Source: an optimization exercise on an open RTL-to-GDS flow (aim: small area, a short achievable clock period and few clock cycles). Production flows keep margins and buffers that such runs may drop. Function was checked by simulation only, so behaviour that the tests miss may differ from the original. The series may have gaps, and a smaller design here may also do less where the tests do not look. Power is estimated from default activity; no workload was simulated.

## design/flow/design.v

```verilog
module reg_file(
    input  logic        clk, reset,
    input  logic        we,
    input  logic [4:0]  waddr,
    input  logic [31:0] wdata,
    input  logic [4:0]  raddr1, raddr2,
    output logic [31:0] rdata1, rdata2
);
logic [31:0] regs [1:31];
logic [31:1] vld;
always_ff @(posedge clk) begin
    for (int k = 1; k < 32; k++)
        if (we && waddr == k) regs[k] <= wdata;
end
always_ff @(posedge clk or posedge reset) begin
    if (reset) vld <= '0;
    else for (int k = 1; k < 32; k++)
        if (we && waddr == k) vld[k] <= 1'b1;
end
always_comb begin
    rdata1 = '0;
    rdata2 = '0;
    for (int k = 1; k < 32; k++) begin
        rdata1 = rdata1 | ({32{vld[k] && raddr1 == k}} & regs[k]);
        rdata2 = rdata2 | ({32{vld[k] && raddr2 == k}} & regs[k]);
    end
end
endmodule
module Top_module(
    input  logic        clk, reset,
    output logic [31:0] imem_addr,
    input  logic [31:0] imem_rdata,
    output logic [31:0] dmem_addr,
    output logic [31:0] dmem_wdata,
    output logic        dmem_we,
    input  logic [31:0] dmem_rdata
);
localparam logic [4:0] OP_LOAD = 5'b00000, OP_IMM = 5'b00100, OP_AUIPC = 5'b00101,
                       OP_STORE = 5'b01000, OP_REG = 5'b01100, OP_LUI = 5'b01101,
                       OP_BRANCH = 5'b11000, OP_JALR = 5'b11001, OP_JAL = 5'b11011;
logic [31:2] pc_f;                   
logic        x_valid;
logic [31:2] x_inst;                 
logic [31:2] x_pc;
logic [31:0] x_rs1v, x_rs2v;         
logic        x_fwd1, x_fwd2;         
logic        m_regwe, m_load, m_store;
logic [4:0]  m_rd;
logic [31:0] m_res, m_wdata;
logic [31:0] wb_data;
assign wb_data    = m_load ? dmem_rdata : m_res;
assign dmem_addr  = m_res;
assign dmem_wdata = m_wdata;
assign dmem_we    = m_store;
logic [31:0] inst_f;
logic [4:0]  rs1_f, rs2_f, op_f;
logic        use1_f, use2_f;
logic [31:0] rf_rd1, rf_rd2, rd1_f, rd2_f;
assign imem_addr = {pc_f, 2'b00};
assign inst_f    = imem_rdata;
assign rs1_f     = inst_f[19:15];
assign rs2_f     = inst_f[24:20];
assign op_f      = inst_f[6:2];
assign use1_f    = !(op_f == OP_LUI || op_f == OP_AUIPC || op_f == OP_JAL);
assign use2_f    = (op_f == OP_REG || op_f == OP_STORE || op_f == OP_BRANCH);
reg_file u_reg_file(
    .clk(clk), .reset(reset),
    .we(m_regwe), .waddr(m_rd), .wdata(wb_data),
    .raddr1(rs1_f), .raddr2(rs2_f),
    .rdata1(rf_rd1), .rdata2(rf_rd2)
);
assign rd1_f = (m_regwe && m_rd == rs1_f) ? wb_data : rf_rd1;
assign rd2_f = (m_regwe && m_rd == rs2_f) ? wb_data : rf_rd2;
logic [4:0]  x_op, x_rd;
logic [2:0]  x_f3;
logic        is_load, is_store, is_reg, is_imm, is_lui, is_auipc, is_br, is_jal, is_jalr;
logic        x_regwe;
logic [31:0] imm_i, imm_s, imm_b, imm_u, imm_j;
assign x_op  = x_inst[6:2];
assign x_rd  = x_inst[11:7];
assign x_f3  = x_inst[14:12];
assign is_load  = x_op == OP_LOAD;
assign is_store = x_op == OP_STORE;
assign is_reg   = x_op == OP_REG;
assign is_imm   = x_op == OP_IMM;
assign is_lui   = x_op == OP_LUI;
assign is_auipc = x_op == OP_AUIPC;
assign is_br    = x_op == OP_BRANCH;
assign is_jal   = x_op == OP_JAL;
assign is_jalr  = x_op == OP_JALR;
assign x_regwe  = (x_rd != 5'd0) && (is_load || is_reg || is_imm || is_lui || is_auipc || is_jal || is_jalr);
assign imm_i = {{20{x_inst[31]}}, x_inst[31:20]};
assign imm_s = {{20{x_inst[31]}}, x_inst[31:25], x_inst[11:7]};
assign imm_b = {{19{x_inst[31]}}, x_inst[31], x_inst[7], x_inst[30:25], x_inst[11:8], 1'b0};
assign imm_u = {x_inst[31:12], 12'b0};
assign imm_j = {{11{x_inst[31]}}, x_inst[31], x_inst[19:12], x_inst[20], x_inst[30:21], 1'b0};
logic [31:0] a, b, op2, op2x, sum, sh_in, sh_out, alu_res, tgt, result;
logic [32:0] sum33;
logic [32:0] sh_ext;
logic        sub, eq, lt, ltu, cond, taken, redirect, left, fill;
logic [31:2] redirect_pc;
assign a   = x_fwd1 ? m_res : x_rs1v;
assign b   = x_fwd2 ? m_res : x_rs2v;
assign op2 = (is_reg || is_br) ? b : (is_store ? imm_s : imm_i);
assign sub   = is_br || ((is_reg || is_imm) && (x_f3 == 3'b010 || x_f3 == 3'b011))
                     || (is_reg && x_f3 == 3'b000 && x_inst[30]);
assign op2x  = sub ? ~op2 : op2;
assign sum33 = {1'b0, a} + {1'b0, op2x} + {32'b0, sub};
assign sum   = sum33[31:0];
assign ltu   = !sum33[32];
assign lt    = (a[31] != op2[31]) ? a[31] : sum[31];
assign eq    = (a == b);
function automatic logic [31:0] rev32(input logic [31:0] v);
    for (int k = 0; k < 32; k++) rev32[k] = v[31 - k];
endfunction
assign left   = (x_f3 == 3'b001);
assign fill   = x_inst[30] && a[31] && !left;
assign sh_in  = left ? rev32(a) : a;
assign sh_ext = $signed({fill, sh_in}) >>> op2[4:0];
assign sh_out = left ? rev32(sh_ext[31:0]) : sh_ext[31:0];
always_comb begin
    case (x_f3)
        3'b000: alu_res = sum;
        3'b001: alu_res = sh_out;
        3'b010: alu_res = {31'b0, lt};
        3'b011: alu_res = {31'b0, ltu};
        3'b100: alu_res = a ^ op2;
        3'b101: alu_res = sh_out;
        3'b110: alu_res = a | op2;
        default: alu_res = a & op2;
    endcase
end
assign tgt = {x_pc, 2'b00} + (is_br ? imm_b : (is_jal ? imm_j : imm_u));
always_comb begin
    case (x_f3)
        3'b000: cond = eq;
        3'b001: cond = !eq;
        3'b100: cond = lt;
        3'b101: cond = !lt;
        3'b110: cond = ltu;
        3'b111: cond = !ltu;
        default: cond = 1'b0;
    endcase
end
assign taken       = is_jal || is_jalr || (is_br && cond);
assign redirect    = x_valid && taken;
assign redirect_pc = is_jalr ? sum[31:2] : tgt[31:2];
always_comb begin
    if (is_lui)                 result = imm_u;
    else if (is_auipc)          result = tgt;
    else if (is_jal || is_jalr) result = {pc_f, 2'b00};
    else if (is_reg || is_imm)  result = alu_res;
    else                        result = sum;
end
logic stall, fwd1_n, fwd2_n;
assign fwd1_n = x_valid && x_regwe && x_rd == rs1_f;
assign fwd2_n = x_valid && x_regwe && x_rd == rs2_f;
assign stall  = is_load && ((fwd1_n && use1_f) || (fwd2_n && use2_f));
always_ff @(posedge clk or posedge reset) begin
    if (reset) begin
        pc_f    <= '0;
        x_valid <= 1'b0;
        m_regwe <= 1'b0;
        m_load  <= 1'b0;
        m_store <= 1'b0;
    end else begin
        pc_f    <= redirect ? redirect_pc : (stall ? pc_f : pc_f + 30'd1);
        x_valid <= !redirect && !stall;
        m_regwe <= x_valid && x_regwe;
        m_load  <= x_valid && is_load;
        m_store <= x_valid && is_store;
    end
end
always_ff @(posedge clk) begin
    x_inst  <= inst_f[31:2];
    x_pc    <= pc_f;
    x_rs1v  <= rd1_f;
    x_rs2v  <= rd2_f;
    x_fwd1  <= fwd1_n;
    x_fwd2  <= fwd2_n;
    m_rd    <= x_rd;
    m_res   <= result;
    m_wdata <= b;
end
endmodule
```

## design/flow/run.sh

```bash
#!/bin/bash
# synth_recipe.tcl (not shown) runs the flow's synth.tcl, then flattens the netlist and writes it again
# the make line also repeats each setting of config.mk as NAME=value (left out here)
make -C /OpenROAD-flow-scripts/flow DESIGN_CONFIG=/design/flow/config.mk WORK_HOME=/design/flow/orfs CLKGATE_MAP_FILE= SYNTH_SCRIPT=/design/flow/synth_recipe.tcl finish
```

## design/flow/config.mk

```make
export PLATFORM = sky130hd
export DESIGN_NAME = Top_module
export DESIGN_NICKNAME = Top_module
export VERILOG_FILES = /design/flow/design.v
export SDC_FILE = /design/flow/constraint.sdc
export NUM_CORES = 4
export LEC_CHECK = 0
export CAP_MARGIN = 20
export CORE_MARGIN = 2
export CORE_UTILIZATION = 35
export PLACE_DENSITY = 0.55
export SETUP_SLACK_MARGIN = 0.4
export SLEW_MARGIN = 20
```

## design/flow/constraint.sdc

```tcl
create_clock -name core_clock -period 12.0 [get_ports {clk}]
set_input_delay 2.4000 -clock core_clock [delete_from_list [all_inputs] [get_ports {clk}]]
set_output_delay 2.4000 -clock core_clock [all_outputs]
set_load 0.01 [all_outputs]
```

==> impl_metrics.tcl, run 1 <==
set metrics [dict create \
    outcome "timing/DRC/antenna clean" \
    grt_util_met1 0.411 \
    p_comb_mw 2.68 \
    netlist_instances 4931 \
    cts_root_buf "clkbuf_16" \
    syn_area_sq_um 60600 \
    slew_headroom 0.102 \
    synth_top_area_frac 0.492 \
    fin_hold_ws_ns 0.487 \
    p_comb_frac 0.212 \
    path_max_fanout 50 \
    grt_max_degree 66 \
    fin_area_sq_um 69600 \
    yosysTopAreaCell "edfxtp_1" \
    clock_skew_ns 0.0368 \
    synth-seq-cells 1252 \
    multiInputGateArea_sq_um 23600 \
    boundaryPins 163 \
    start_kind "flop" \
    floorplan.initialDensity 0.353 \
    drv_cap 0 \
    cts-htree-levels 4 \
    final_core_util 0.405 \
    p_clk_mw 4.25 \
    synth_sequential_area_ratio 0.583 \
    row_count 152 \
    grt_pass1_wl_um 416000 \
    arrival_ns 8.69 \
    synth_top_family_by_area "compound AO/OA/AOI/OAI gates" \
    use_met3 0.135 \
    firstDrtPassIters 13 \
    antenna_found_initial 22 \
    critPathLaunch "x_inst[3]" \
    grt_usage 0.344 \
    clk_pin_slew_ns 0.06 \
    rsz0062_at_grt "no" \
    critPathKind "reg -> reg" \
    cp_top_family "compound AO/OA/AOI/OAI gates" \
    finalCriticalPeriod_ns 8.00 \
    multi_input_area_share 0.339 \
    core_region_area_sq_um 172000 \
    regArea_sq_um 35300 \
    powerSeq_mw 5.72 \
    ys_types 89 \
    dominant_cells "flip-flops and latches" \
    synth_fa_ha_area_frac 0.0265 \
    internal-power_mw 8.52 \
    die_h_um 420 \
    final_max_slew_viol_count 0 \
    synthSimpleGateAreaFrac 0.0767 \
    area_delta_synth_final_pct 15.0 \
    synth_mux_area_frac 0.0340 \
    top_power_group "registers" \
    nClkBuffers 171 \
    cts_tree "done" \
    crit_slowest_cell "nor3_1" \
    largest_reg_flops 992 \
    synth_xor_xnor_area_share 0.0278 \
    cts_buffers 136 \
    place_ws_ns 4.30 \
    regToRegEndpoint "pc_f[16]" \
    n_all_buffers 324 \
    met2WireLength_um 133000 \
    r2r-start "x_inst[3]" \
    synth-async-reset-ratio 0.0519 \
    m1WireLength_um 108000 \
    cts.repair.resized 0 \
    fmax_mhz 125 \
    antenna_left 0 \
    drc 0 \
    synth-edff-count 992 \
    crit_path_end_kind "flop" \
    cts.sinks 1252 \
    synth.avg_cell_area_sq_um 12.3 \
    first_iter_violations 10800 \
    holdPathStages 1 \
    setup_viol 0 \
    p_switching_mw 4.12 \
    inv_count 130 \
    path_cells "nor3_1 > nand2_1 > o31ai_4 > buf_4 > o21ai_0 > fa_1 > nor2b_1 > o31a_1 > o31a_1 > a22oi_1 > o221a_2 > o31ai_1 > mux2i_1 > a31oi_2 > nor2_4 > buf_4 > mux2_2 > a221oi_2" \
    cts_setup_buffers 0 \
    synth_most_common_cell "edfxtp_1" \
    finalCritPeriodShare 0.666 \
    taps 2310 \
    place.gp.congestion 0.998 \
    clk-insertion-delay-late_ns 0.80 \
    regToRegSetupSlack_ns 4.00 \
    synth-main-ff-cell "edfxtp_1" \
]
Testbench counts for the RTL of run 1, summed over its fixed seeds: cycles 113,148.
Run 1, M1 wires:
Supply wires on this layer in grey.
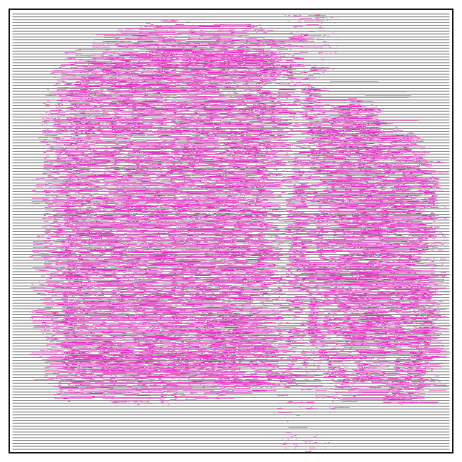
main direction: horizontal
wire length on this layer: 108 mm
longest straight run: 134 um

Run 1, met3 routing:
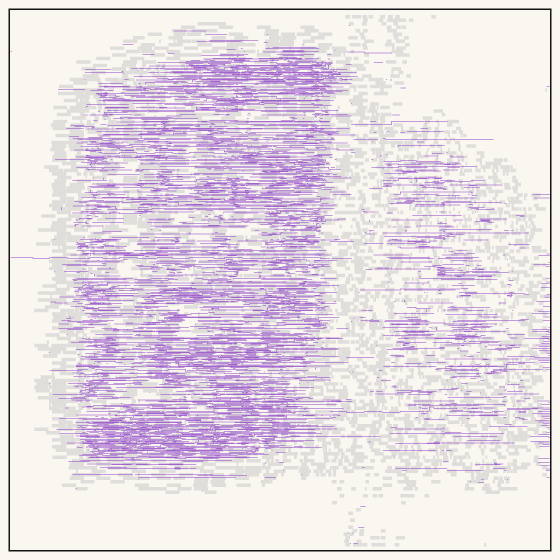
longest straight run: 196 um
share of all routed wire: 15%
wire length on this layer: 46.2 mm
nets with wire on the layer: 1,016

Run 1, met4 routing:
Bar = 100 um. Supply wires on this layer in grey.
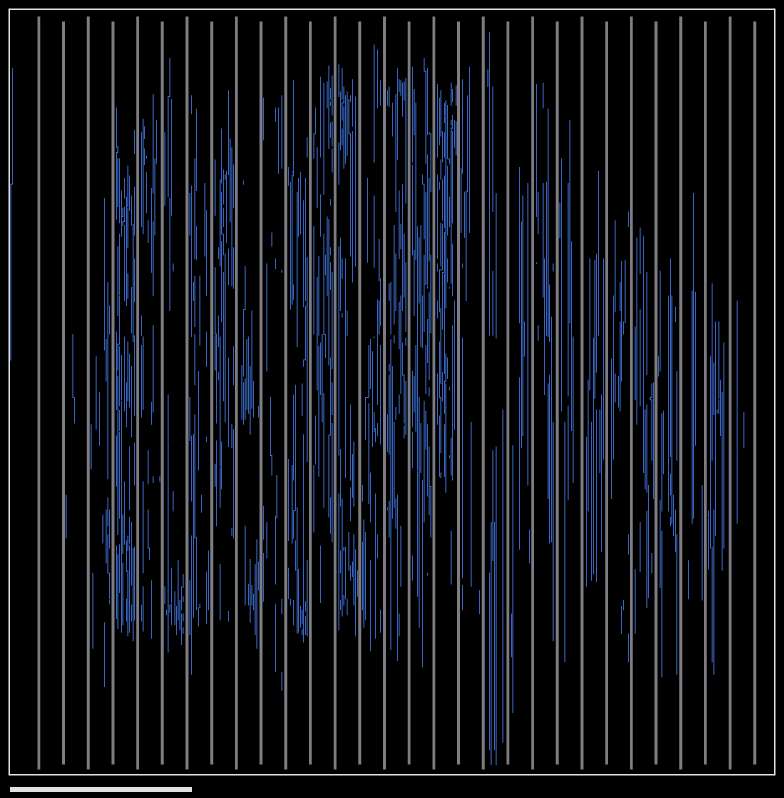
wire length on this layer: 24.7 mm
main direction: vertical
nets with wire on the layer: 308
share of all routed wire: 7.9%

Run 1, the routed nets:
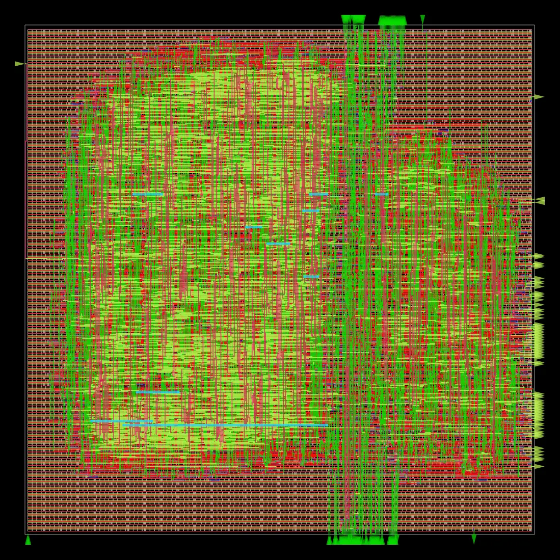
wire length per cell: 42.1 um
DR WL met3: 46,200 um
top sig layer: met5
via count: 52,500

Run 1, met2 routing:
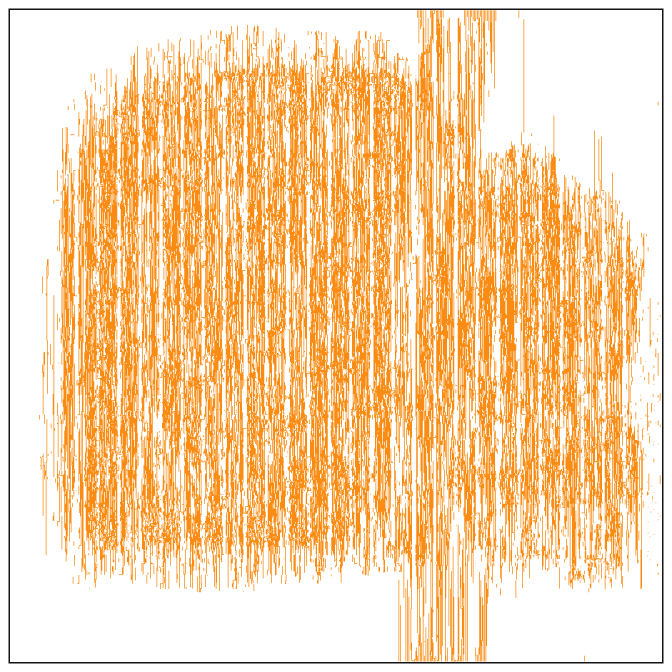

## Run 2: files that changed since run 1, shown whole
removed: design/flow/run.sh
==> design/flow/design.v <==
module reg_file(
    input  logic        clk, reset,
    input  logic        we,
    input  logic [4:0]  waddr,
    input  logic [31:0] wdata,
    input  logic [4:0]  raddr1, raddr2,
    output logic [31:0] rdata1, rdata2
);
logic [31:0] regs [1:31];
logic [31:1] vld;
always_ff @(posedge clk) begin
    for (int k = 1; k < 32; k++)
        if (we && waddr == k) regs[k] <= wdata;
end
always_ff @(posedge clk or posedge reset) begin
    if (reset) vld <= '0;
    else for (int k = 1; k < 32; k++)
        if (we && waddr == k) vld[k] <= 1'b1;
end
always_comb begin
    rdata1 = '0;
    rdata2 = '0;
    for (int k = 1; k < 32; k++) begin
        rdata1 = rdata1 | ({32{vld[k] && raddr1 == k}} & regs[k]);
        rdata2 = rdata2 | ({32{vld[k] && raddr2 == k}} & regs[k]);
    end
end
endmodule
module Top_module(
    input  logic        clk, reset,
    output logic [31:0] imem_addr,
    input  logic [31:0] imem_rdata,
    output logic [31:0] dmem_addr,
    output logic [31:0] dmem_wdata,
    output logic        dmem_we,
    input  logic [31:0] dmem_rdata
);
localparam logic [4:0] OP_LOAD = 5'b00000, OP_IMM = 5'b00100, OP_AUIPC = 5'b00101,
                       OP_STORE = 5'b01000, OP_REG = 5'b01100, OP_LUI = 5'b01101,
                       OP_BRANCH = 5'b11000, OP_JALR = 5'b11001, OP_JAL = 5'b11011;
logic [31:2] pc_f;                   
logic        x_valid;
logic [31:2] x_pc;
logic [31:0] x_rs1v, x_rs2v;         
logic [31:0] x_imm;                  
logic [4:0]  x_rd;
logic [2:0]  x_f3;
logic        x_i30, x_useimm, x_sub, x_regwe;
logic        x_load, x_store, x_br, x_jal, x_jalr, x_lui, x_auipc, x_alu;
logic        m_regwe, m_load, m_store;
logic [4:0]  m_rd;
logic [31:0] m_res, m_wdata;
logic [31:0] wb_data;
assign wb_data    = m_load ? dmem_rdata : m_res;
assign dmem_addr  = m_res;
assign dmem_wdata = m_wdata;
assign dmem_we    = m_store;
logic [31:0] inst_f, imm_f;
logic [4:0]  rs1_f, rs2_f, rd_f, op_f;
logic [2:0]  f3_f;
logic        use1_f, use2_f;
logic        load_f, store_f, br_f, jal_f, jalr_f, lui_f, auipc_f, reg_f, opimm_f;
logic [31:0] rf_rd1, rf_rd2, rd1_f, rd2_f;
assign imem_addr = {pc_f, 2'b00};
assign inst_f    = imem_rdata;
assign rs1_f     = inst_f[19:15];
assign rs2_f     = inst_f[24:20];
assign rd_f      = inst_f[11:7];
assign op_f      = inst_f[6:2];
assign f3_f      = inst_f[14:12];
assign load_f    = op_f == OP_LOAD;
assign store_f   = op_f == OP_STORE;
assign br_f      = op_f == OP_BRANCH;
assign jal_f     = op_f == OP_JAL;
assign jalr_f    = op_f == OP_JALR;
assign lui_f     = op_f == OP_LUI;
assign auipc_f   = op_f == OP_AUIPC;
assign reg_f     = op_f == OP_REG;
assign opimm_f   = op_f == OP_IMM;
assign use1_f    = !(lui_f || auipc_f || jal_f);
assign use2_f    = reg_f || store_f || br_f;
always_comb begin
    if (store_f)               imm_f = {{20{inst_f[31]}}, inst_f[31:25], inst_f[11:7]};
    else if (br_f)             imm_f = {{19{inst_f[31]}}, inst_f[31], inst_f[7], inst_f[30:25], inst_f[11:8], 1'b0};
    else if (lui_f || auipc_f) imm_f = {inst_f[31:12], 12'b0};
    else if (jal_f)            imm_f = {{11{inst_f[31]}}, inst_f[31], inst_f[19:12], inst_f[20], inst_f[30:21], 1'b0};
    else                       imm_f = {{20{inst_f[31]}}, inst_f[31:20]};
end
reg_file u_reg_file(
    .clk(clk), .reset(reset),
    .we(m_regwe), .waddr(m_rd), .wdata(wb_data),
    .raddr1(rs1_f), .raddr2(rs2_f),
    .rdata1(rf_rd1), .rdata2(rf_rd2)
);
assign rd1_f = (m_regwe && m_rd == rs1_f) ? wb_data : rf_rd1;
assign rd2_f = (m_regwe && m_rd == rs2_f) ? wb_data : rf_rd2;
logic [31:0] a, b, op2, op2x, sum, sh_in, sh_out, alu_res, tgt, result;
logic [32:0] sum33, diff33;
logic [32:0] sh_ext;
logic        eq, lt, ltu, blt, bltu, cond, taken, redirect, left, fill;
logic [31:2] redirect_pc;
assign a   = x_rs1v;
assign b   = x_rs2v;
assign op2 = x_useimm ? x_imm : b;
assign op2x  = x_sub ? ~op2 : op2;
assign sum33 = {1'b0, a} + {1'b0, op2x} + {32'b0, x_sub};
assign sum   = sum33[31:0];
assign ltu   = !sum33[32];
assign lt    = (a[31] != op2[31]) ? a[31] : sum[31];
assign diff33 = {1'b0, a} + {1'b0, ~b} + 33'd1;
assign bltu   = !diff33[32];
assign blt    = (a[31] != b[31]) ? a[31] : diff33[31];
assign eq     = (a == b);
function automatic logic [31:0] rev32(input logic [31:0] v);
    for (int k = 0; k < 32; k++) rev32[k] = v[31 - k];
endfunction
assign left   = !x_f3[2];
assign fill   = x_i30 && a[31] && !left;
assign sh_in  = left ? rev32(a) : a;
assign sh_ext = $signed({fill, sh_in}) >>> op2[4:0];
assign sh_out = left ? rev32(sh_ext[31:0]) : sh_ext[31:0];
always_comb begin
    case (x_f3)
        3'b000: alu_res = sum;
        3'b001: alu_res = sh_out;
        3'b010: alu_res = {31'b0, lt};
        3'b011: alu_res = {31'b0, ltu};
        3'b100: alu_res = a ^ op2;
        3'b101: alu_res = sh_out;
        3'b110: alu_res = a | op2;
        default: alu_res = a & op2;
    endcase
end
assign tgt = {x_pc, 2'b00} + x_imm;
always_comb begin
    case (x_f3)
        3'b000: cond = eq;
        3'b001: cond = !eq;
        3'b100: cond = blt;
        3'b101: cond = !blt;
        3'b110: cond = bltu;
        3'b111: cond = !bltu;
        default: cond = 1'b0;
    endcase
end
assign taken       = x_jal || x_jalr || (x_br && cond);
assign redirect    = x_valid && taken;
assign redirect_pc = x_jalr ? sum[31:2] : tgt[31:2];
always_comb begin
    if (x_lui)                result = x_imm;
    else if (x_auipc)         result = tgt;
    else if (x_jal || x_jalr) result = {pc_f, 2'b00};
    else if (x_alu)           result = alu_res;
    else                      result = sum;
end
logic stall, fwd1_n, fwd2_n;
assign fwd1_n = x_valid && x_regwe && x_rd == rs1_f;
assign fwd2_n = x_valid && x_regwe && x_rd == rs2_f;
assign stall  = x_load && ((fwd1_n && use1_f) || (fwd2_n && use2_f));
always_ff @(posedge clk or posedge reset) begin
    if (reset) begin
        pc_f    <= '0;
        x_valid <= 1'b0;
        m_regwe <= 1'b0;
        m_load  <= 1'b0;
        m_store <= 1'b0;
    end else begin
        pc_f    <= redirect ? redirect_pc : (stall ? pc_f : pc_f + 30'd1);
        x_valid <= !redirect && !stall;
        m_regwe <= x_valid && x_regwe;
        m_load  <= x_valid && x_load;
        m_store <= x_valid && x_store;
    end
end
always_ff @(posedge clk) begin
    x_pc    <= pc_f;
    x_rs1v  <= fwd1_n ? result : rd1_f;
    x_rs2v  <= fwd2_n ? result : rd2_f;
    x_imm   <= imm_f;
    x_rd    <= rd_f;
    x_f3    <= f3_f;
    x_i30   <= inst_f[30];
    x_useimm <= !(reg_f || br_f);
    x_sub   <= (reg_f && f3_f == 3'b000 && inst_f[30]) ||
               ((reg_f || opimm_f) && (f3_f == 3'b010 || f3_f == 3'b011));
    x_regwe <= (rd_f != 5'd0) && (load_f || reg_f || opimm_f || lui_f || auipc_f || jal_f || jalr_f);
    x_load  <= load_f;
    x_store <= store_f;
    x_br    <= br_f;
    x_jal   <= jal_f;
    x_jalr  <= jalr_f;
    x_lui   <= lui_f;
    x_auipc <= auipc_f;
    x_alu   <= reg_f || opimm_f;
    m_rd    <= x_rd;
    m_res   <= result;
    m_wdata <= b;
end
endmodule
==> design/flow/flow/run.sh <==
#!/bin/bash
set -euo pipefail
MARGIN=$(cat flow/margin.txt)
bash standard.sh SETUP_SLACK_MARGIN=$MARGIN finish > standard_finish.log 2>&1 || { tail -50 standard_finish.log; exit 1; }
tail -5 standard_finish.log
==> design/flow/flow/margin.txt <==
8
==> design/flow/standard.sh <==
#!/bin/bash
# synth_recipe.tcl (not shown) runs the flow's synth.tcl, then flattens the netlist and writes it again
# the make line also repeats each setting of config.mk as NAME=value (left out here)
make -C /OpenROAD-flow-scripts/flow DESIGN_CONFIG=/design/flow/config.mk WORK_HOME=/design/flow/orfs CLKGATE_MAP_FILE= SYNTH_SCRIPT=/design/flow/synth_recipe.tcl "${@:-finish}"
Run 2, met2 routing:
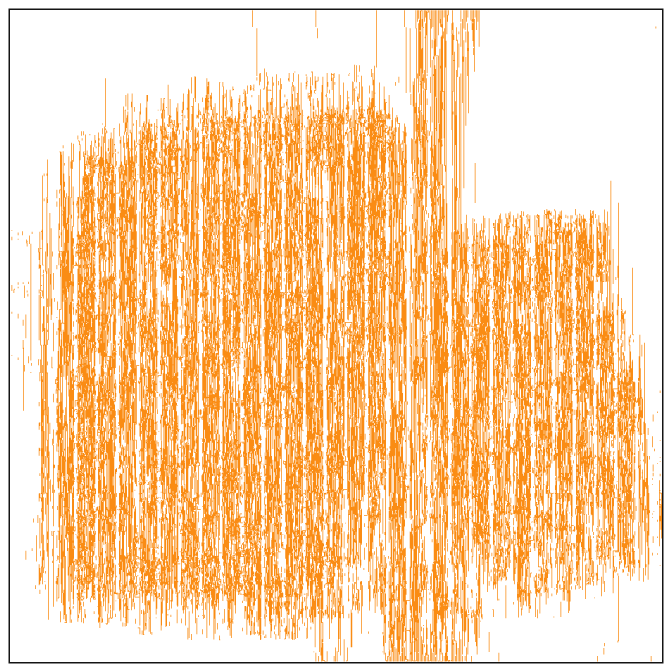
longest straight run: 155 um
share of all routed wire: 42%
nets with wire on the layer: 4,987
main direction: vertical
wire length on this layer: 142 mm

Run 2, met4 routing:
Bar = 100 um. Supply wires on this layer in grey.
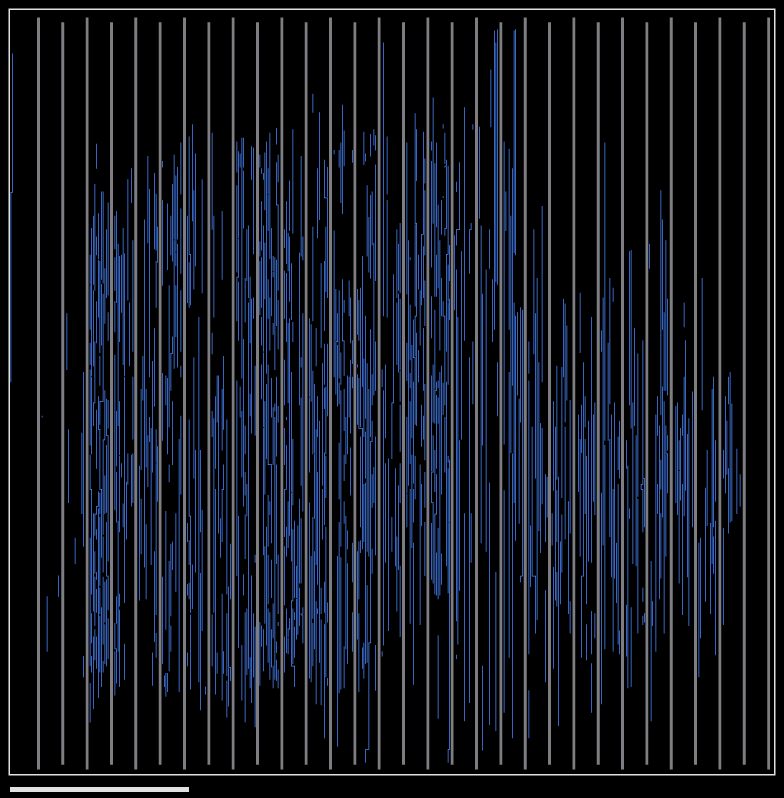
share of all routed wire: 10%
longest straight run: 204 um
main direction: vertical
nets with wire on the layer: 380
wire length on this layer: 35.8 mm

==> run 2 against run 1 <==
Net effect:
- still clean
- die area grew 2.9%
- clock skew grew 0.029 ns
- non-clock buffer count grew 237
- clock power grew 7.3%
- utilization grew 3.8 points
==> impl_metrics.tcl, run 2 <==
set metrics [dict create \
    outcome "timing/DRC/antenna clean" \
    p_comb_frac 0.244 \
    finalCritPeriodShare 0.341 \
    critPathLaunch "imem_rdata[17]" \
    synth_most_common_cell "edfxtp_1" \
    arrival_ns 4.81 \
    synth-async-reset-ratio 0.0511 \
    cts.repair.resized 648 \
    crit_path_end_kind "flop" \
    powerSeq_mw 5.70 \
    ys_types 103 \
    antenna_left 0 \
    synth_fa_ha_area_frac 0.0325 \
    cts-htree-levels 4 \
    first_iter_violations 11400 \
    synth-seq-cells 1272 \
    final_core_util 0.443 \
    nClkBuffers 172 \
    switching_share 0.329 \
    dominant_cells "flip-flops and latches" \
    regArea_sq_um 35800 \
    cts_buffers 140 \
    final_max_slew_viol_count 0 \
    wl_met3_um 52100 \
    wire_per_inst_um 43.2 \
    highest_layer "met5" \
    place.gp.congestion 0.980 \
    drive_gt1_frac 0.248 \
    synth-edff-count 992 \
    cp.depth 11 \
    internal-power_mw 9.11 \
    firstDrtPassIters 10 \
    p_comb_mw 3.30 \
    synth_top_family_by_area "compound AO/OA/AOI/OAI gates" \
    fin_hold_ws_ns 0.409 \
    cts.sinks 1272 \
    floorplan.initialDensity 0.353 \
    die_w_um 426 \
    taps 2340 \
    regToRegEndpoint "m_res[25]" \
    grt_pass1_wl_um 452000 \
    boundaryPins 163 \
    multi_input_area_share 0.357 \
    synthSimpleGateAreaFrac 0.0901 \
    clk_pin_slew_ns 0.07 \
    regToRegSetupSlack_ns 7.93 \
    fin_area_sq_um 78300 \
    use_met3 0.135 \
    start_kind "input pin" \
    grt_max_degree 66 \
    hpwl_um 195000 \
    die_h_um 426 \
    clk-insertion-delay-late_ns 0.82 \
    finalCriticalPeriod_ns 4.09 \
    crit_slowest_cell "and3_4" \
    synth.avg_cell_area_sq_um 12.0 \
    cts_root_buf "clkbuf_16" \
    place_ws_ns 5.49 \
    critPathKind "in -> reg" \
    p_switching_mw 4.46 \
    rsz0062_at_grt "yes" \
    synth-compound-area-share 0.204 \
    path_cells "buf_4 > nor3b_4 > and3_4 > buf_16 > a22o_1 > a221oi_1 > nand4_1 > nor3_1 > a21oi_2 > nor2_1 > a21oi_1" \
    finalWorstSetupSlack_ns 7.91 \
    antenna_found_initial 21 \
    top_register "u_reg_file.regs" \
    netlist_instances 5192 \
    routed-via-count 56700 \
    core_region_area_sq_um 176000 \
    cts_setup_buffers 171 \
    grt_util_met1 0.427 \
    grt_usage 0.363 \
    setup_viol 0 \
    path_max_fanout 25 \
    drv_cap 0 \
    grt_overflow 0 \
    multiInputGateArea_sq_um 27900 \
    top_power_group "registers" \
    area_delta_synth_final_pct 25.6 \
    p_clk_mw 4.56 \
    holdPathEnd "m_rd[2]" \
    synth_xor_xnor_area_share 0.0180 \
    row_count 154 \
    fmax_mhz 245 \
    clock_skew_ns 0.0659 \
    seq_cell_count 1272 \
    r2r-start "x_useimm" \
    syn_area_sq_um 62300 \
    synth_mux_area_frac 0.0467 \
    n_all_buffers 561 \
    synth_sequential_area_ratio 0.573 \
    grt_pass1_vias 52900 \
    met2WireLength_um 142000 \
    m1WireLength_um 113000 \
    synth-main-ff-cell "edfxtp_1" \
    largest_reg_flops 992 \
    crit_end "x_rs1v[4]" \
    holdPathStages 0 \
    synth_top_area_frac 0.478 \
    yosysTopAreaCell "edfxtp_1" \
    slew_headroom 0.219 \
    cp_top_family "simple AND/OR/NAND/NOR gates" \
    cts_tree "done" \
    drc 0 \
    inv_count 161 \
]
Testbench counts for the RTL of run 2, summed over its fixed seeds: cycles 113,148.
==> run 3, diff against run 2 <==
--- a/design/flow/config.mk
+++ b/design/flow/config.mk
@@ -9,4 +9,5 @@
 export CORE_MARGIN = 2
 export CORE_UTILIZATION = 35
+export CTS_BUF_LIST = sky130_fd_sc_hd__clkbuf_8
 export PLACE_DENSITY = 0.55
 export SETUP_SLACK_MARGIN = 0.4
Run 3, the routed nets:
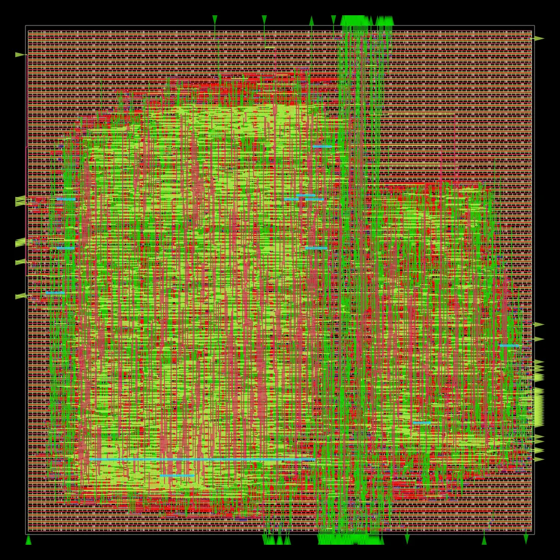
GRT Util Overall: 0.361
met2 WL post-DR: 142,000 um
WL final: 339,000 um

Run 3, M1 wires:
Supply wires on this layer in grey.
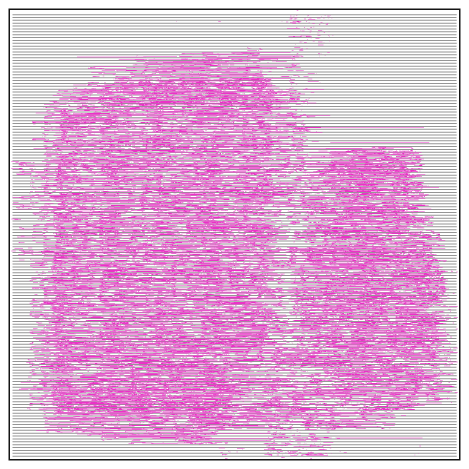
longest straight run: 166 um
wire length on this layer: 113 mm
met1 Track Usage GR: 0.424
via count: 56,500

==> run 3 against run 2 <==
Net effect:
- worst setup slack worse by 0.11 ns
- critical path depth up 5
- routed wire length down 1.2%
- highest routed layer unchanged
- critical path type is now reg -> reg
- non-clock buffer count down 48
- clock-buffer cell count up 49
- utilization down 1.0 points
- first-iteration DRC count up 2.4%
- final area down 2.3%
- critical endpoint is now m_res[25]
- die area unchanged
==> impl_metrics.tcl, run 3 <==
set metrics [dict create \
    final_max_slew_viol_count 0 \
    synth_top_area_frac 0.478 \
    r2r_cells 16 \
    finalCritPeriodShare 0.350 \
    core_region_area_sq_um 176000 \
    holdPathEnd "m_rd[2]" \
    drive_gt1_frac 0.250 \
    synth-edff-count 992 \
    nClkBuffers 221 \
    final_core_util 0.433 \
    antenna_left 0 \
    synth.avg_cell_area_sq_um 12.0 \
    n_all_buffers 513 \
    inv_count 161 \
    synth_top_family_by_area "compound AO/OA/AOI/OAI gates" \
    area_delta_synth_final_pct 22.7 \
    regToRegEndpoint "m_res[25]" \
    row_count 154 \
    busiest_layer "met2" \
    top_register "u_reg_file.regs" \
    place.gp.congestion 0.980 \
    p_comb_frac 0.256 \
    wire_per_inst_um 42.2 \
    synthSimpleGateAreaFrac 0.0901 \
    multiInputGateArea_sq_um 27500 \
    finalCriticalPeriod_ns 4.20 \
    largest_reg_flops 992 \
    path_cells "buf_6 > buf_16 > mux2i_4 > xnor2_1 > ha_2 > nand4_1 > nor3_2 > nand3_4 > a211oi_4 > o211ai_1 > mux2_2 > o211ai_1 > o211ai_1 > buf_4 > buf_4 > inv_1" \
    antenna_found_initial 21 \
    critPathLaunch "x_useimm" \
    use_met3 0.144 \
    highest_layer "met5" \
    synth_fa_ha_area_frac 0.0325 \
    top_power_group "registers" \
    taps 2340 \
    crit_path_end_kind "flop" \
    clock_skew_ns 0.114 \
    synth-seq-cells 1272 \
    floorplan.initialDensity 0.353 \
    hpwl_um 195000 \
    synth_most_common_cell "edfxtp_1" \
    critPathBufInv 5 \
    cts.repair.resized 776 \
    slew_headroom 0.226 \
    die_h_um 426 \
    path_max_fanout 7 \
    grt_pass1_wl_um 451000 \
    rsz0062_at_grt "yes" \
    synth_xor_xnor_area_share 0.0180 \
    cts_tree "done" \
    crit_slowest_cell "ha_2" \
    dominant_cells "flip-flops and latches" \
    p_comb_mw 3.29 \
    cts.sinks 1272 \
    crit_end "m_res[25]" \
    clkCellAreaFrac 0.0545 \
    critPathKind "reg -> reg" \
    arrival_ns 5.08 \
    outcome "timing/DRC/antenna clean" \
    syn_area_sq_um 62300 \
    grt_max_degree 66 \
    p_clk_mw 3.87 \
    start_kind "flop" \
    final_cells 8034 \
    seq_cell_count 1272 \
    m1WireLength_um 113000 \
    clk_pin_slew_ns 0.06 \
    first_iter_violations 11700 \
    netlist_instances 5192 \
    p_switching_mw 4.45 \
    fmax_mhz 238 \
    switching_share 0.346 \
    wl_met3_um 51100 \
    place_ws_ns 5.49 \
    grt_overflow 0 \
    setup_viol 0 \
    synth_mux_area_frac 0.0467 \
    firstDrtPassIters 10 \
    synth.area.top_cells "edfxtp_1 (48%), dfxtp_1 (6.9%), a22oi_1 (5.2%), a221oi_1 (3.6%), a22o_1 (3.4%)" \
    synth_sequential_area_ratio 0.573 \
    grt_pass1_vias 53200 \
    final_cell_mix "edfxtp_1 (992), a22oi_1 (395), a22o_1 (244), buf_4 (240), nor2_1 (228)" \
    die_w_um 426 \
    finalWorstSetupSlack_ns 7.80 \
    drc 0 \
    cts-htree-levels 4 \
    cp_top_family "compound AO/OA/AOI/OAI gates" \
    regArea_sq_um 35800 \
    clk-insertion-delay-late_ns 1.03 \
    cts_root_buf "clkbuf_8" \
    synth-compound-area-share 0.204 \
    internal-power_mw 8.41 \
    synth-async-reset-ratio 0.0511 \
    yosysTopAreaCell "edfxtp_1" \
    holdPathStages 0 \
    n_antenna_cell 9 \
    powerSeq_mw 5.71 \
    cts_buffers 206 \
    multi_input_area_share 0.360 \
    fin_hold_ws_ns 0.412 \
    yosysWarningCount 3 \
    fin_area_sq_um 76500 \
    regToRegSetupSlack_ns 7.80 \
    drv_cap 0 \
    synth-main-ff-cell "edfxtp_1" \
    cp.depth 16 \
    r2r-start "x_useimm" \
    ys_types 103 \
    boundaryPins 163 \
    cts_setup_buffers 142 \
]
==> run 4, diff against run 3 <==
--- a/design/flow/design.v
+++ b/design/flow/design.v
@@ -42,4 +42,5 @@
 logic        x_valid;
 logic [31:2] x_pc;
+logic        x_seq;                  
 logic [31:0] x_rs1v, x_rs2v;         
 logic [31:0] x_imm;                  
@@ -144,5 +145,5 @@
     endcase
 end
-assign taken       = x_jal || x_jalr || (x_br && cond);
+assign taken       = x_jalr || ((x_jal || (x_br && cond)) && !x_seq);
 assign redirect    = x_valid && taken;
 assign redirect_pc = x_jalr ? sum[31:2] : tgt[31:2];
@@ -175,4 +176,6 @@
 always_ff @(posedge clk) begin
     x_pc    <= pc_f;
+    x_seq   <= (br_f  && imm_f[12:2] == 11'd1) ||
+               (jal_f && imm_f[20:2] == 19'd1);
     x_rs1v  <= fwd1_n ? result : rd1_f;
     x_rs2v  <= fwd2_n ? result : rd2_f;
Run 4, M1 wires:
Supply wires on this layer in grey.
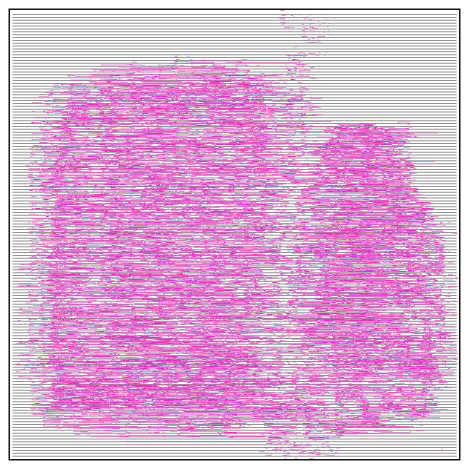
main direction: horizontal
wire length on this layer: 113 mm
longest straight run: 133 um

Run 4, met4 routing:
Bar = 100 um. Supply wires on this layer in grey.
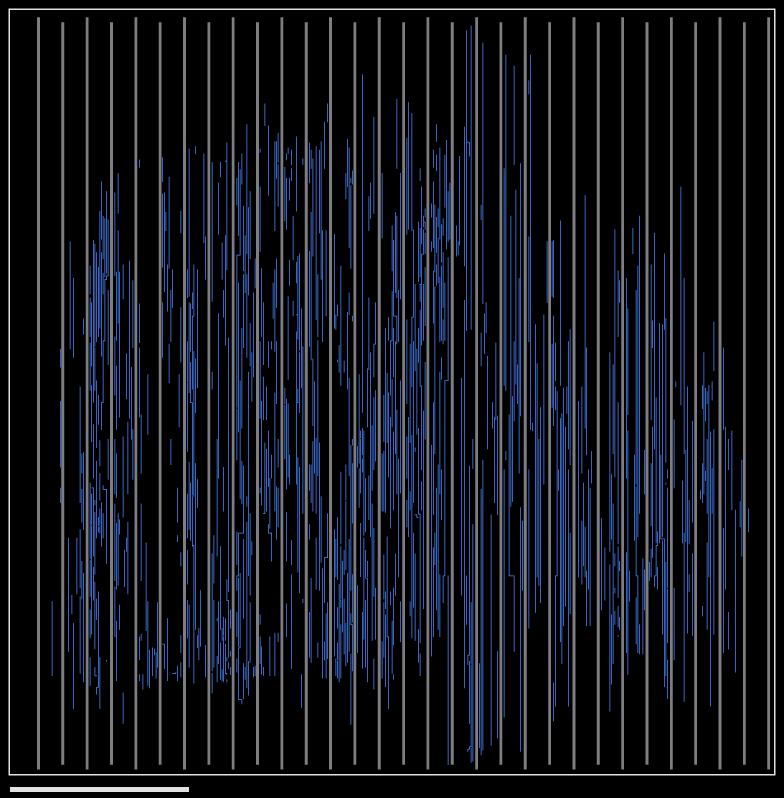
main direction: vertical
nets with wire on the layer: 374
longest straight run: 216 um

==> run 4 against run 3 <==
Net effect:
- total power up 0.73%
- largest cell class unchanged
- synthesized area about the same
- maximum frequency up 0.50%
- final area down 0.73%
- combinational power up 3%
- sequential share of layout area up 0.44 points
- critical path type is now in -> reg
- global-route usage down 0.45 points
- utilization down 0.32 points
- via count up 0.91%
==> impl_metrics.tcl, run 4 <==
set metrics [dict create \
    outcome "timing/DRC/antenna clean" \
    internal-power_mw 8.41 \
    n_all_buffers 489 \
    crit_end "x_rs2v[7]" \
    place.gp.congestion 1.02 \
    critPathKind "in -> reg" \
    antenna_found_initial 16 \
    top_register "u_reg_file.regs" \
    final_max_slew_viol_count 0 \
    powerSeq_mw 5.72 \
    regArea_sq_um 35900 \
    cts.repair.resized 763 \
    path_cells "clkbuf_4 > and2_4 > and3_2 > buf_6 > buf_12 > a22o_1 > a221oi_2 > nand4_1 > nor3_1 > o22ai_1" \
    switching_share 0.351 \
    syn_area_sq_um 62300 \
    dominant_cells "flip-flops and latches" \
    cts_root_buf "clkbuf_8" \
    arrival_ns 4.98 \
    synth-seq-cells 1273 \
    path_max_fanout 18 \
    final_cells 8085 \
    fmax_mhz 239 \
    antenna_left 0 \
    synth_top_family_by_area "compound AO/OA/AOI/OAI gates" \
    cts_setup_buffers 86 \
    finalWorstSetupSlack_ns 7.82 \
    cts_tree "done" \
    crit_path_end_kind "flop" \
    nClkBuffers 228 \
    p_comb_frac 0.261 \
    wl_um 338000 \
    netlist_instances 5265 \
    cts.sinks 1273 \
    grt_overflow 0 \
    rsz0062_at_grt "yes" \
    wl_met3_um 50900 \
    drc 0 \
    grt_max_degree 66 \
    synth_xor_xnor_area_share 0.0184 \
    boundaryPins 163 \
    final_cell_mix "edfxtp_1 (992), a22oi_1 (419), nand2_1 (278), a22o_1 (239), inv_1 (233)" \
    regToRegEndpoint "x_rs1v[18]" \
    clk-insertion-delay-late_ns 1.02 \
    largest_reg_flops 992 \
    p_clk_mw 3.86 \
    use_met3 0.131 \
    cts_buffers 211 \
    synth_most_common_cell "edfxtp_1" \
    clkCellAreaFrac 0.0549 \
    finalCritPeriodShare 0.348 \
    critPathBufInv 3 \
    area_delta_synth_final_pct 21.8 \
    cts-htree-levels 4 \
    m1WireLength_um 113000 \
    wire_per_inst_um 41.8 \
    yosysWarningCount 3 \
    routed-via-count 57000 \
    synth_top_area_frac 0.478 \
    die_w_um 426 \
    finalCriticalPeriod_ns 4.18 \
    n_antenna_cell 10 \
    grt_util_met1 0.428 \
    p_switching_mw 4.56 \
    met2WireLength_um 144000 \
    p_comb_mw 3.38 \
    final_core_util 0.430 \
    setup_viol 0 \
    synthSimpleGateAreaFrac 0.0942 \
    ys_types 89 \
    synth_fa_ha_area_frac 0.0325 \
    critPathLaunch "imem_rdata[21]" \
    row_count 154 \
    synth.area.top_cells "edfxtp_1 (48%), dfxtp_1 (6.9%), a22oi_1 (5.2%), a221oi_1 (3.6%), a22o_1 (3.4%)" \
    grt_pass1_wl_um 446000 \
    r2r-start "x_rs1v[31]" \
    r2r_cells 10 \
    synth-edff-count 992 \
    firstDrtPassIters 10 \
    grt_pass1_vias 52700 \
    inv_count 169 \
    seq_cell_count 1273 \
    core_region_area_sq_um 176000 \
    taps 2340 \
    holdPathEnd "m_rd[1]" \
    fin_hold_ws_ns 0.404 \
    regToRegSetupSlack_ns 7.99 \
    drv_cap 0 \
    synth-main-ff-cell "edfxtp_1" \
    first_iter_violations 11800 \
    cp_top_family "simple AND/OR/NAND/NOR gates" \
    grt_usage 0.357 \
    yosysTopAreaCell "edfxtp_1" \
    synth_mux_area_frac 0.0399 \
    cp.depth 10 \
]
Testbench counts for the RTL of run 4, summed over its fixed seeds: cycles 110,643.
Run 4, met3 routing:
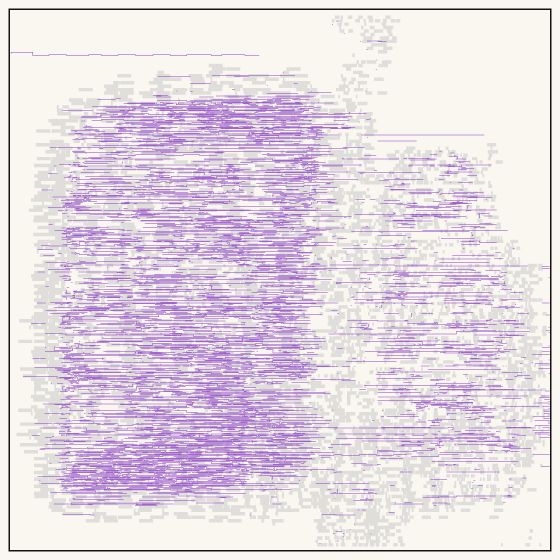

==> run 5, diff against run 4 <==
==> design/flow/flow/margin.txt (replaced) <==
7.75
Run 5, met3 routing:
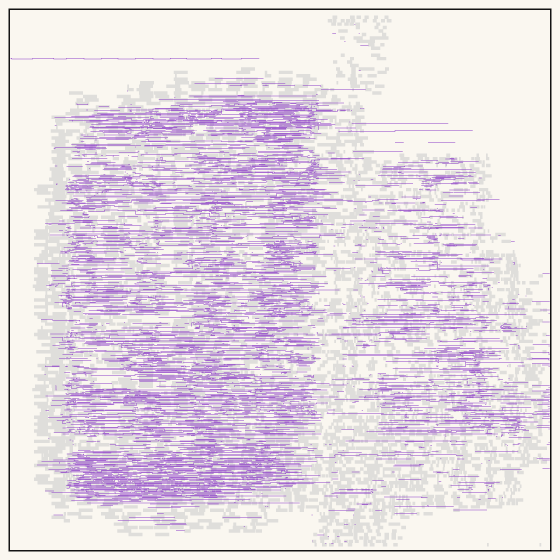
share of all routed wire: 15%
main direction: horizontal
nets with wire on the layer: 1,149
longest straight run: 186 um
wire length on this layer: 49.2 mm
met3 usage: 0.129
WL final: 331,000 um
via count: 56,500

Run 5, the routed nets:
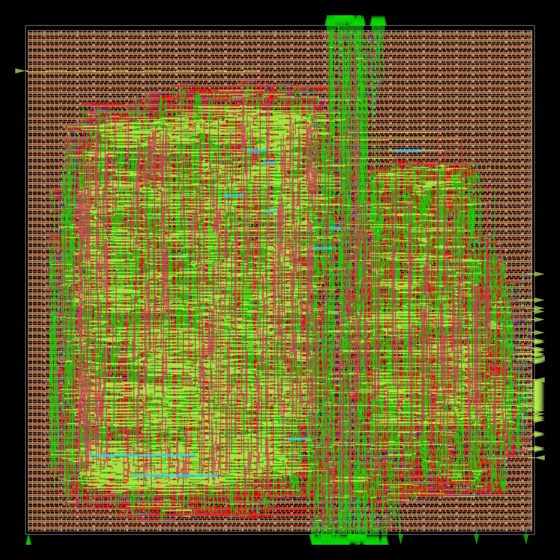
GRT Util Overall: 0.353
DR WL met3: 49,200 um
M1 wire length: 110,000 um
met2 WL post-DR: 141,000 um

==> run 5 against run 4 <==
Net effect:
- largest cell class unchanged
- largest power group unchanged
- clock skew down 0.014 ns
- cell count shrank 1.1%
- total power is 0.35% lower
- worst setup slack got worse by 0.13 ns
- via count fell by 0.89%
==> impl_metrics.tcl, run 5 <==
set metrics [dict create \
    outcome "timing/DRC/antenna clean" \
    final_core_util 0.416 \
    path_cells "buf_2 > nor2_4 > and3_2 > buf_6 > a222oi_1 > nand3_1 > nor3_4 > nand2_1 > o211ai_1 > o21ai_1" \
    n_antenna_cell 12 \
    wire_per_inst_um 41.4 \
    arrival_ns 5.13 \
    p_comb_frac 0.250 \
    clk-insertion-delay-late_ns 1.02 \
    grt_pass1_wl_um 442000 \
    finalWorstSetupSlack_ns 7.69 \
    firstDrtPassIters 9 \
    drv_cap 0 \
    grt_overflow 0 \
    critPathKind "in -> reg" \
    antenna_found_initial 18 \
    row_count 154 \
    r2r_cells 11 \
    regToRegEndpoint "x_rs2v[18]" \
    first_iter_violations 12300 \
    crit_path_end_kind "flop" \
    synth_xor_xnor_area_share 0.0184 \
    clk_pin_slew_ns 0.07 \
    ys_types 89 \
    fin_area_sq_um 73400 \
    floorplan.initialDensity 0.353 \
    critPathBufInv 2 \
    cts_tree "done" \
    cts_setup_buffers 54 \
    busiest_layer "met2" \
    core_region_area_sq_um 176000 \
    r2r-start "x_f3[2]" \
    grt_pass1_vias 52800 \
    place_ws_ns 5.49 \
    yosysTopAreaCell "edfxtp_1" \
    synth_most_common_cell "edfxtp_1" \
    dominant_cells "flip-flops and latches" \
    grt_util_met1 0.415 \
    synth_top_family_by_area "compound AO/OA/AOI/OAI gates" \
    cp.depth 10 \
    boundaryPins 163 \
    internal-power_mw 8.41 \
    antenna_left 0 \
    p_clk_mw 3.95 \
    synth_sequential_area_ratio 0.574 \
]
Run 5, met4 routing:
Bar = 100 um. Supply wires on this layer in grey.
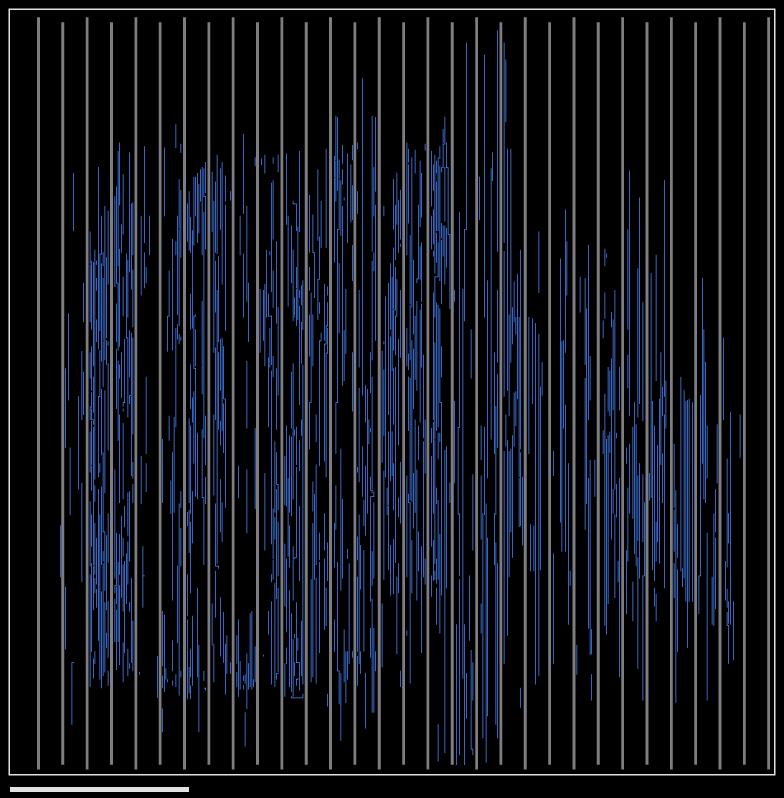

==> run 6, diff against run 5 <==
==> design/flow/flow/margin.txt (replaced) <==
8
--- a/design/flow/config.mk
+++ b/design/flow/config.mk
@@ -8,7 +8,7 @@
 export CAP_MARGIN = 20
 export CORE_MARGIN = 2
-export CORE_UTILIZATION = 35
+export CORE_UTILIZATION = 45
 export CTS_BUF_LIST = sky130_fd_sc_hd__clkbuf_8
-export PLACE_DENSITY = 0.55
+export PLACE_DENSITY = 0.62
 export SETUP_SLACK_MARGIN = 0.4
 export SLEW_MARGIN = 20
Run 6, met4 routing:
Bar = 100 um. Supply wires on this layer in grey.
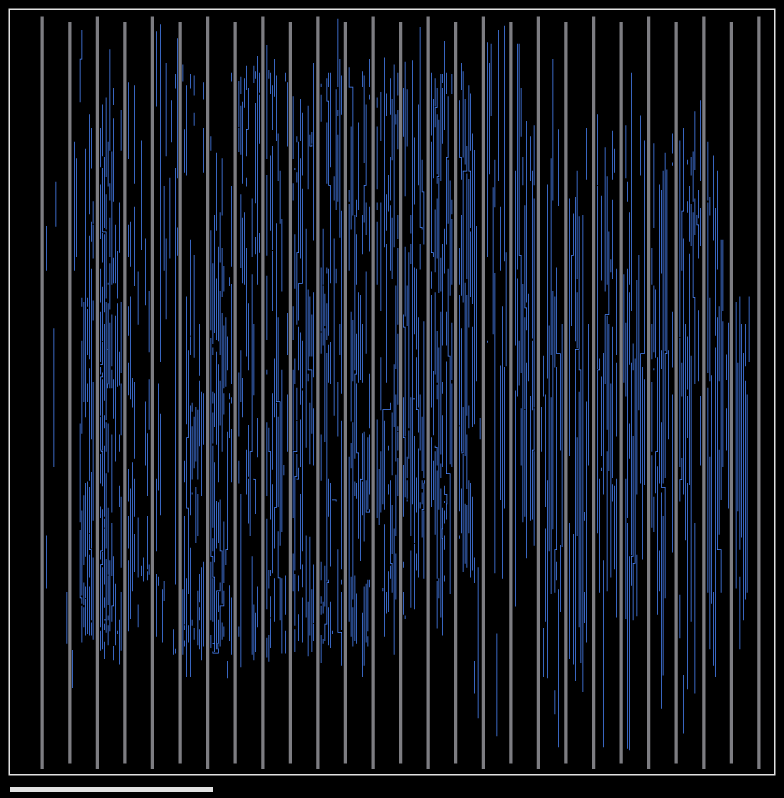
share of all routed wire: 11%
main direction: vertical
via count: 57,400
WL final: 323,000 um

Run 6, the routed nets:
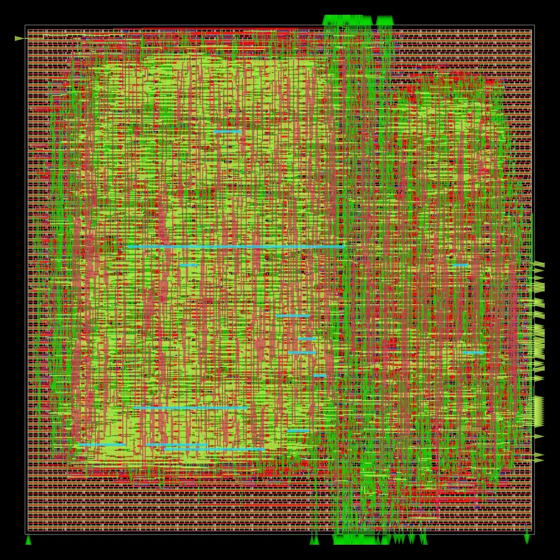
wire length per cell: 43.0 um
M1 wire length: 103,000 um
met2 WL post-DR: 132,000 um

==> run 6 against run 5 <==
Net effect:
- via count is 1.6% higher
- routed wire length is 2.4% lower
- sequential share of layout area is 1.1 points lower
- worst setup slack better by 0.17 ns
- non-clock buffer count is 97 higher
- largest power group unchanged
- critical path type unchanged
- synthesized area stayed put
- final area is 2.4% higher
==> impl_metrics.tcl, run 6 <==
set metrics [dict create \
    crit_end "x_rs1v[6]" \
    synth_fa_ha_area_frac 0.0325 \
    synth-seq-cells 1273 \
    cts_tree "done" \
    area_delta_synth_final_pct 20.7 \
    taps 1794 \
    synth_mux_area_frac 0.0399 \
    synth_sequential_area_ratio 0.574 \
    synth-async-reset-ratio 0.0511 \
    cts_setup_buffers 106 \
    syn_area_sq_um 62300 \
    cts_buffers 206 \
    rsz0062_at_grt "yes" \
    yosysWarningCount 3 \
    crit_slowest_cell "and3_4" \
    synth-compound-area-share 0.205 \
    antenna_found_initial 18 \
    drive_gt1_frac 0.235 \
    grt_util_met1 0.511 \
    crit_path_end_kind "flop" \
    holdPathStages 0 \
    clk-insertion-delay-late_ns 0.98 \
    finalCritPeriodShare 0.345 \
    critPathBufInv 3 \
    synth_top_area_frac 0.478 \
    drc 0 \
    dominant_cells "flip-flops and latches" \
    p_clk_mw 3.79 \
    cp_top_family "simple AND/OR/NAND/NOR gates" \
    synth.avg_cell_area_sq_um 11.8 \
    die_w_um 376 \
    top_register "u_reg_file.regs" \
    cts_root_buf "clkbuf_8" \
    synth.area.top_cells "edfxtp_1 (48%), dfxtp_1 (6.9%), a22oi_1 (5.2%), a221oi_1 (3.6%), a22o_1 (3.4%)" \
    start_kind "input pin" \
    synth_most_common_cell "edfxtp_1" \
    cts.sinks 1273 \
    grt_usage 0.441 \
    antenna_left 0 \
    regToRegSetupSlack_ns 7.90 \
    synthSimpleGateAreaFrac 0.0942 \
    final_cell_mix "edfxtp_1 (992), a22oi_1 (419), nand2_1 (281), a22o_1 (239), buf_4 (235)" \
    row_count 136 \
    finalCriticalPeriod_ns 4.14 \
    fin_hold_ws_ns 0.400 \
    n_antenna_cell 7 \
    clkCellAreaFrac 0.0540 \
    clk_pin_slew_ns 0.05 \
    tns_ns 0 \
    fmax_mhz 241 \
    die_h_um 376 \
    switching_share 0.350 \
    floorplan.initialDensity 0.453 \
    grt_max_degree 66 \
    multiInputGateArea_sq_um 27400 \
    outcome "timing/DRC/antenna clean" \
    final_core_util 0.547 \
    critPathLaunch "imem_rdata[19]" \
    highest_layer "met5" \
    clock_skew_ns 0.0723 \
    drv_cap 0 \
    largest_reg_flops 992 \
    ys_types 89 \
    r2r_cells 15 \
    fin_area_sq_um 75200 \
    seq_cell_count 1273 \
    powerSeq_mw 5.69 \
    busiest_layer "met2" \
    wl_met3_um 52900 \
    boundaryPins 163 \
    regToRegEndpoint "x_rs2v[21]" \
    regArea_sq_um 35900 \
    grt_overflow 0 \
    p_switching_mw 4.51 \
    cts.repair.resized 695 \
    p_comb_mw 3.41 \
    yosysTopAreaCell "edfxtp_1" \
    p_seq_frac 0.442 \
    setup_viol 0 \
    netlist_instances 5265 \
    core_region_area_sq_um 137000 \
    cp.depth 11 \
    nClkBuffers 220 \
    slew_headroom 0.214 \
    holdPathEnd "m_rd[4]" \
    fillers 11600 \
    path_max_fanout 15 \
    inv_count 169 \
    top_power_group "registers" \
    synth_top_family_by_area "compound AO/OA/AOI/OAI gates" \
    path_cells "buf_6 > nor3_2 > and3_4 > buf_4 > buf_8 > a22oi_2 > nand4_1 > nor4_1 > nand2_1 > o211ai_1 > o21ai_1" \
    place.gp.congestion 1.06 \
    final_max_slew_viol_count 0 \
    cts-htree-levels 4 \
    grt_pass1_wl_um 431000 \
    first_iter_violations 12900 \
    r2r-start "x_useimm" \
    finalWorstSetupSlack_ns 7.86 \
    arrival_ns 5.00 \
    p_comb_frac 0.264 \
    n_all_buffers 494 \
    critPathKind "in -> reg" \
    place_ws_ns 5.54 \
    final_cells 7528 \
    internal-power_mw 8.39 \
    hpwl_um 186000 \
    use_met3 0.186 \
    firstDrtPassIters 17 \
]
==> run 7, diff against run 6 <==
--- a/design/flow/config.mk
+++ b/design/flow/config.mk
@@ -8,7 +8,7 @@
 export CAP_MARGIN = 20
 export CORE_MARGIN = 2
-export CORE_UTILIZATION = 45
+export CORE_UTILIZATION = 40
 export CTS_BUF_LIST = sky130_fd_sc_hd__clkbuf_8
-export PLACE_DENSITY = 0.62
+export PLACE_DENSITY = 0.6
 export SETUP_SLACK_MARGIN = 0.4
 export SLEW_MARGIN = 20
==> run 7 against run 6 <==
Net effect:
- clock skew is 0.011 ns higher
- utilization is 5.4 points lower
- maximum frequency is 0.21% higher
- critical path depth is 1 higher
- sequential cell count stayed put
- worst setup slack better by 0.0088 ns
- global-route usage is 4.2 points lower
- synthesized area stayed put
- routed wire length is 2.8% higher
- first-iteration DRC count is 3.0% higher
- largest cell class unchanged
- largest power group unchanged
==> impl_metrics.tcl, run 7 <==
set metrics [dict create \
    outcome "timing/DRC/antenna clean" \
    synth_xor_xnor_area_share 0.0184 \
    cp.depth 12 \
    path_max_fanout 17 \
    synthSimpleGateAreaFrac 0.0942 \
    synth-async-reset-ratio 0.0511 \
    die_w_um 399 \
    cts_setup_buffers 95 \
    fmax_mhz 242 \
    drv_cap 0 \
    antenna_left 0 \
    taps 2044 \
    p_clk_mw 3.68 \
    netlist_instances 5265 \
    powerSeq_mw 5.69 \
    largest_reg_flops 992 \
    syn_area_sq_um 62300 \
    highest_layer "met5" \
    n_antenna_cell 14 \
    synth-seq-cells 1273 \
    core_region_area_sq_um 154000 \
    grt_max_degree 63 \
    floorplan.initialDensity 0.404 \
    start_kind "input pin" \
    wire_per_inst_um 42.5 \
    regToRegSetupSlack_ns 7.94 \
    cts_tree "done" \
    hpwl_um 190000 \
    row_count 144 \
    inv_count 169 \
    finalCriticalPeriod_ns 4.13 \
    fillers 13500 \
    multiInputGateArea_sq_um 27600 \
    drive_gt1_frac 0.241 \
    top_register "u_reg_file.regs" \
    synth-compound-area-share 0.205 \
    p_switching_mw 4.54 \
    cts_root_buf "clkbuf_8" \
    holdPathEnd "m_rd[2]" \
    busiest_layer "met2" \
    regToRegEndpoint "x_rs2v[8]" \
    critPathBufInv 3 \
    area_delta_synth_final_pct 22.3 \
    synth.area.top_cells "edfxtp_1 (48%), dfxtp_1 (6.9%), a22oi_1 (5.2%), a221oi_1 (3.6%), a22o_1 (3.4%)" \
    switching_share 0.352 \
    synth-edff-count 992 \
    synth-main-ff-cell "edfxtp_1" \
    clock_skew_ns 0.0834 \
    top_power_group "registers" \
    final_max_slew_viol_count 0 \
    cts.repair.resized 638 \
    rsz0062_at_grt "yes" \
    slew_headroom 0.191 \
    synth_top_area_frac 0.478 \
    r2r-start "x_useimm" \
    firstDrtPassIters 12 \
    p_comb_mw 3.51 \
    synth_top_family_by_area "compound AO/OA/AOI/OAI gates" \
    tns_ns 0 \
    fin_area_sq_um 76200 \
    grt_pass1_wl_um 437000 \
    p_seq_frac 0.442 \
    crit_path_end_kind "flop" \
    cts.sinks 1273 \
    met2WireLength_um 136000 \
    finalWorstSetupSlack_ns 7.87 \
    yosysWarningCount 3 \
    fin_hold_ws_ns 0.392 \
    final_core_util 0.493 \
    crit_end "x_rs2v[25]" \
    arrival_ns 4.93 \
    dominant_cells "flip-flops and latches" \
    internal-power_mw 8.34 \
    n_all_buffers 541 \
    synth.avg_cell_area_sq_um 11.8 \
    path_cells "buf_4 > nor2b_4 > and3_2 > buf_6 > buf_6 > a22o_1 > a221oi_1 > nand3_1 > nor3_1 > nand2_2 > o211ai_1 > o21ai_1" \
    boundaryPins 163 \
    ys_types 89 \
    nClkBuffers 215 \
    p_comb_frac 0.272 \
    cts-htree-levels 4 \
    critPathKind "in -> reg" \
    die_h_um 399 \
    cts_buffers 204 \
    finalCritPeriodShare 0.344 \
    critPathLaunch "imem_rdata[21]" \
    place_ws_ns 5.56 \
    antenna_found_initial 16 \
    final_cells 7821 \
    grt_usage 0.399 \
    clk_pin_slew_ns 0.07 \
    first_iter_violations 13200 \
    place.gp.congestion 1.03 \
    regArea_sq_um 35900 \
    yosysTopAreaCell "edfxtp_1" \
]
Run 7, met3 routing:
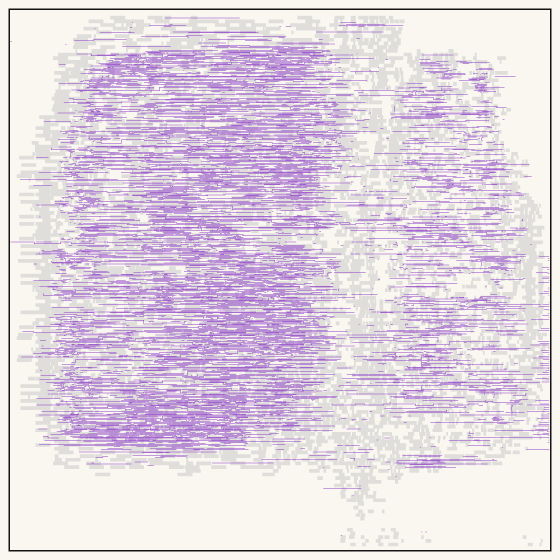
share of all routed wire: 17%
nets with wire on the layer: 1,218
wire length on this layer: 55.1 mm
longest straight run: 180 um
main direction: horizontal
WL final: 333,000 um
met3 usage: 0.166
via count: 57,800

Run 7, M1 wires:
Supply wires on this layer in grey.
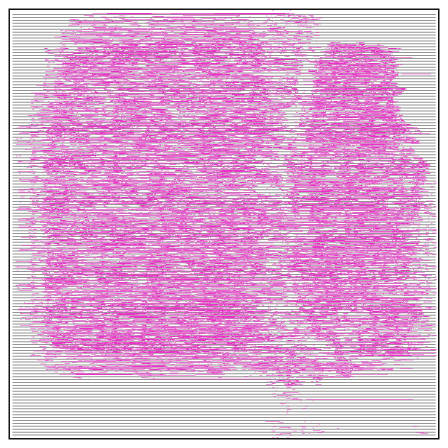
main direction: horizontal
longest straight run: 152 um
nets with wire on the layer: 5,537
wire length on this layer: 108 mm
met1 Track Usage GR: 0.474

==> run 8, diff against run 7 <==
--- a/design/flow/design.v
+++ b/design/flow/design.v
@@ -42,10 +42,10 @@
 logic        x_valid;
 logic [31:2] x_pc;
-logic        x_seq;                  
-logic [31:0] x_rs1v, x_rs2v;         
+logic [31:0] x_rs1v;                 
+logic [31:0] x_op2v;                 
 logic [31:0] x_imm;                  
 logic [4:0]  x_rd;
 logic [2:0]  x_f3;
-logic        x_i30, x_useimm, x_sub, x_regwe;
+logic        x_i30, x_sub, x_regwe, x_seq;
 logic        x_load, x_store, x_br, x_jal, x_jalr, x_lui, x_auipc, x_alu;
 logic        m_regwe, m_load, m_store;
@@ -60,7 +60,8 @@
 logic [4:0]  rs1_f, rs2_f, rd_f, op_f;
 logic [2:0]  f3_f;
-logic        use1_f, use2_f;
+logic        use1_f, use2_f, useimm_f, sub_f;
 logic        load_f, store_f, br_f, jal_f, jalr_f, lui_f, auipc_f, reg_f, opimm_f;
-logic [31:0] rf_rd1, rf_rd2, rd1_f, rd2_f;
+logic [31:0] rf_rd1, rf_rd2, rd1_f, rd2_f, result;
+logic        fwd1_n, fwd2_n, stall;
 assign imem_addr = {pc_f, 2'b00};
 assign inst_f    = imem_rdata;
@@ -81,4 +82,7 @@
 assign use1_f    = !(lui_f || auipc_f || jal_f);
 assign use2_f    = reg_f || store_f || br_f;
+assign useimm_f  = !(reg_f || br_f);
+assign sub_f     = br_f || (reg_f && f3_f == 3'b000 && inst_f[30]) ||
+                   ((reg_f || opimm_f) && (f3_f == 3'b010 || f3_f == 3'b011));
 always_comb begin
     if (store_f)               imm_f = {{20{inst_f[31]}}, inst_f[31:25], inst_f[11:7]};
@@ -88,4 +92,7 @@
     else                       imm_f = {{20{inst_f[31]}}, inst_f[31:20]};
 end
+assign fwd1_n = x_valid && x_regwe && x_rd == rs1_f;
+assign fwd2_n = x_valid && x_regwe && x_rd == rs2_f;
+assign stall  = x_load && ((fwd1_n && use1_f) || (fwd2_n && use2_f));
 reg_file u_reg_file(
     .clk(clk), .reset(reset),
@@ -96,12 +103,11 @@
 assign rd1_f = (m_regwe && m_rd == rs1_f) ? wb_data : rf_rd1;
 assign rd2_f = (m_regwe && m_rd == rs2_f) ? wb_data : rf_rd2;
-logic [31:0] a, b, op2, op2x, sum, sh_in, sh_out, alu_res, tgt, result;
-logic [32:0] sum33, diff33;
+logic [31:0] a, op2, op2x, sum, sh_in, sh_out, alu_res, tgt;
+logic [32:0] sum33;
 logic [32:0] sh_ext;
-logic        eq, lt, ltu, blt, bltu, cond, taken, redirect, left, fill;
+logic        eq, lt, ltu, cond, taken, redirect, left, fill;
 logic [31:2] redirect_pc;
 assign a   = x_rs1v;
-assign b   = x_rs2v;
-assign op2 = x_useimm ? x_imm : b;
+assign op2 = x_op2v;
 assign op2x  = x_sub ? ~op2 : op2;
 assign sum33 = {1'b0, a} + {1'b0, op2x} + {32'b0, x_sub};
@@ -109,8 +115,5 @@
 assign ltu   = !sum33[32];
 assign lt    = (a[31] != op2[31]) ? a[31] : sum[31];
-assign diff33 = {1'b0, a} + {1'b0, ~b} + 33'd1;
-assign bltu   = !diff33[32];
-assign blt    = (a[31] != b[31]) ? a[31] : diff33[31];
-assign eq     = (a == b);
+assign eq    = (a == op2);
 function automatic logic [31:0] rev32(input logic [31:0] v);
     for (int k = 0; k < 32; k++) rev32[k] = v[31 - k];
@@ -138,8 +141,8 @@
         3'b000: cond = eq;
         3'b001: cond = !eq;
-        3'b100: cond = blt;
-        3'b101: cond = !blt;
-        3'b110: cond = bltu;
-        3'b111: cond = !bltu;
+        3'b100: cond = lt;
+        3'b101: cond = !lt;
+        3'b110: cond = ltu;
+        3'b111: cond = !ltu;
         default: cond = 1'b0;
     endcase
@@ -155,8 +158,4 @@
     else                      result = sum;
 end
-logic stall, fwd1_n, fwd2_n;
-assign fwd1_n = x_valid && x_regwe && x_rd == rs1_f;
-assign fwd2_n = x_valid && x_regwe && x_rd == rs2_f;
-assign stall  = x_load && ((fwd1_n && use1_f) || (fwd2_n && use2_f));
 always_ff @(posedge clk or posedge reset) begin
     if (reset) begin
@@ -176,15 +175,13 @@
 always_ff @(posedge clk) begin
     x_pc    <= pc_f;
-    x_seq   <= (br_f  && imm_f[12:2] == 11'd1) ||
-               (jal_f && imm_f[20:2] == 19'd1);
     x_rs1v  <= fwd1_n ? result : rd1_f;
-    x_rs2v  <= fwd2_n ? result : rd2_f;
-    x_imm   <= imm_f;
+    x_op2v  <= (fwd2_n && !useimm_f) ? result : (useimm_f ? imm_f : rd2_f);
+    x_imm   <= (fwd2_n && store_f)   ? result : (store_f  ? rd2_f : imm_f);
     x_rd    <= rd_f;
     x_f3    <= f3_f;
     x_i30   <= inst_f[30];
-    x_useimm <= !(reg_f || br_f);
-    x_sub   <= (reg_f && f3_f == 3'b000 && inst_f[30]) ||
-               ((reg_f || opimm_f) && (f3_f == 3'b010 || f3_f == 3'b011));
+    x_sub   <= sub_f;
+    x_seq   <= (br_f  && imm_f[12:2] == 11'd1) ||
+               (jal_f && imm_f[20:2] == 19'd1);
     x_regwe <= (rd_f != 5'd0) && (load_f || reg_f || opimm_f || lui_f || auipc_f || jal_f || jalr_f);
     x_load  <= load_f;
@@ -198,5 +195,5 @@
     m_rd    <= x_rd;
     m_res   <= result;
-    m_wdata <= b;
+    m_wdata <= x_imm;
 end
 endmodule
--- a/design/flow/config.mk
+++ b/design/flow/config.mk
@@ -8,7 +8,7 @@
 export CAP_MARGIN = 20
 export CORE_MARGIN = 2
-export CORE_UTILIZATION = 40
+export CORE_UTILIZATION = 35
 export CTS_BUF_LIST = sky130_fd_sc_hd__clkbuf_8
-export PLACE_DENSITY = 0.6
+export PLACE_DENSITY = 0.55
 export SETUP_SLACK_MARGIN = 0.4
 export SLEW_MARGIN = 20
Run 8, met4 routing:
Bar = 100 um. Supply wires on this layer in grey.
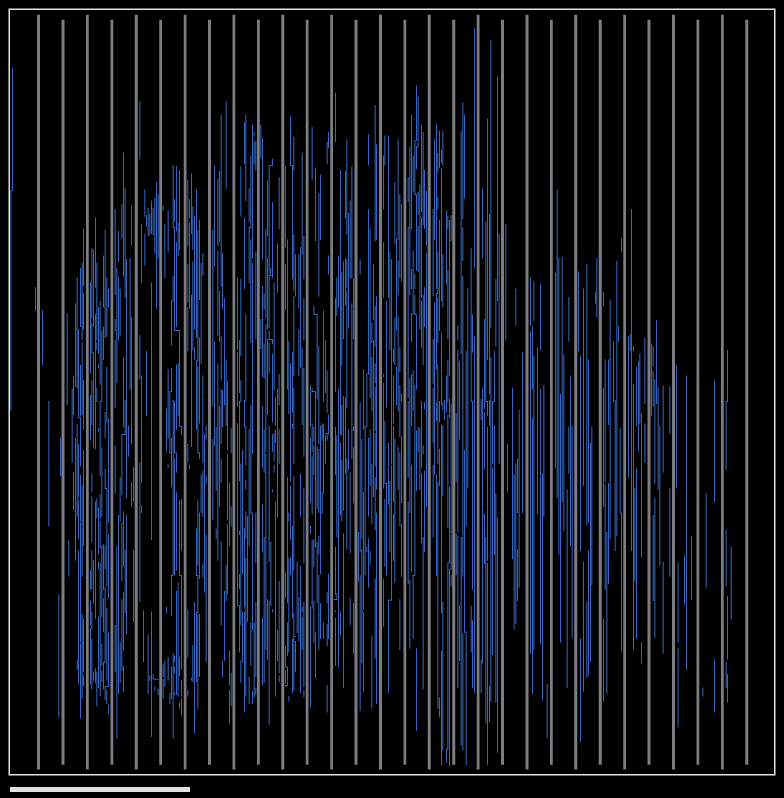
longest straight run: 191 um
wire length on this layer: 35.4 mm
nets with wire on the layer: 415
share of all routed wire: 10%
main direction: vertical
via count: 56,700
WL final: 345,000 um

==> run 8 against run 7 <==
Net effect:
- still clean
- sequential cell count decreased by 1
- global-route usage down 3.3 points
- synthesized cell count fell by 3.5%
- maximum frequency is 1.4% lower
- register-to-register slack about the same
- first-iteration DRC count down 14%
- via count decreased by 2.0%
- sequential power decreased by 1%
- non-clock buffer count rose by 38
==> impl_metrics.tcl, run 8 <==
set metrics [dict create \
    p_comb_frac 0.252 \
    tns_ns 0 \
    busiest_layer "met2" \
    seq_cell_count 1272 \
    use_met3 0.140 \
    syn_area_sq_um 61900 \
    final_core_util 0.437 \
    drive_gt1_frac 0.263 \
    die_h_um 425 \
    antenna_left 0 \
    first_iter_violations 11400 \
    cts-htree-levels 4 \
    drc 0 \
    start_kind "input pin" \
    r2r_cells 10 \
    netlist_instances 5083 \
    row_count 154 \
    highest_layer "met5" \
    critPathBufInv 3 \
    cts.repair.resized 797 \
    yosysWarningCount 3 \
    taps 2340 \
    synth_top_area_frac 0.481 \
    final_cells 7983 \
    grt_pass1_wl_um 453000 \
    crit_slowest_cell "nor3_4" \
    powerSeq_mw 5.63 \
    synth-edff-count 992 \
    clk-insertion-delay-late_ns 1.03 \
    tightest_slew_ns 1.19 \
    fin_area_sq_um 76800 \
    fin_hold_ws_ns 0.401 \
    holdPathStages 0 \
    final_cell_mix "edfxtp_1 (992), a22oi_1 (381), a22o_1 (272), buf_4 (266), clkbuf_8 (216)" \
    hp-start "x_rd[1]" \
    regArea_sq_um 35800 \
    crit_path_end_kind "flop" \
    grt_pass1_vias 52600 \
    yosysTopAreaCell "edfxtp_1" \
    arrival_ns 5.04 \
    critPathKind "in -> reg" \
    finalCritPeriodShare 0.349 \
    regToRegEndpoint "x_imm[6]" \
    synthSimpleGateAreaFrac 0.0905 \
    cp.depth 12 \
    final_max_slew_viol_count 0 \
    synth_most_common_cell "edfxtp_1" \
    p_seq_frac 0.446 \
    p_switching_mw 4.39 \
    finalWorstSetupSlack_ns 7.81 \
    antenna_found_initial 12 \
    crit_end "x_imm[29]" \
    grt_max_degree 58 \
    core_region_area_sq_um 176000 \
    synth_fa_ha_area_frac 0.0259 \
    synth-main-ff-cell "edfxtp_1" \
    path_cells "clkbuf_16 > and3b_2 > buf_6 > and3_4 > buf_12 > a22o_1 > a221oi_4 > nand4_1 > nor3_4 > nor3_2 > a21oi_2 > mux2i_1" \
    synth-async-reset-ratio 0.0511 \
    r2r-start "x_f3[2]" \
    dominant_cells "flip-flops and latches" \
    multi_input_area_share 0.352 \
    finalCriticalPeriod_ns 4.19 \
    drv_cap 0 \
    holdPathEnd "m_rd[1]" \
    boundaryPins 163 \
    cp_top_family "simple AND/OR/NAND/NOR gates" \
    slew_headroom 0.209 \
    setup_viol 0 \
    grt_util_met1 0.430 \
    regToRegSetupSlack_ns 7.94 \
    fillers 16100 \
    place.gp.congestion 1.01 \
    clkCellAreaFrac 0.0529 \
    firstDrtPassIters 12 \
    synth.area.top_cells "edfxtp_1 (48%), dfxtp_1 (7.0%), a22oi_1 (4.8%), a221oi_1 (3.9%), a22o_1 (3.9%)" \
    synth_mux_area_frac 0.0407 \
    critPathLaunch "imem_rdata[20]" \
    cts.sinks 1272 \
    multiInputGateArea_sq_um 27100 \
    outcome "timing/DRC/antenna clean" \
    p_clk_mw 3.81 \
    synth_xor_xnor_area_share 0.0192 \
    top_register "u_reg_file.regs" \
    synth_top_family_by_area "compound AO/OA/AOI/OAI gates" \
    internal-power_mw 8.24 \
    n_all_buffers 579 \
    floorplan.initialDensity 0.352 \
    n_antenna_cell 10 \
    cts_setup_buffers 130 \
    switching_share 0.348 \
    top_power_group "registers" \
    ys_types 102 \
    synth-seq-cells 1272 \
    path_max_fanout 15 \
    synth.avg_cell_area_sq_um 12.2 \
    place_ws_ns 5.06 \
    synth_sequential_area_ratio 0.577 \
    hpwl_um 205000 \
    synth-compound-area-share 0.209 \
    cts_tree "done" \
    nClkBuffers 216 \
]
Testbench counts for the RTL of run 8, summed over its fixed seeds: cycles 110,643.
Run 8, the routed nets:
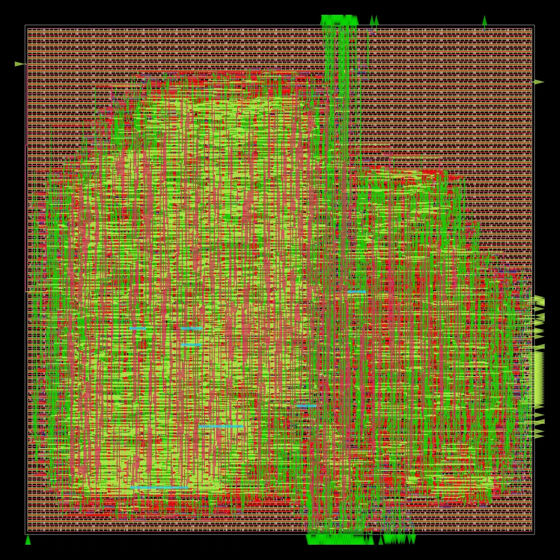
wire length per cell: 43.3 um
GRT Util Overall: 0.366
met2 WL post-DR: 144,000 um
DR WL met3: 51,700 um
M1 wire length: 114,000 um


==> gallery <==
Met2 routing.
Plate I
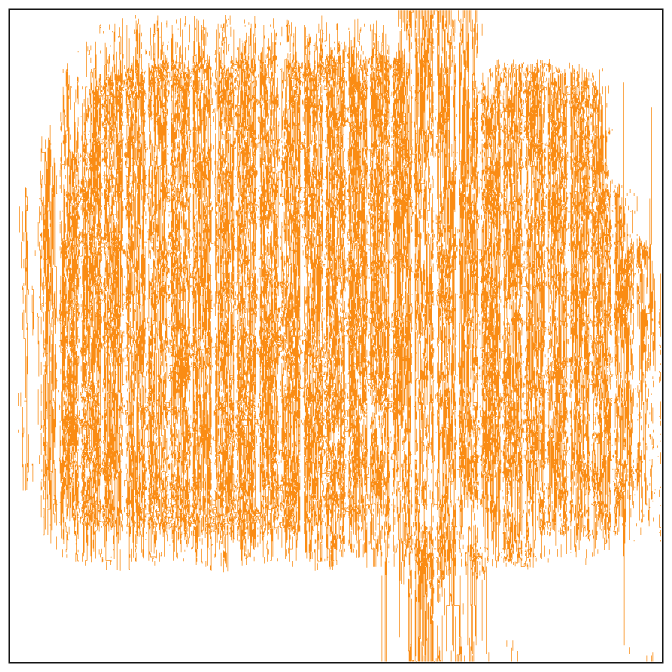
Plate II
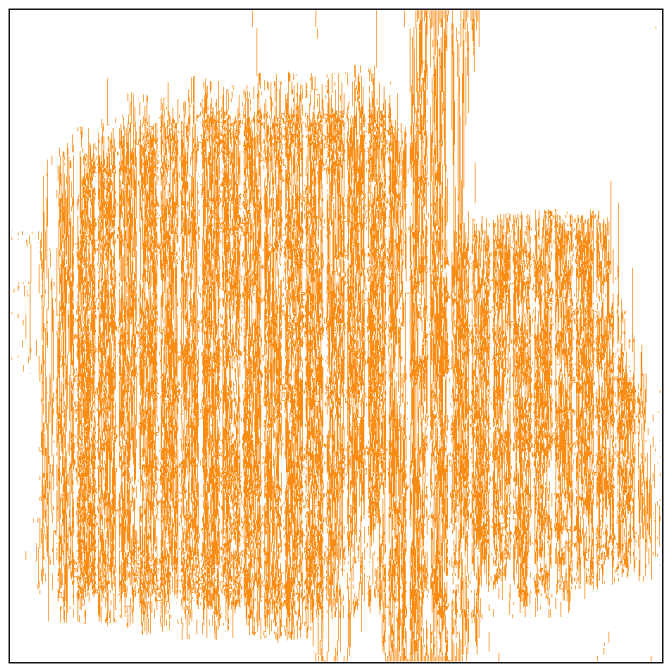
Plate II comes from run 3.
Plate I comes from run 7.

Key to Plate I:
wire length on this layer: 136 mm
share of all routed wire: 41%
nets with wire on the layer: 5,043
longest straight run: 128 um
main direction: vertical


==> gallery <==
M1 wires.
Supply wires on this layer in grey.
panel A
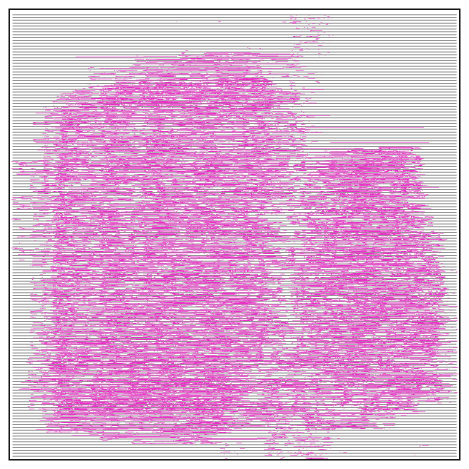
panel B
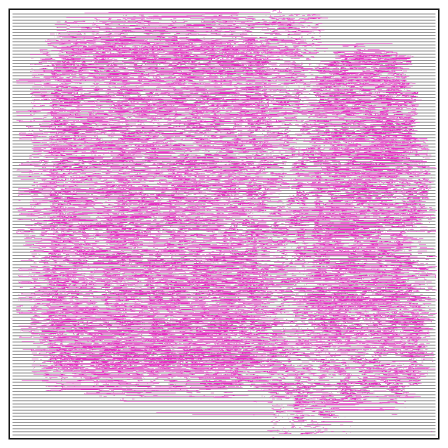
- panel A = run 2
- panel B = run 6

re-timing with driven ports:
No port has a modelled driver above. Below, the same layouts with a new extraction and two added sets of constraints.
Step 1 (the two cells are an assumption about what drives the block):
set clk [get_ports {clk}]
set_driving_cell -lib_cell sky130_fd_sc_hd__clkbuf_16 $clk
set_driving_cell -lib_cell sky130_fd_sc_hd__buf_2 [delete_from_list [all_inputs] $clk]
Step 2 adds t to the input delays and takes it off the output delays; t is the mean of the earliest and latest rising clock arrival at the registers after step 1. Input paths then give back, and output paths get back, about the clock's delay inside the block.
a / b / c = ideal / step 1 / step 2; a / b = the first two.
run | t, ns | slack for setup (ns) | hold slack, ns | worst data-port slew with drivers (ns)
run 1 | 0.861 | 4.003 / 4.003 / 4.003 | 0.487 / 0.487 / 0.487 | 0.07
run 2 | 0.878 | 7.911 / 7.928 / 7.092 | 0.409 / 0.409 / 0.409 | 0.07
run 3 | 1.059 | 7.797 / 7.797 / 6.911 | 0.412 / 0.412 / 0.412 | 0.07
run 4 | 1.052 | 7.818 / 7.878 / 6.826 | 0.404 / 0.404 / 0.404 | 0.06
run 5 | 1.063 | 7.692 / 7.702 / 6.668 | 0.410 / 0.410 / 0.410 | 0.10
run 6 | 1.023 | 7.857 / 7.903 / 6.881 | 0.400 / 0.400 / 0.400 | 0.07
run 7 | 1.016 | 7.866 / 7.894 / 6.878 | 0.392 / 0.392 / 0.392 | 0.07
run 8 | 1.062 | 7.806 / 7.746 / 6.683 | 0.401 / 0.401 / 0.401 | 0.18
After both steps every run listed still meets setup and hold. The setup slack of run 8, which loses most, moves by -0.060 ns with the drivers and by -1.123 ns with both steps.
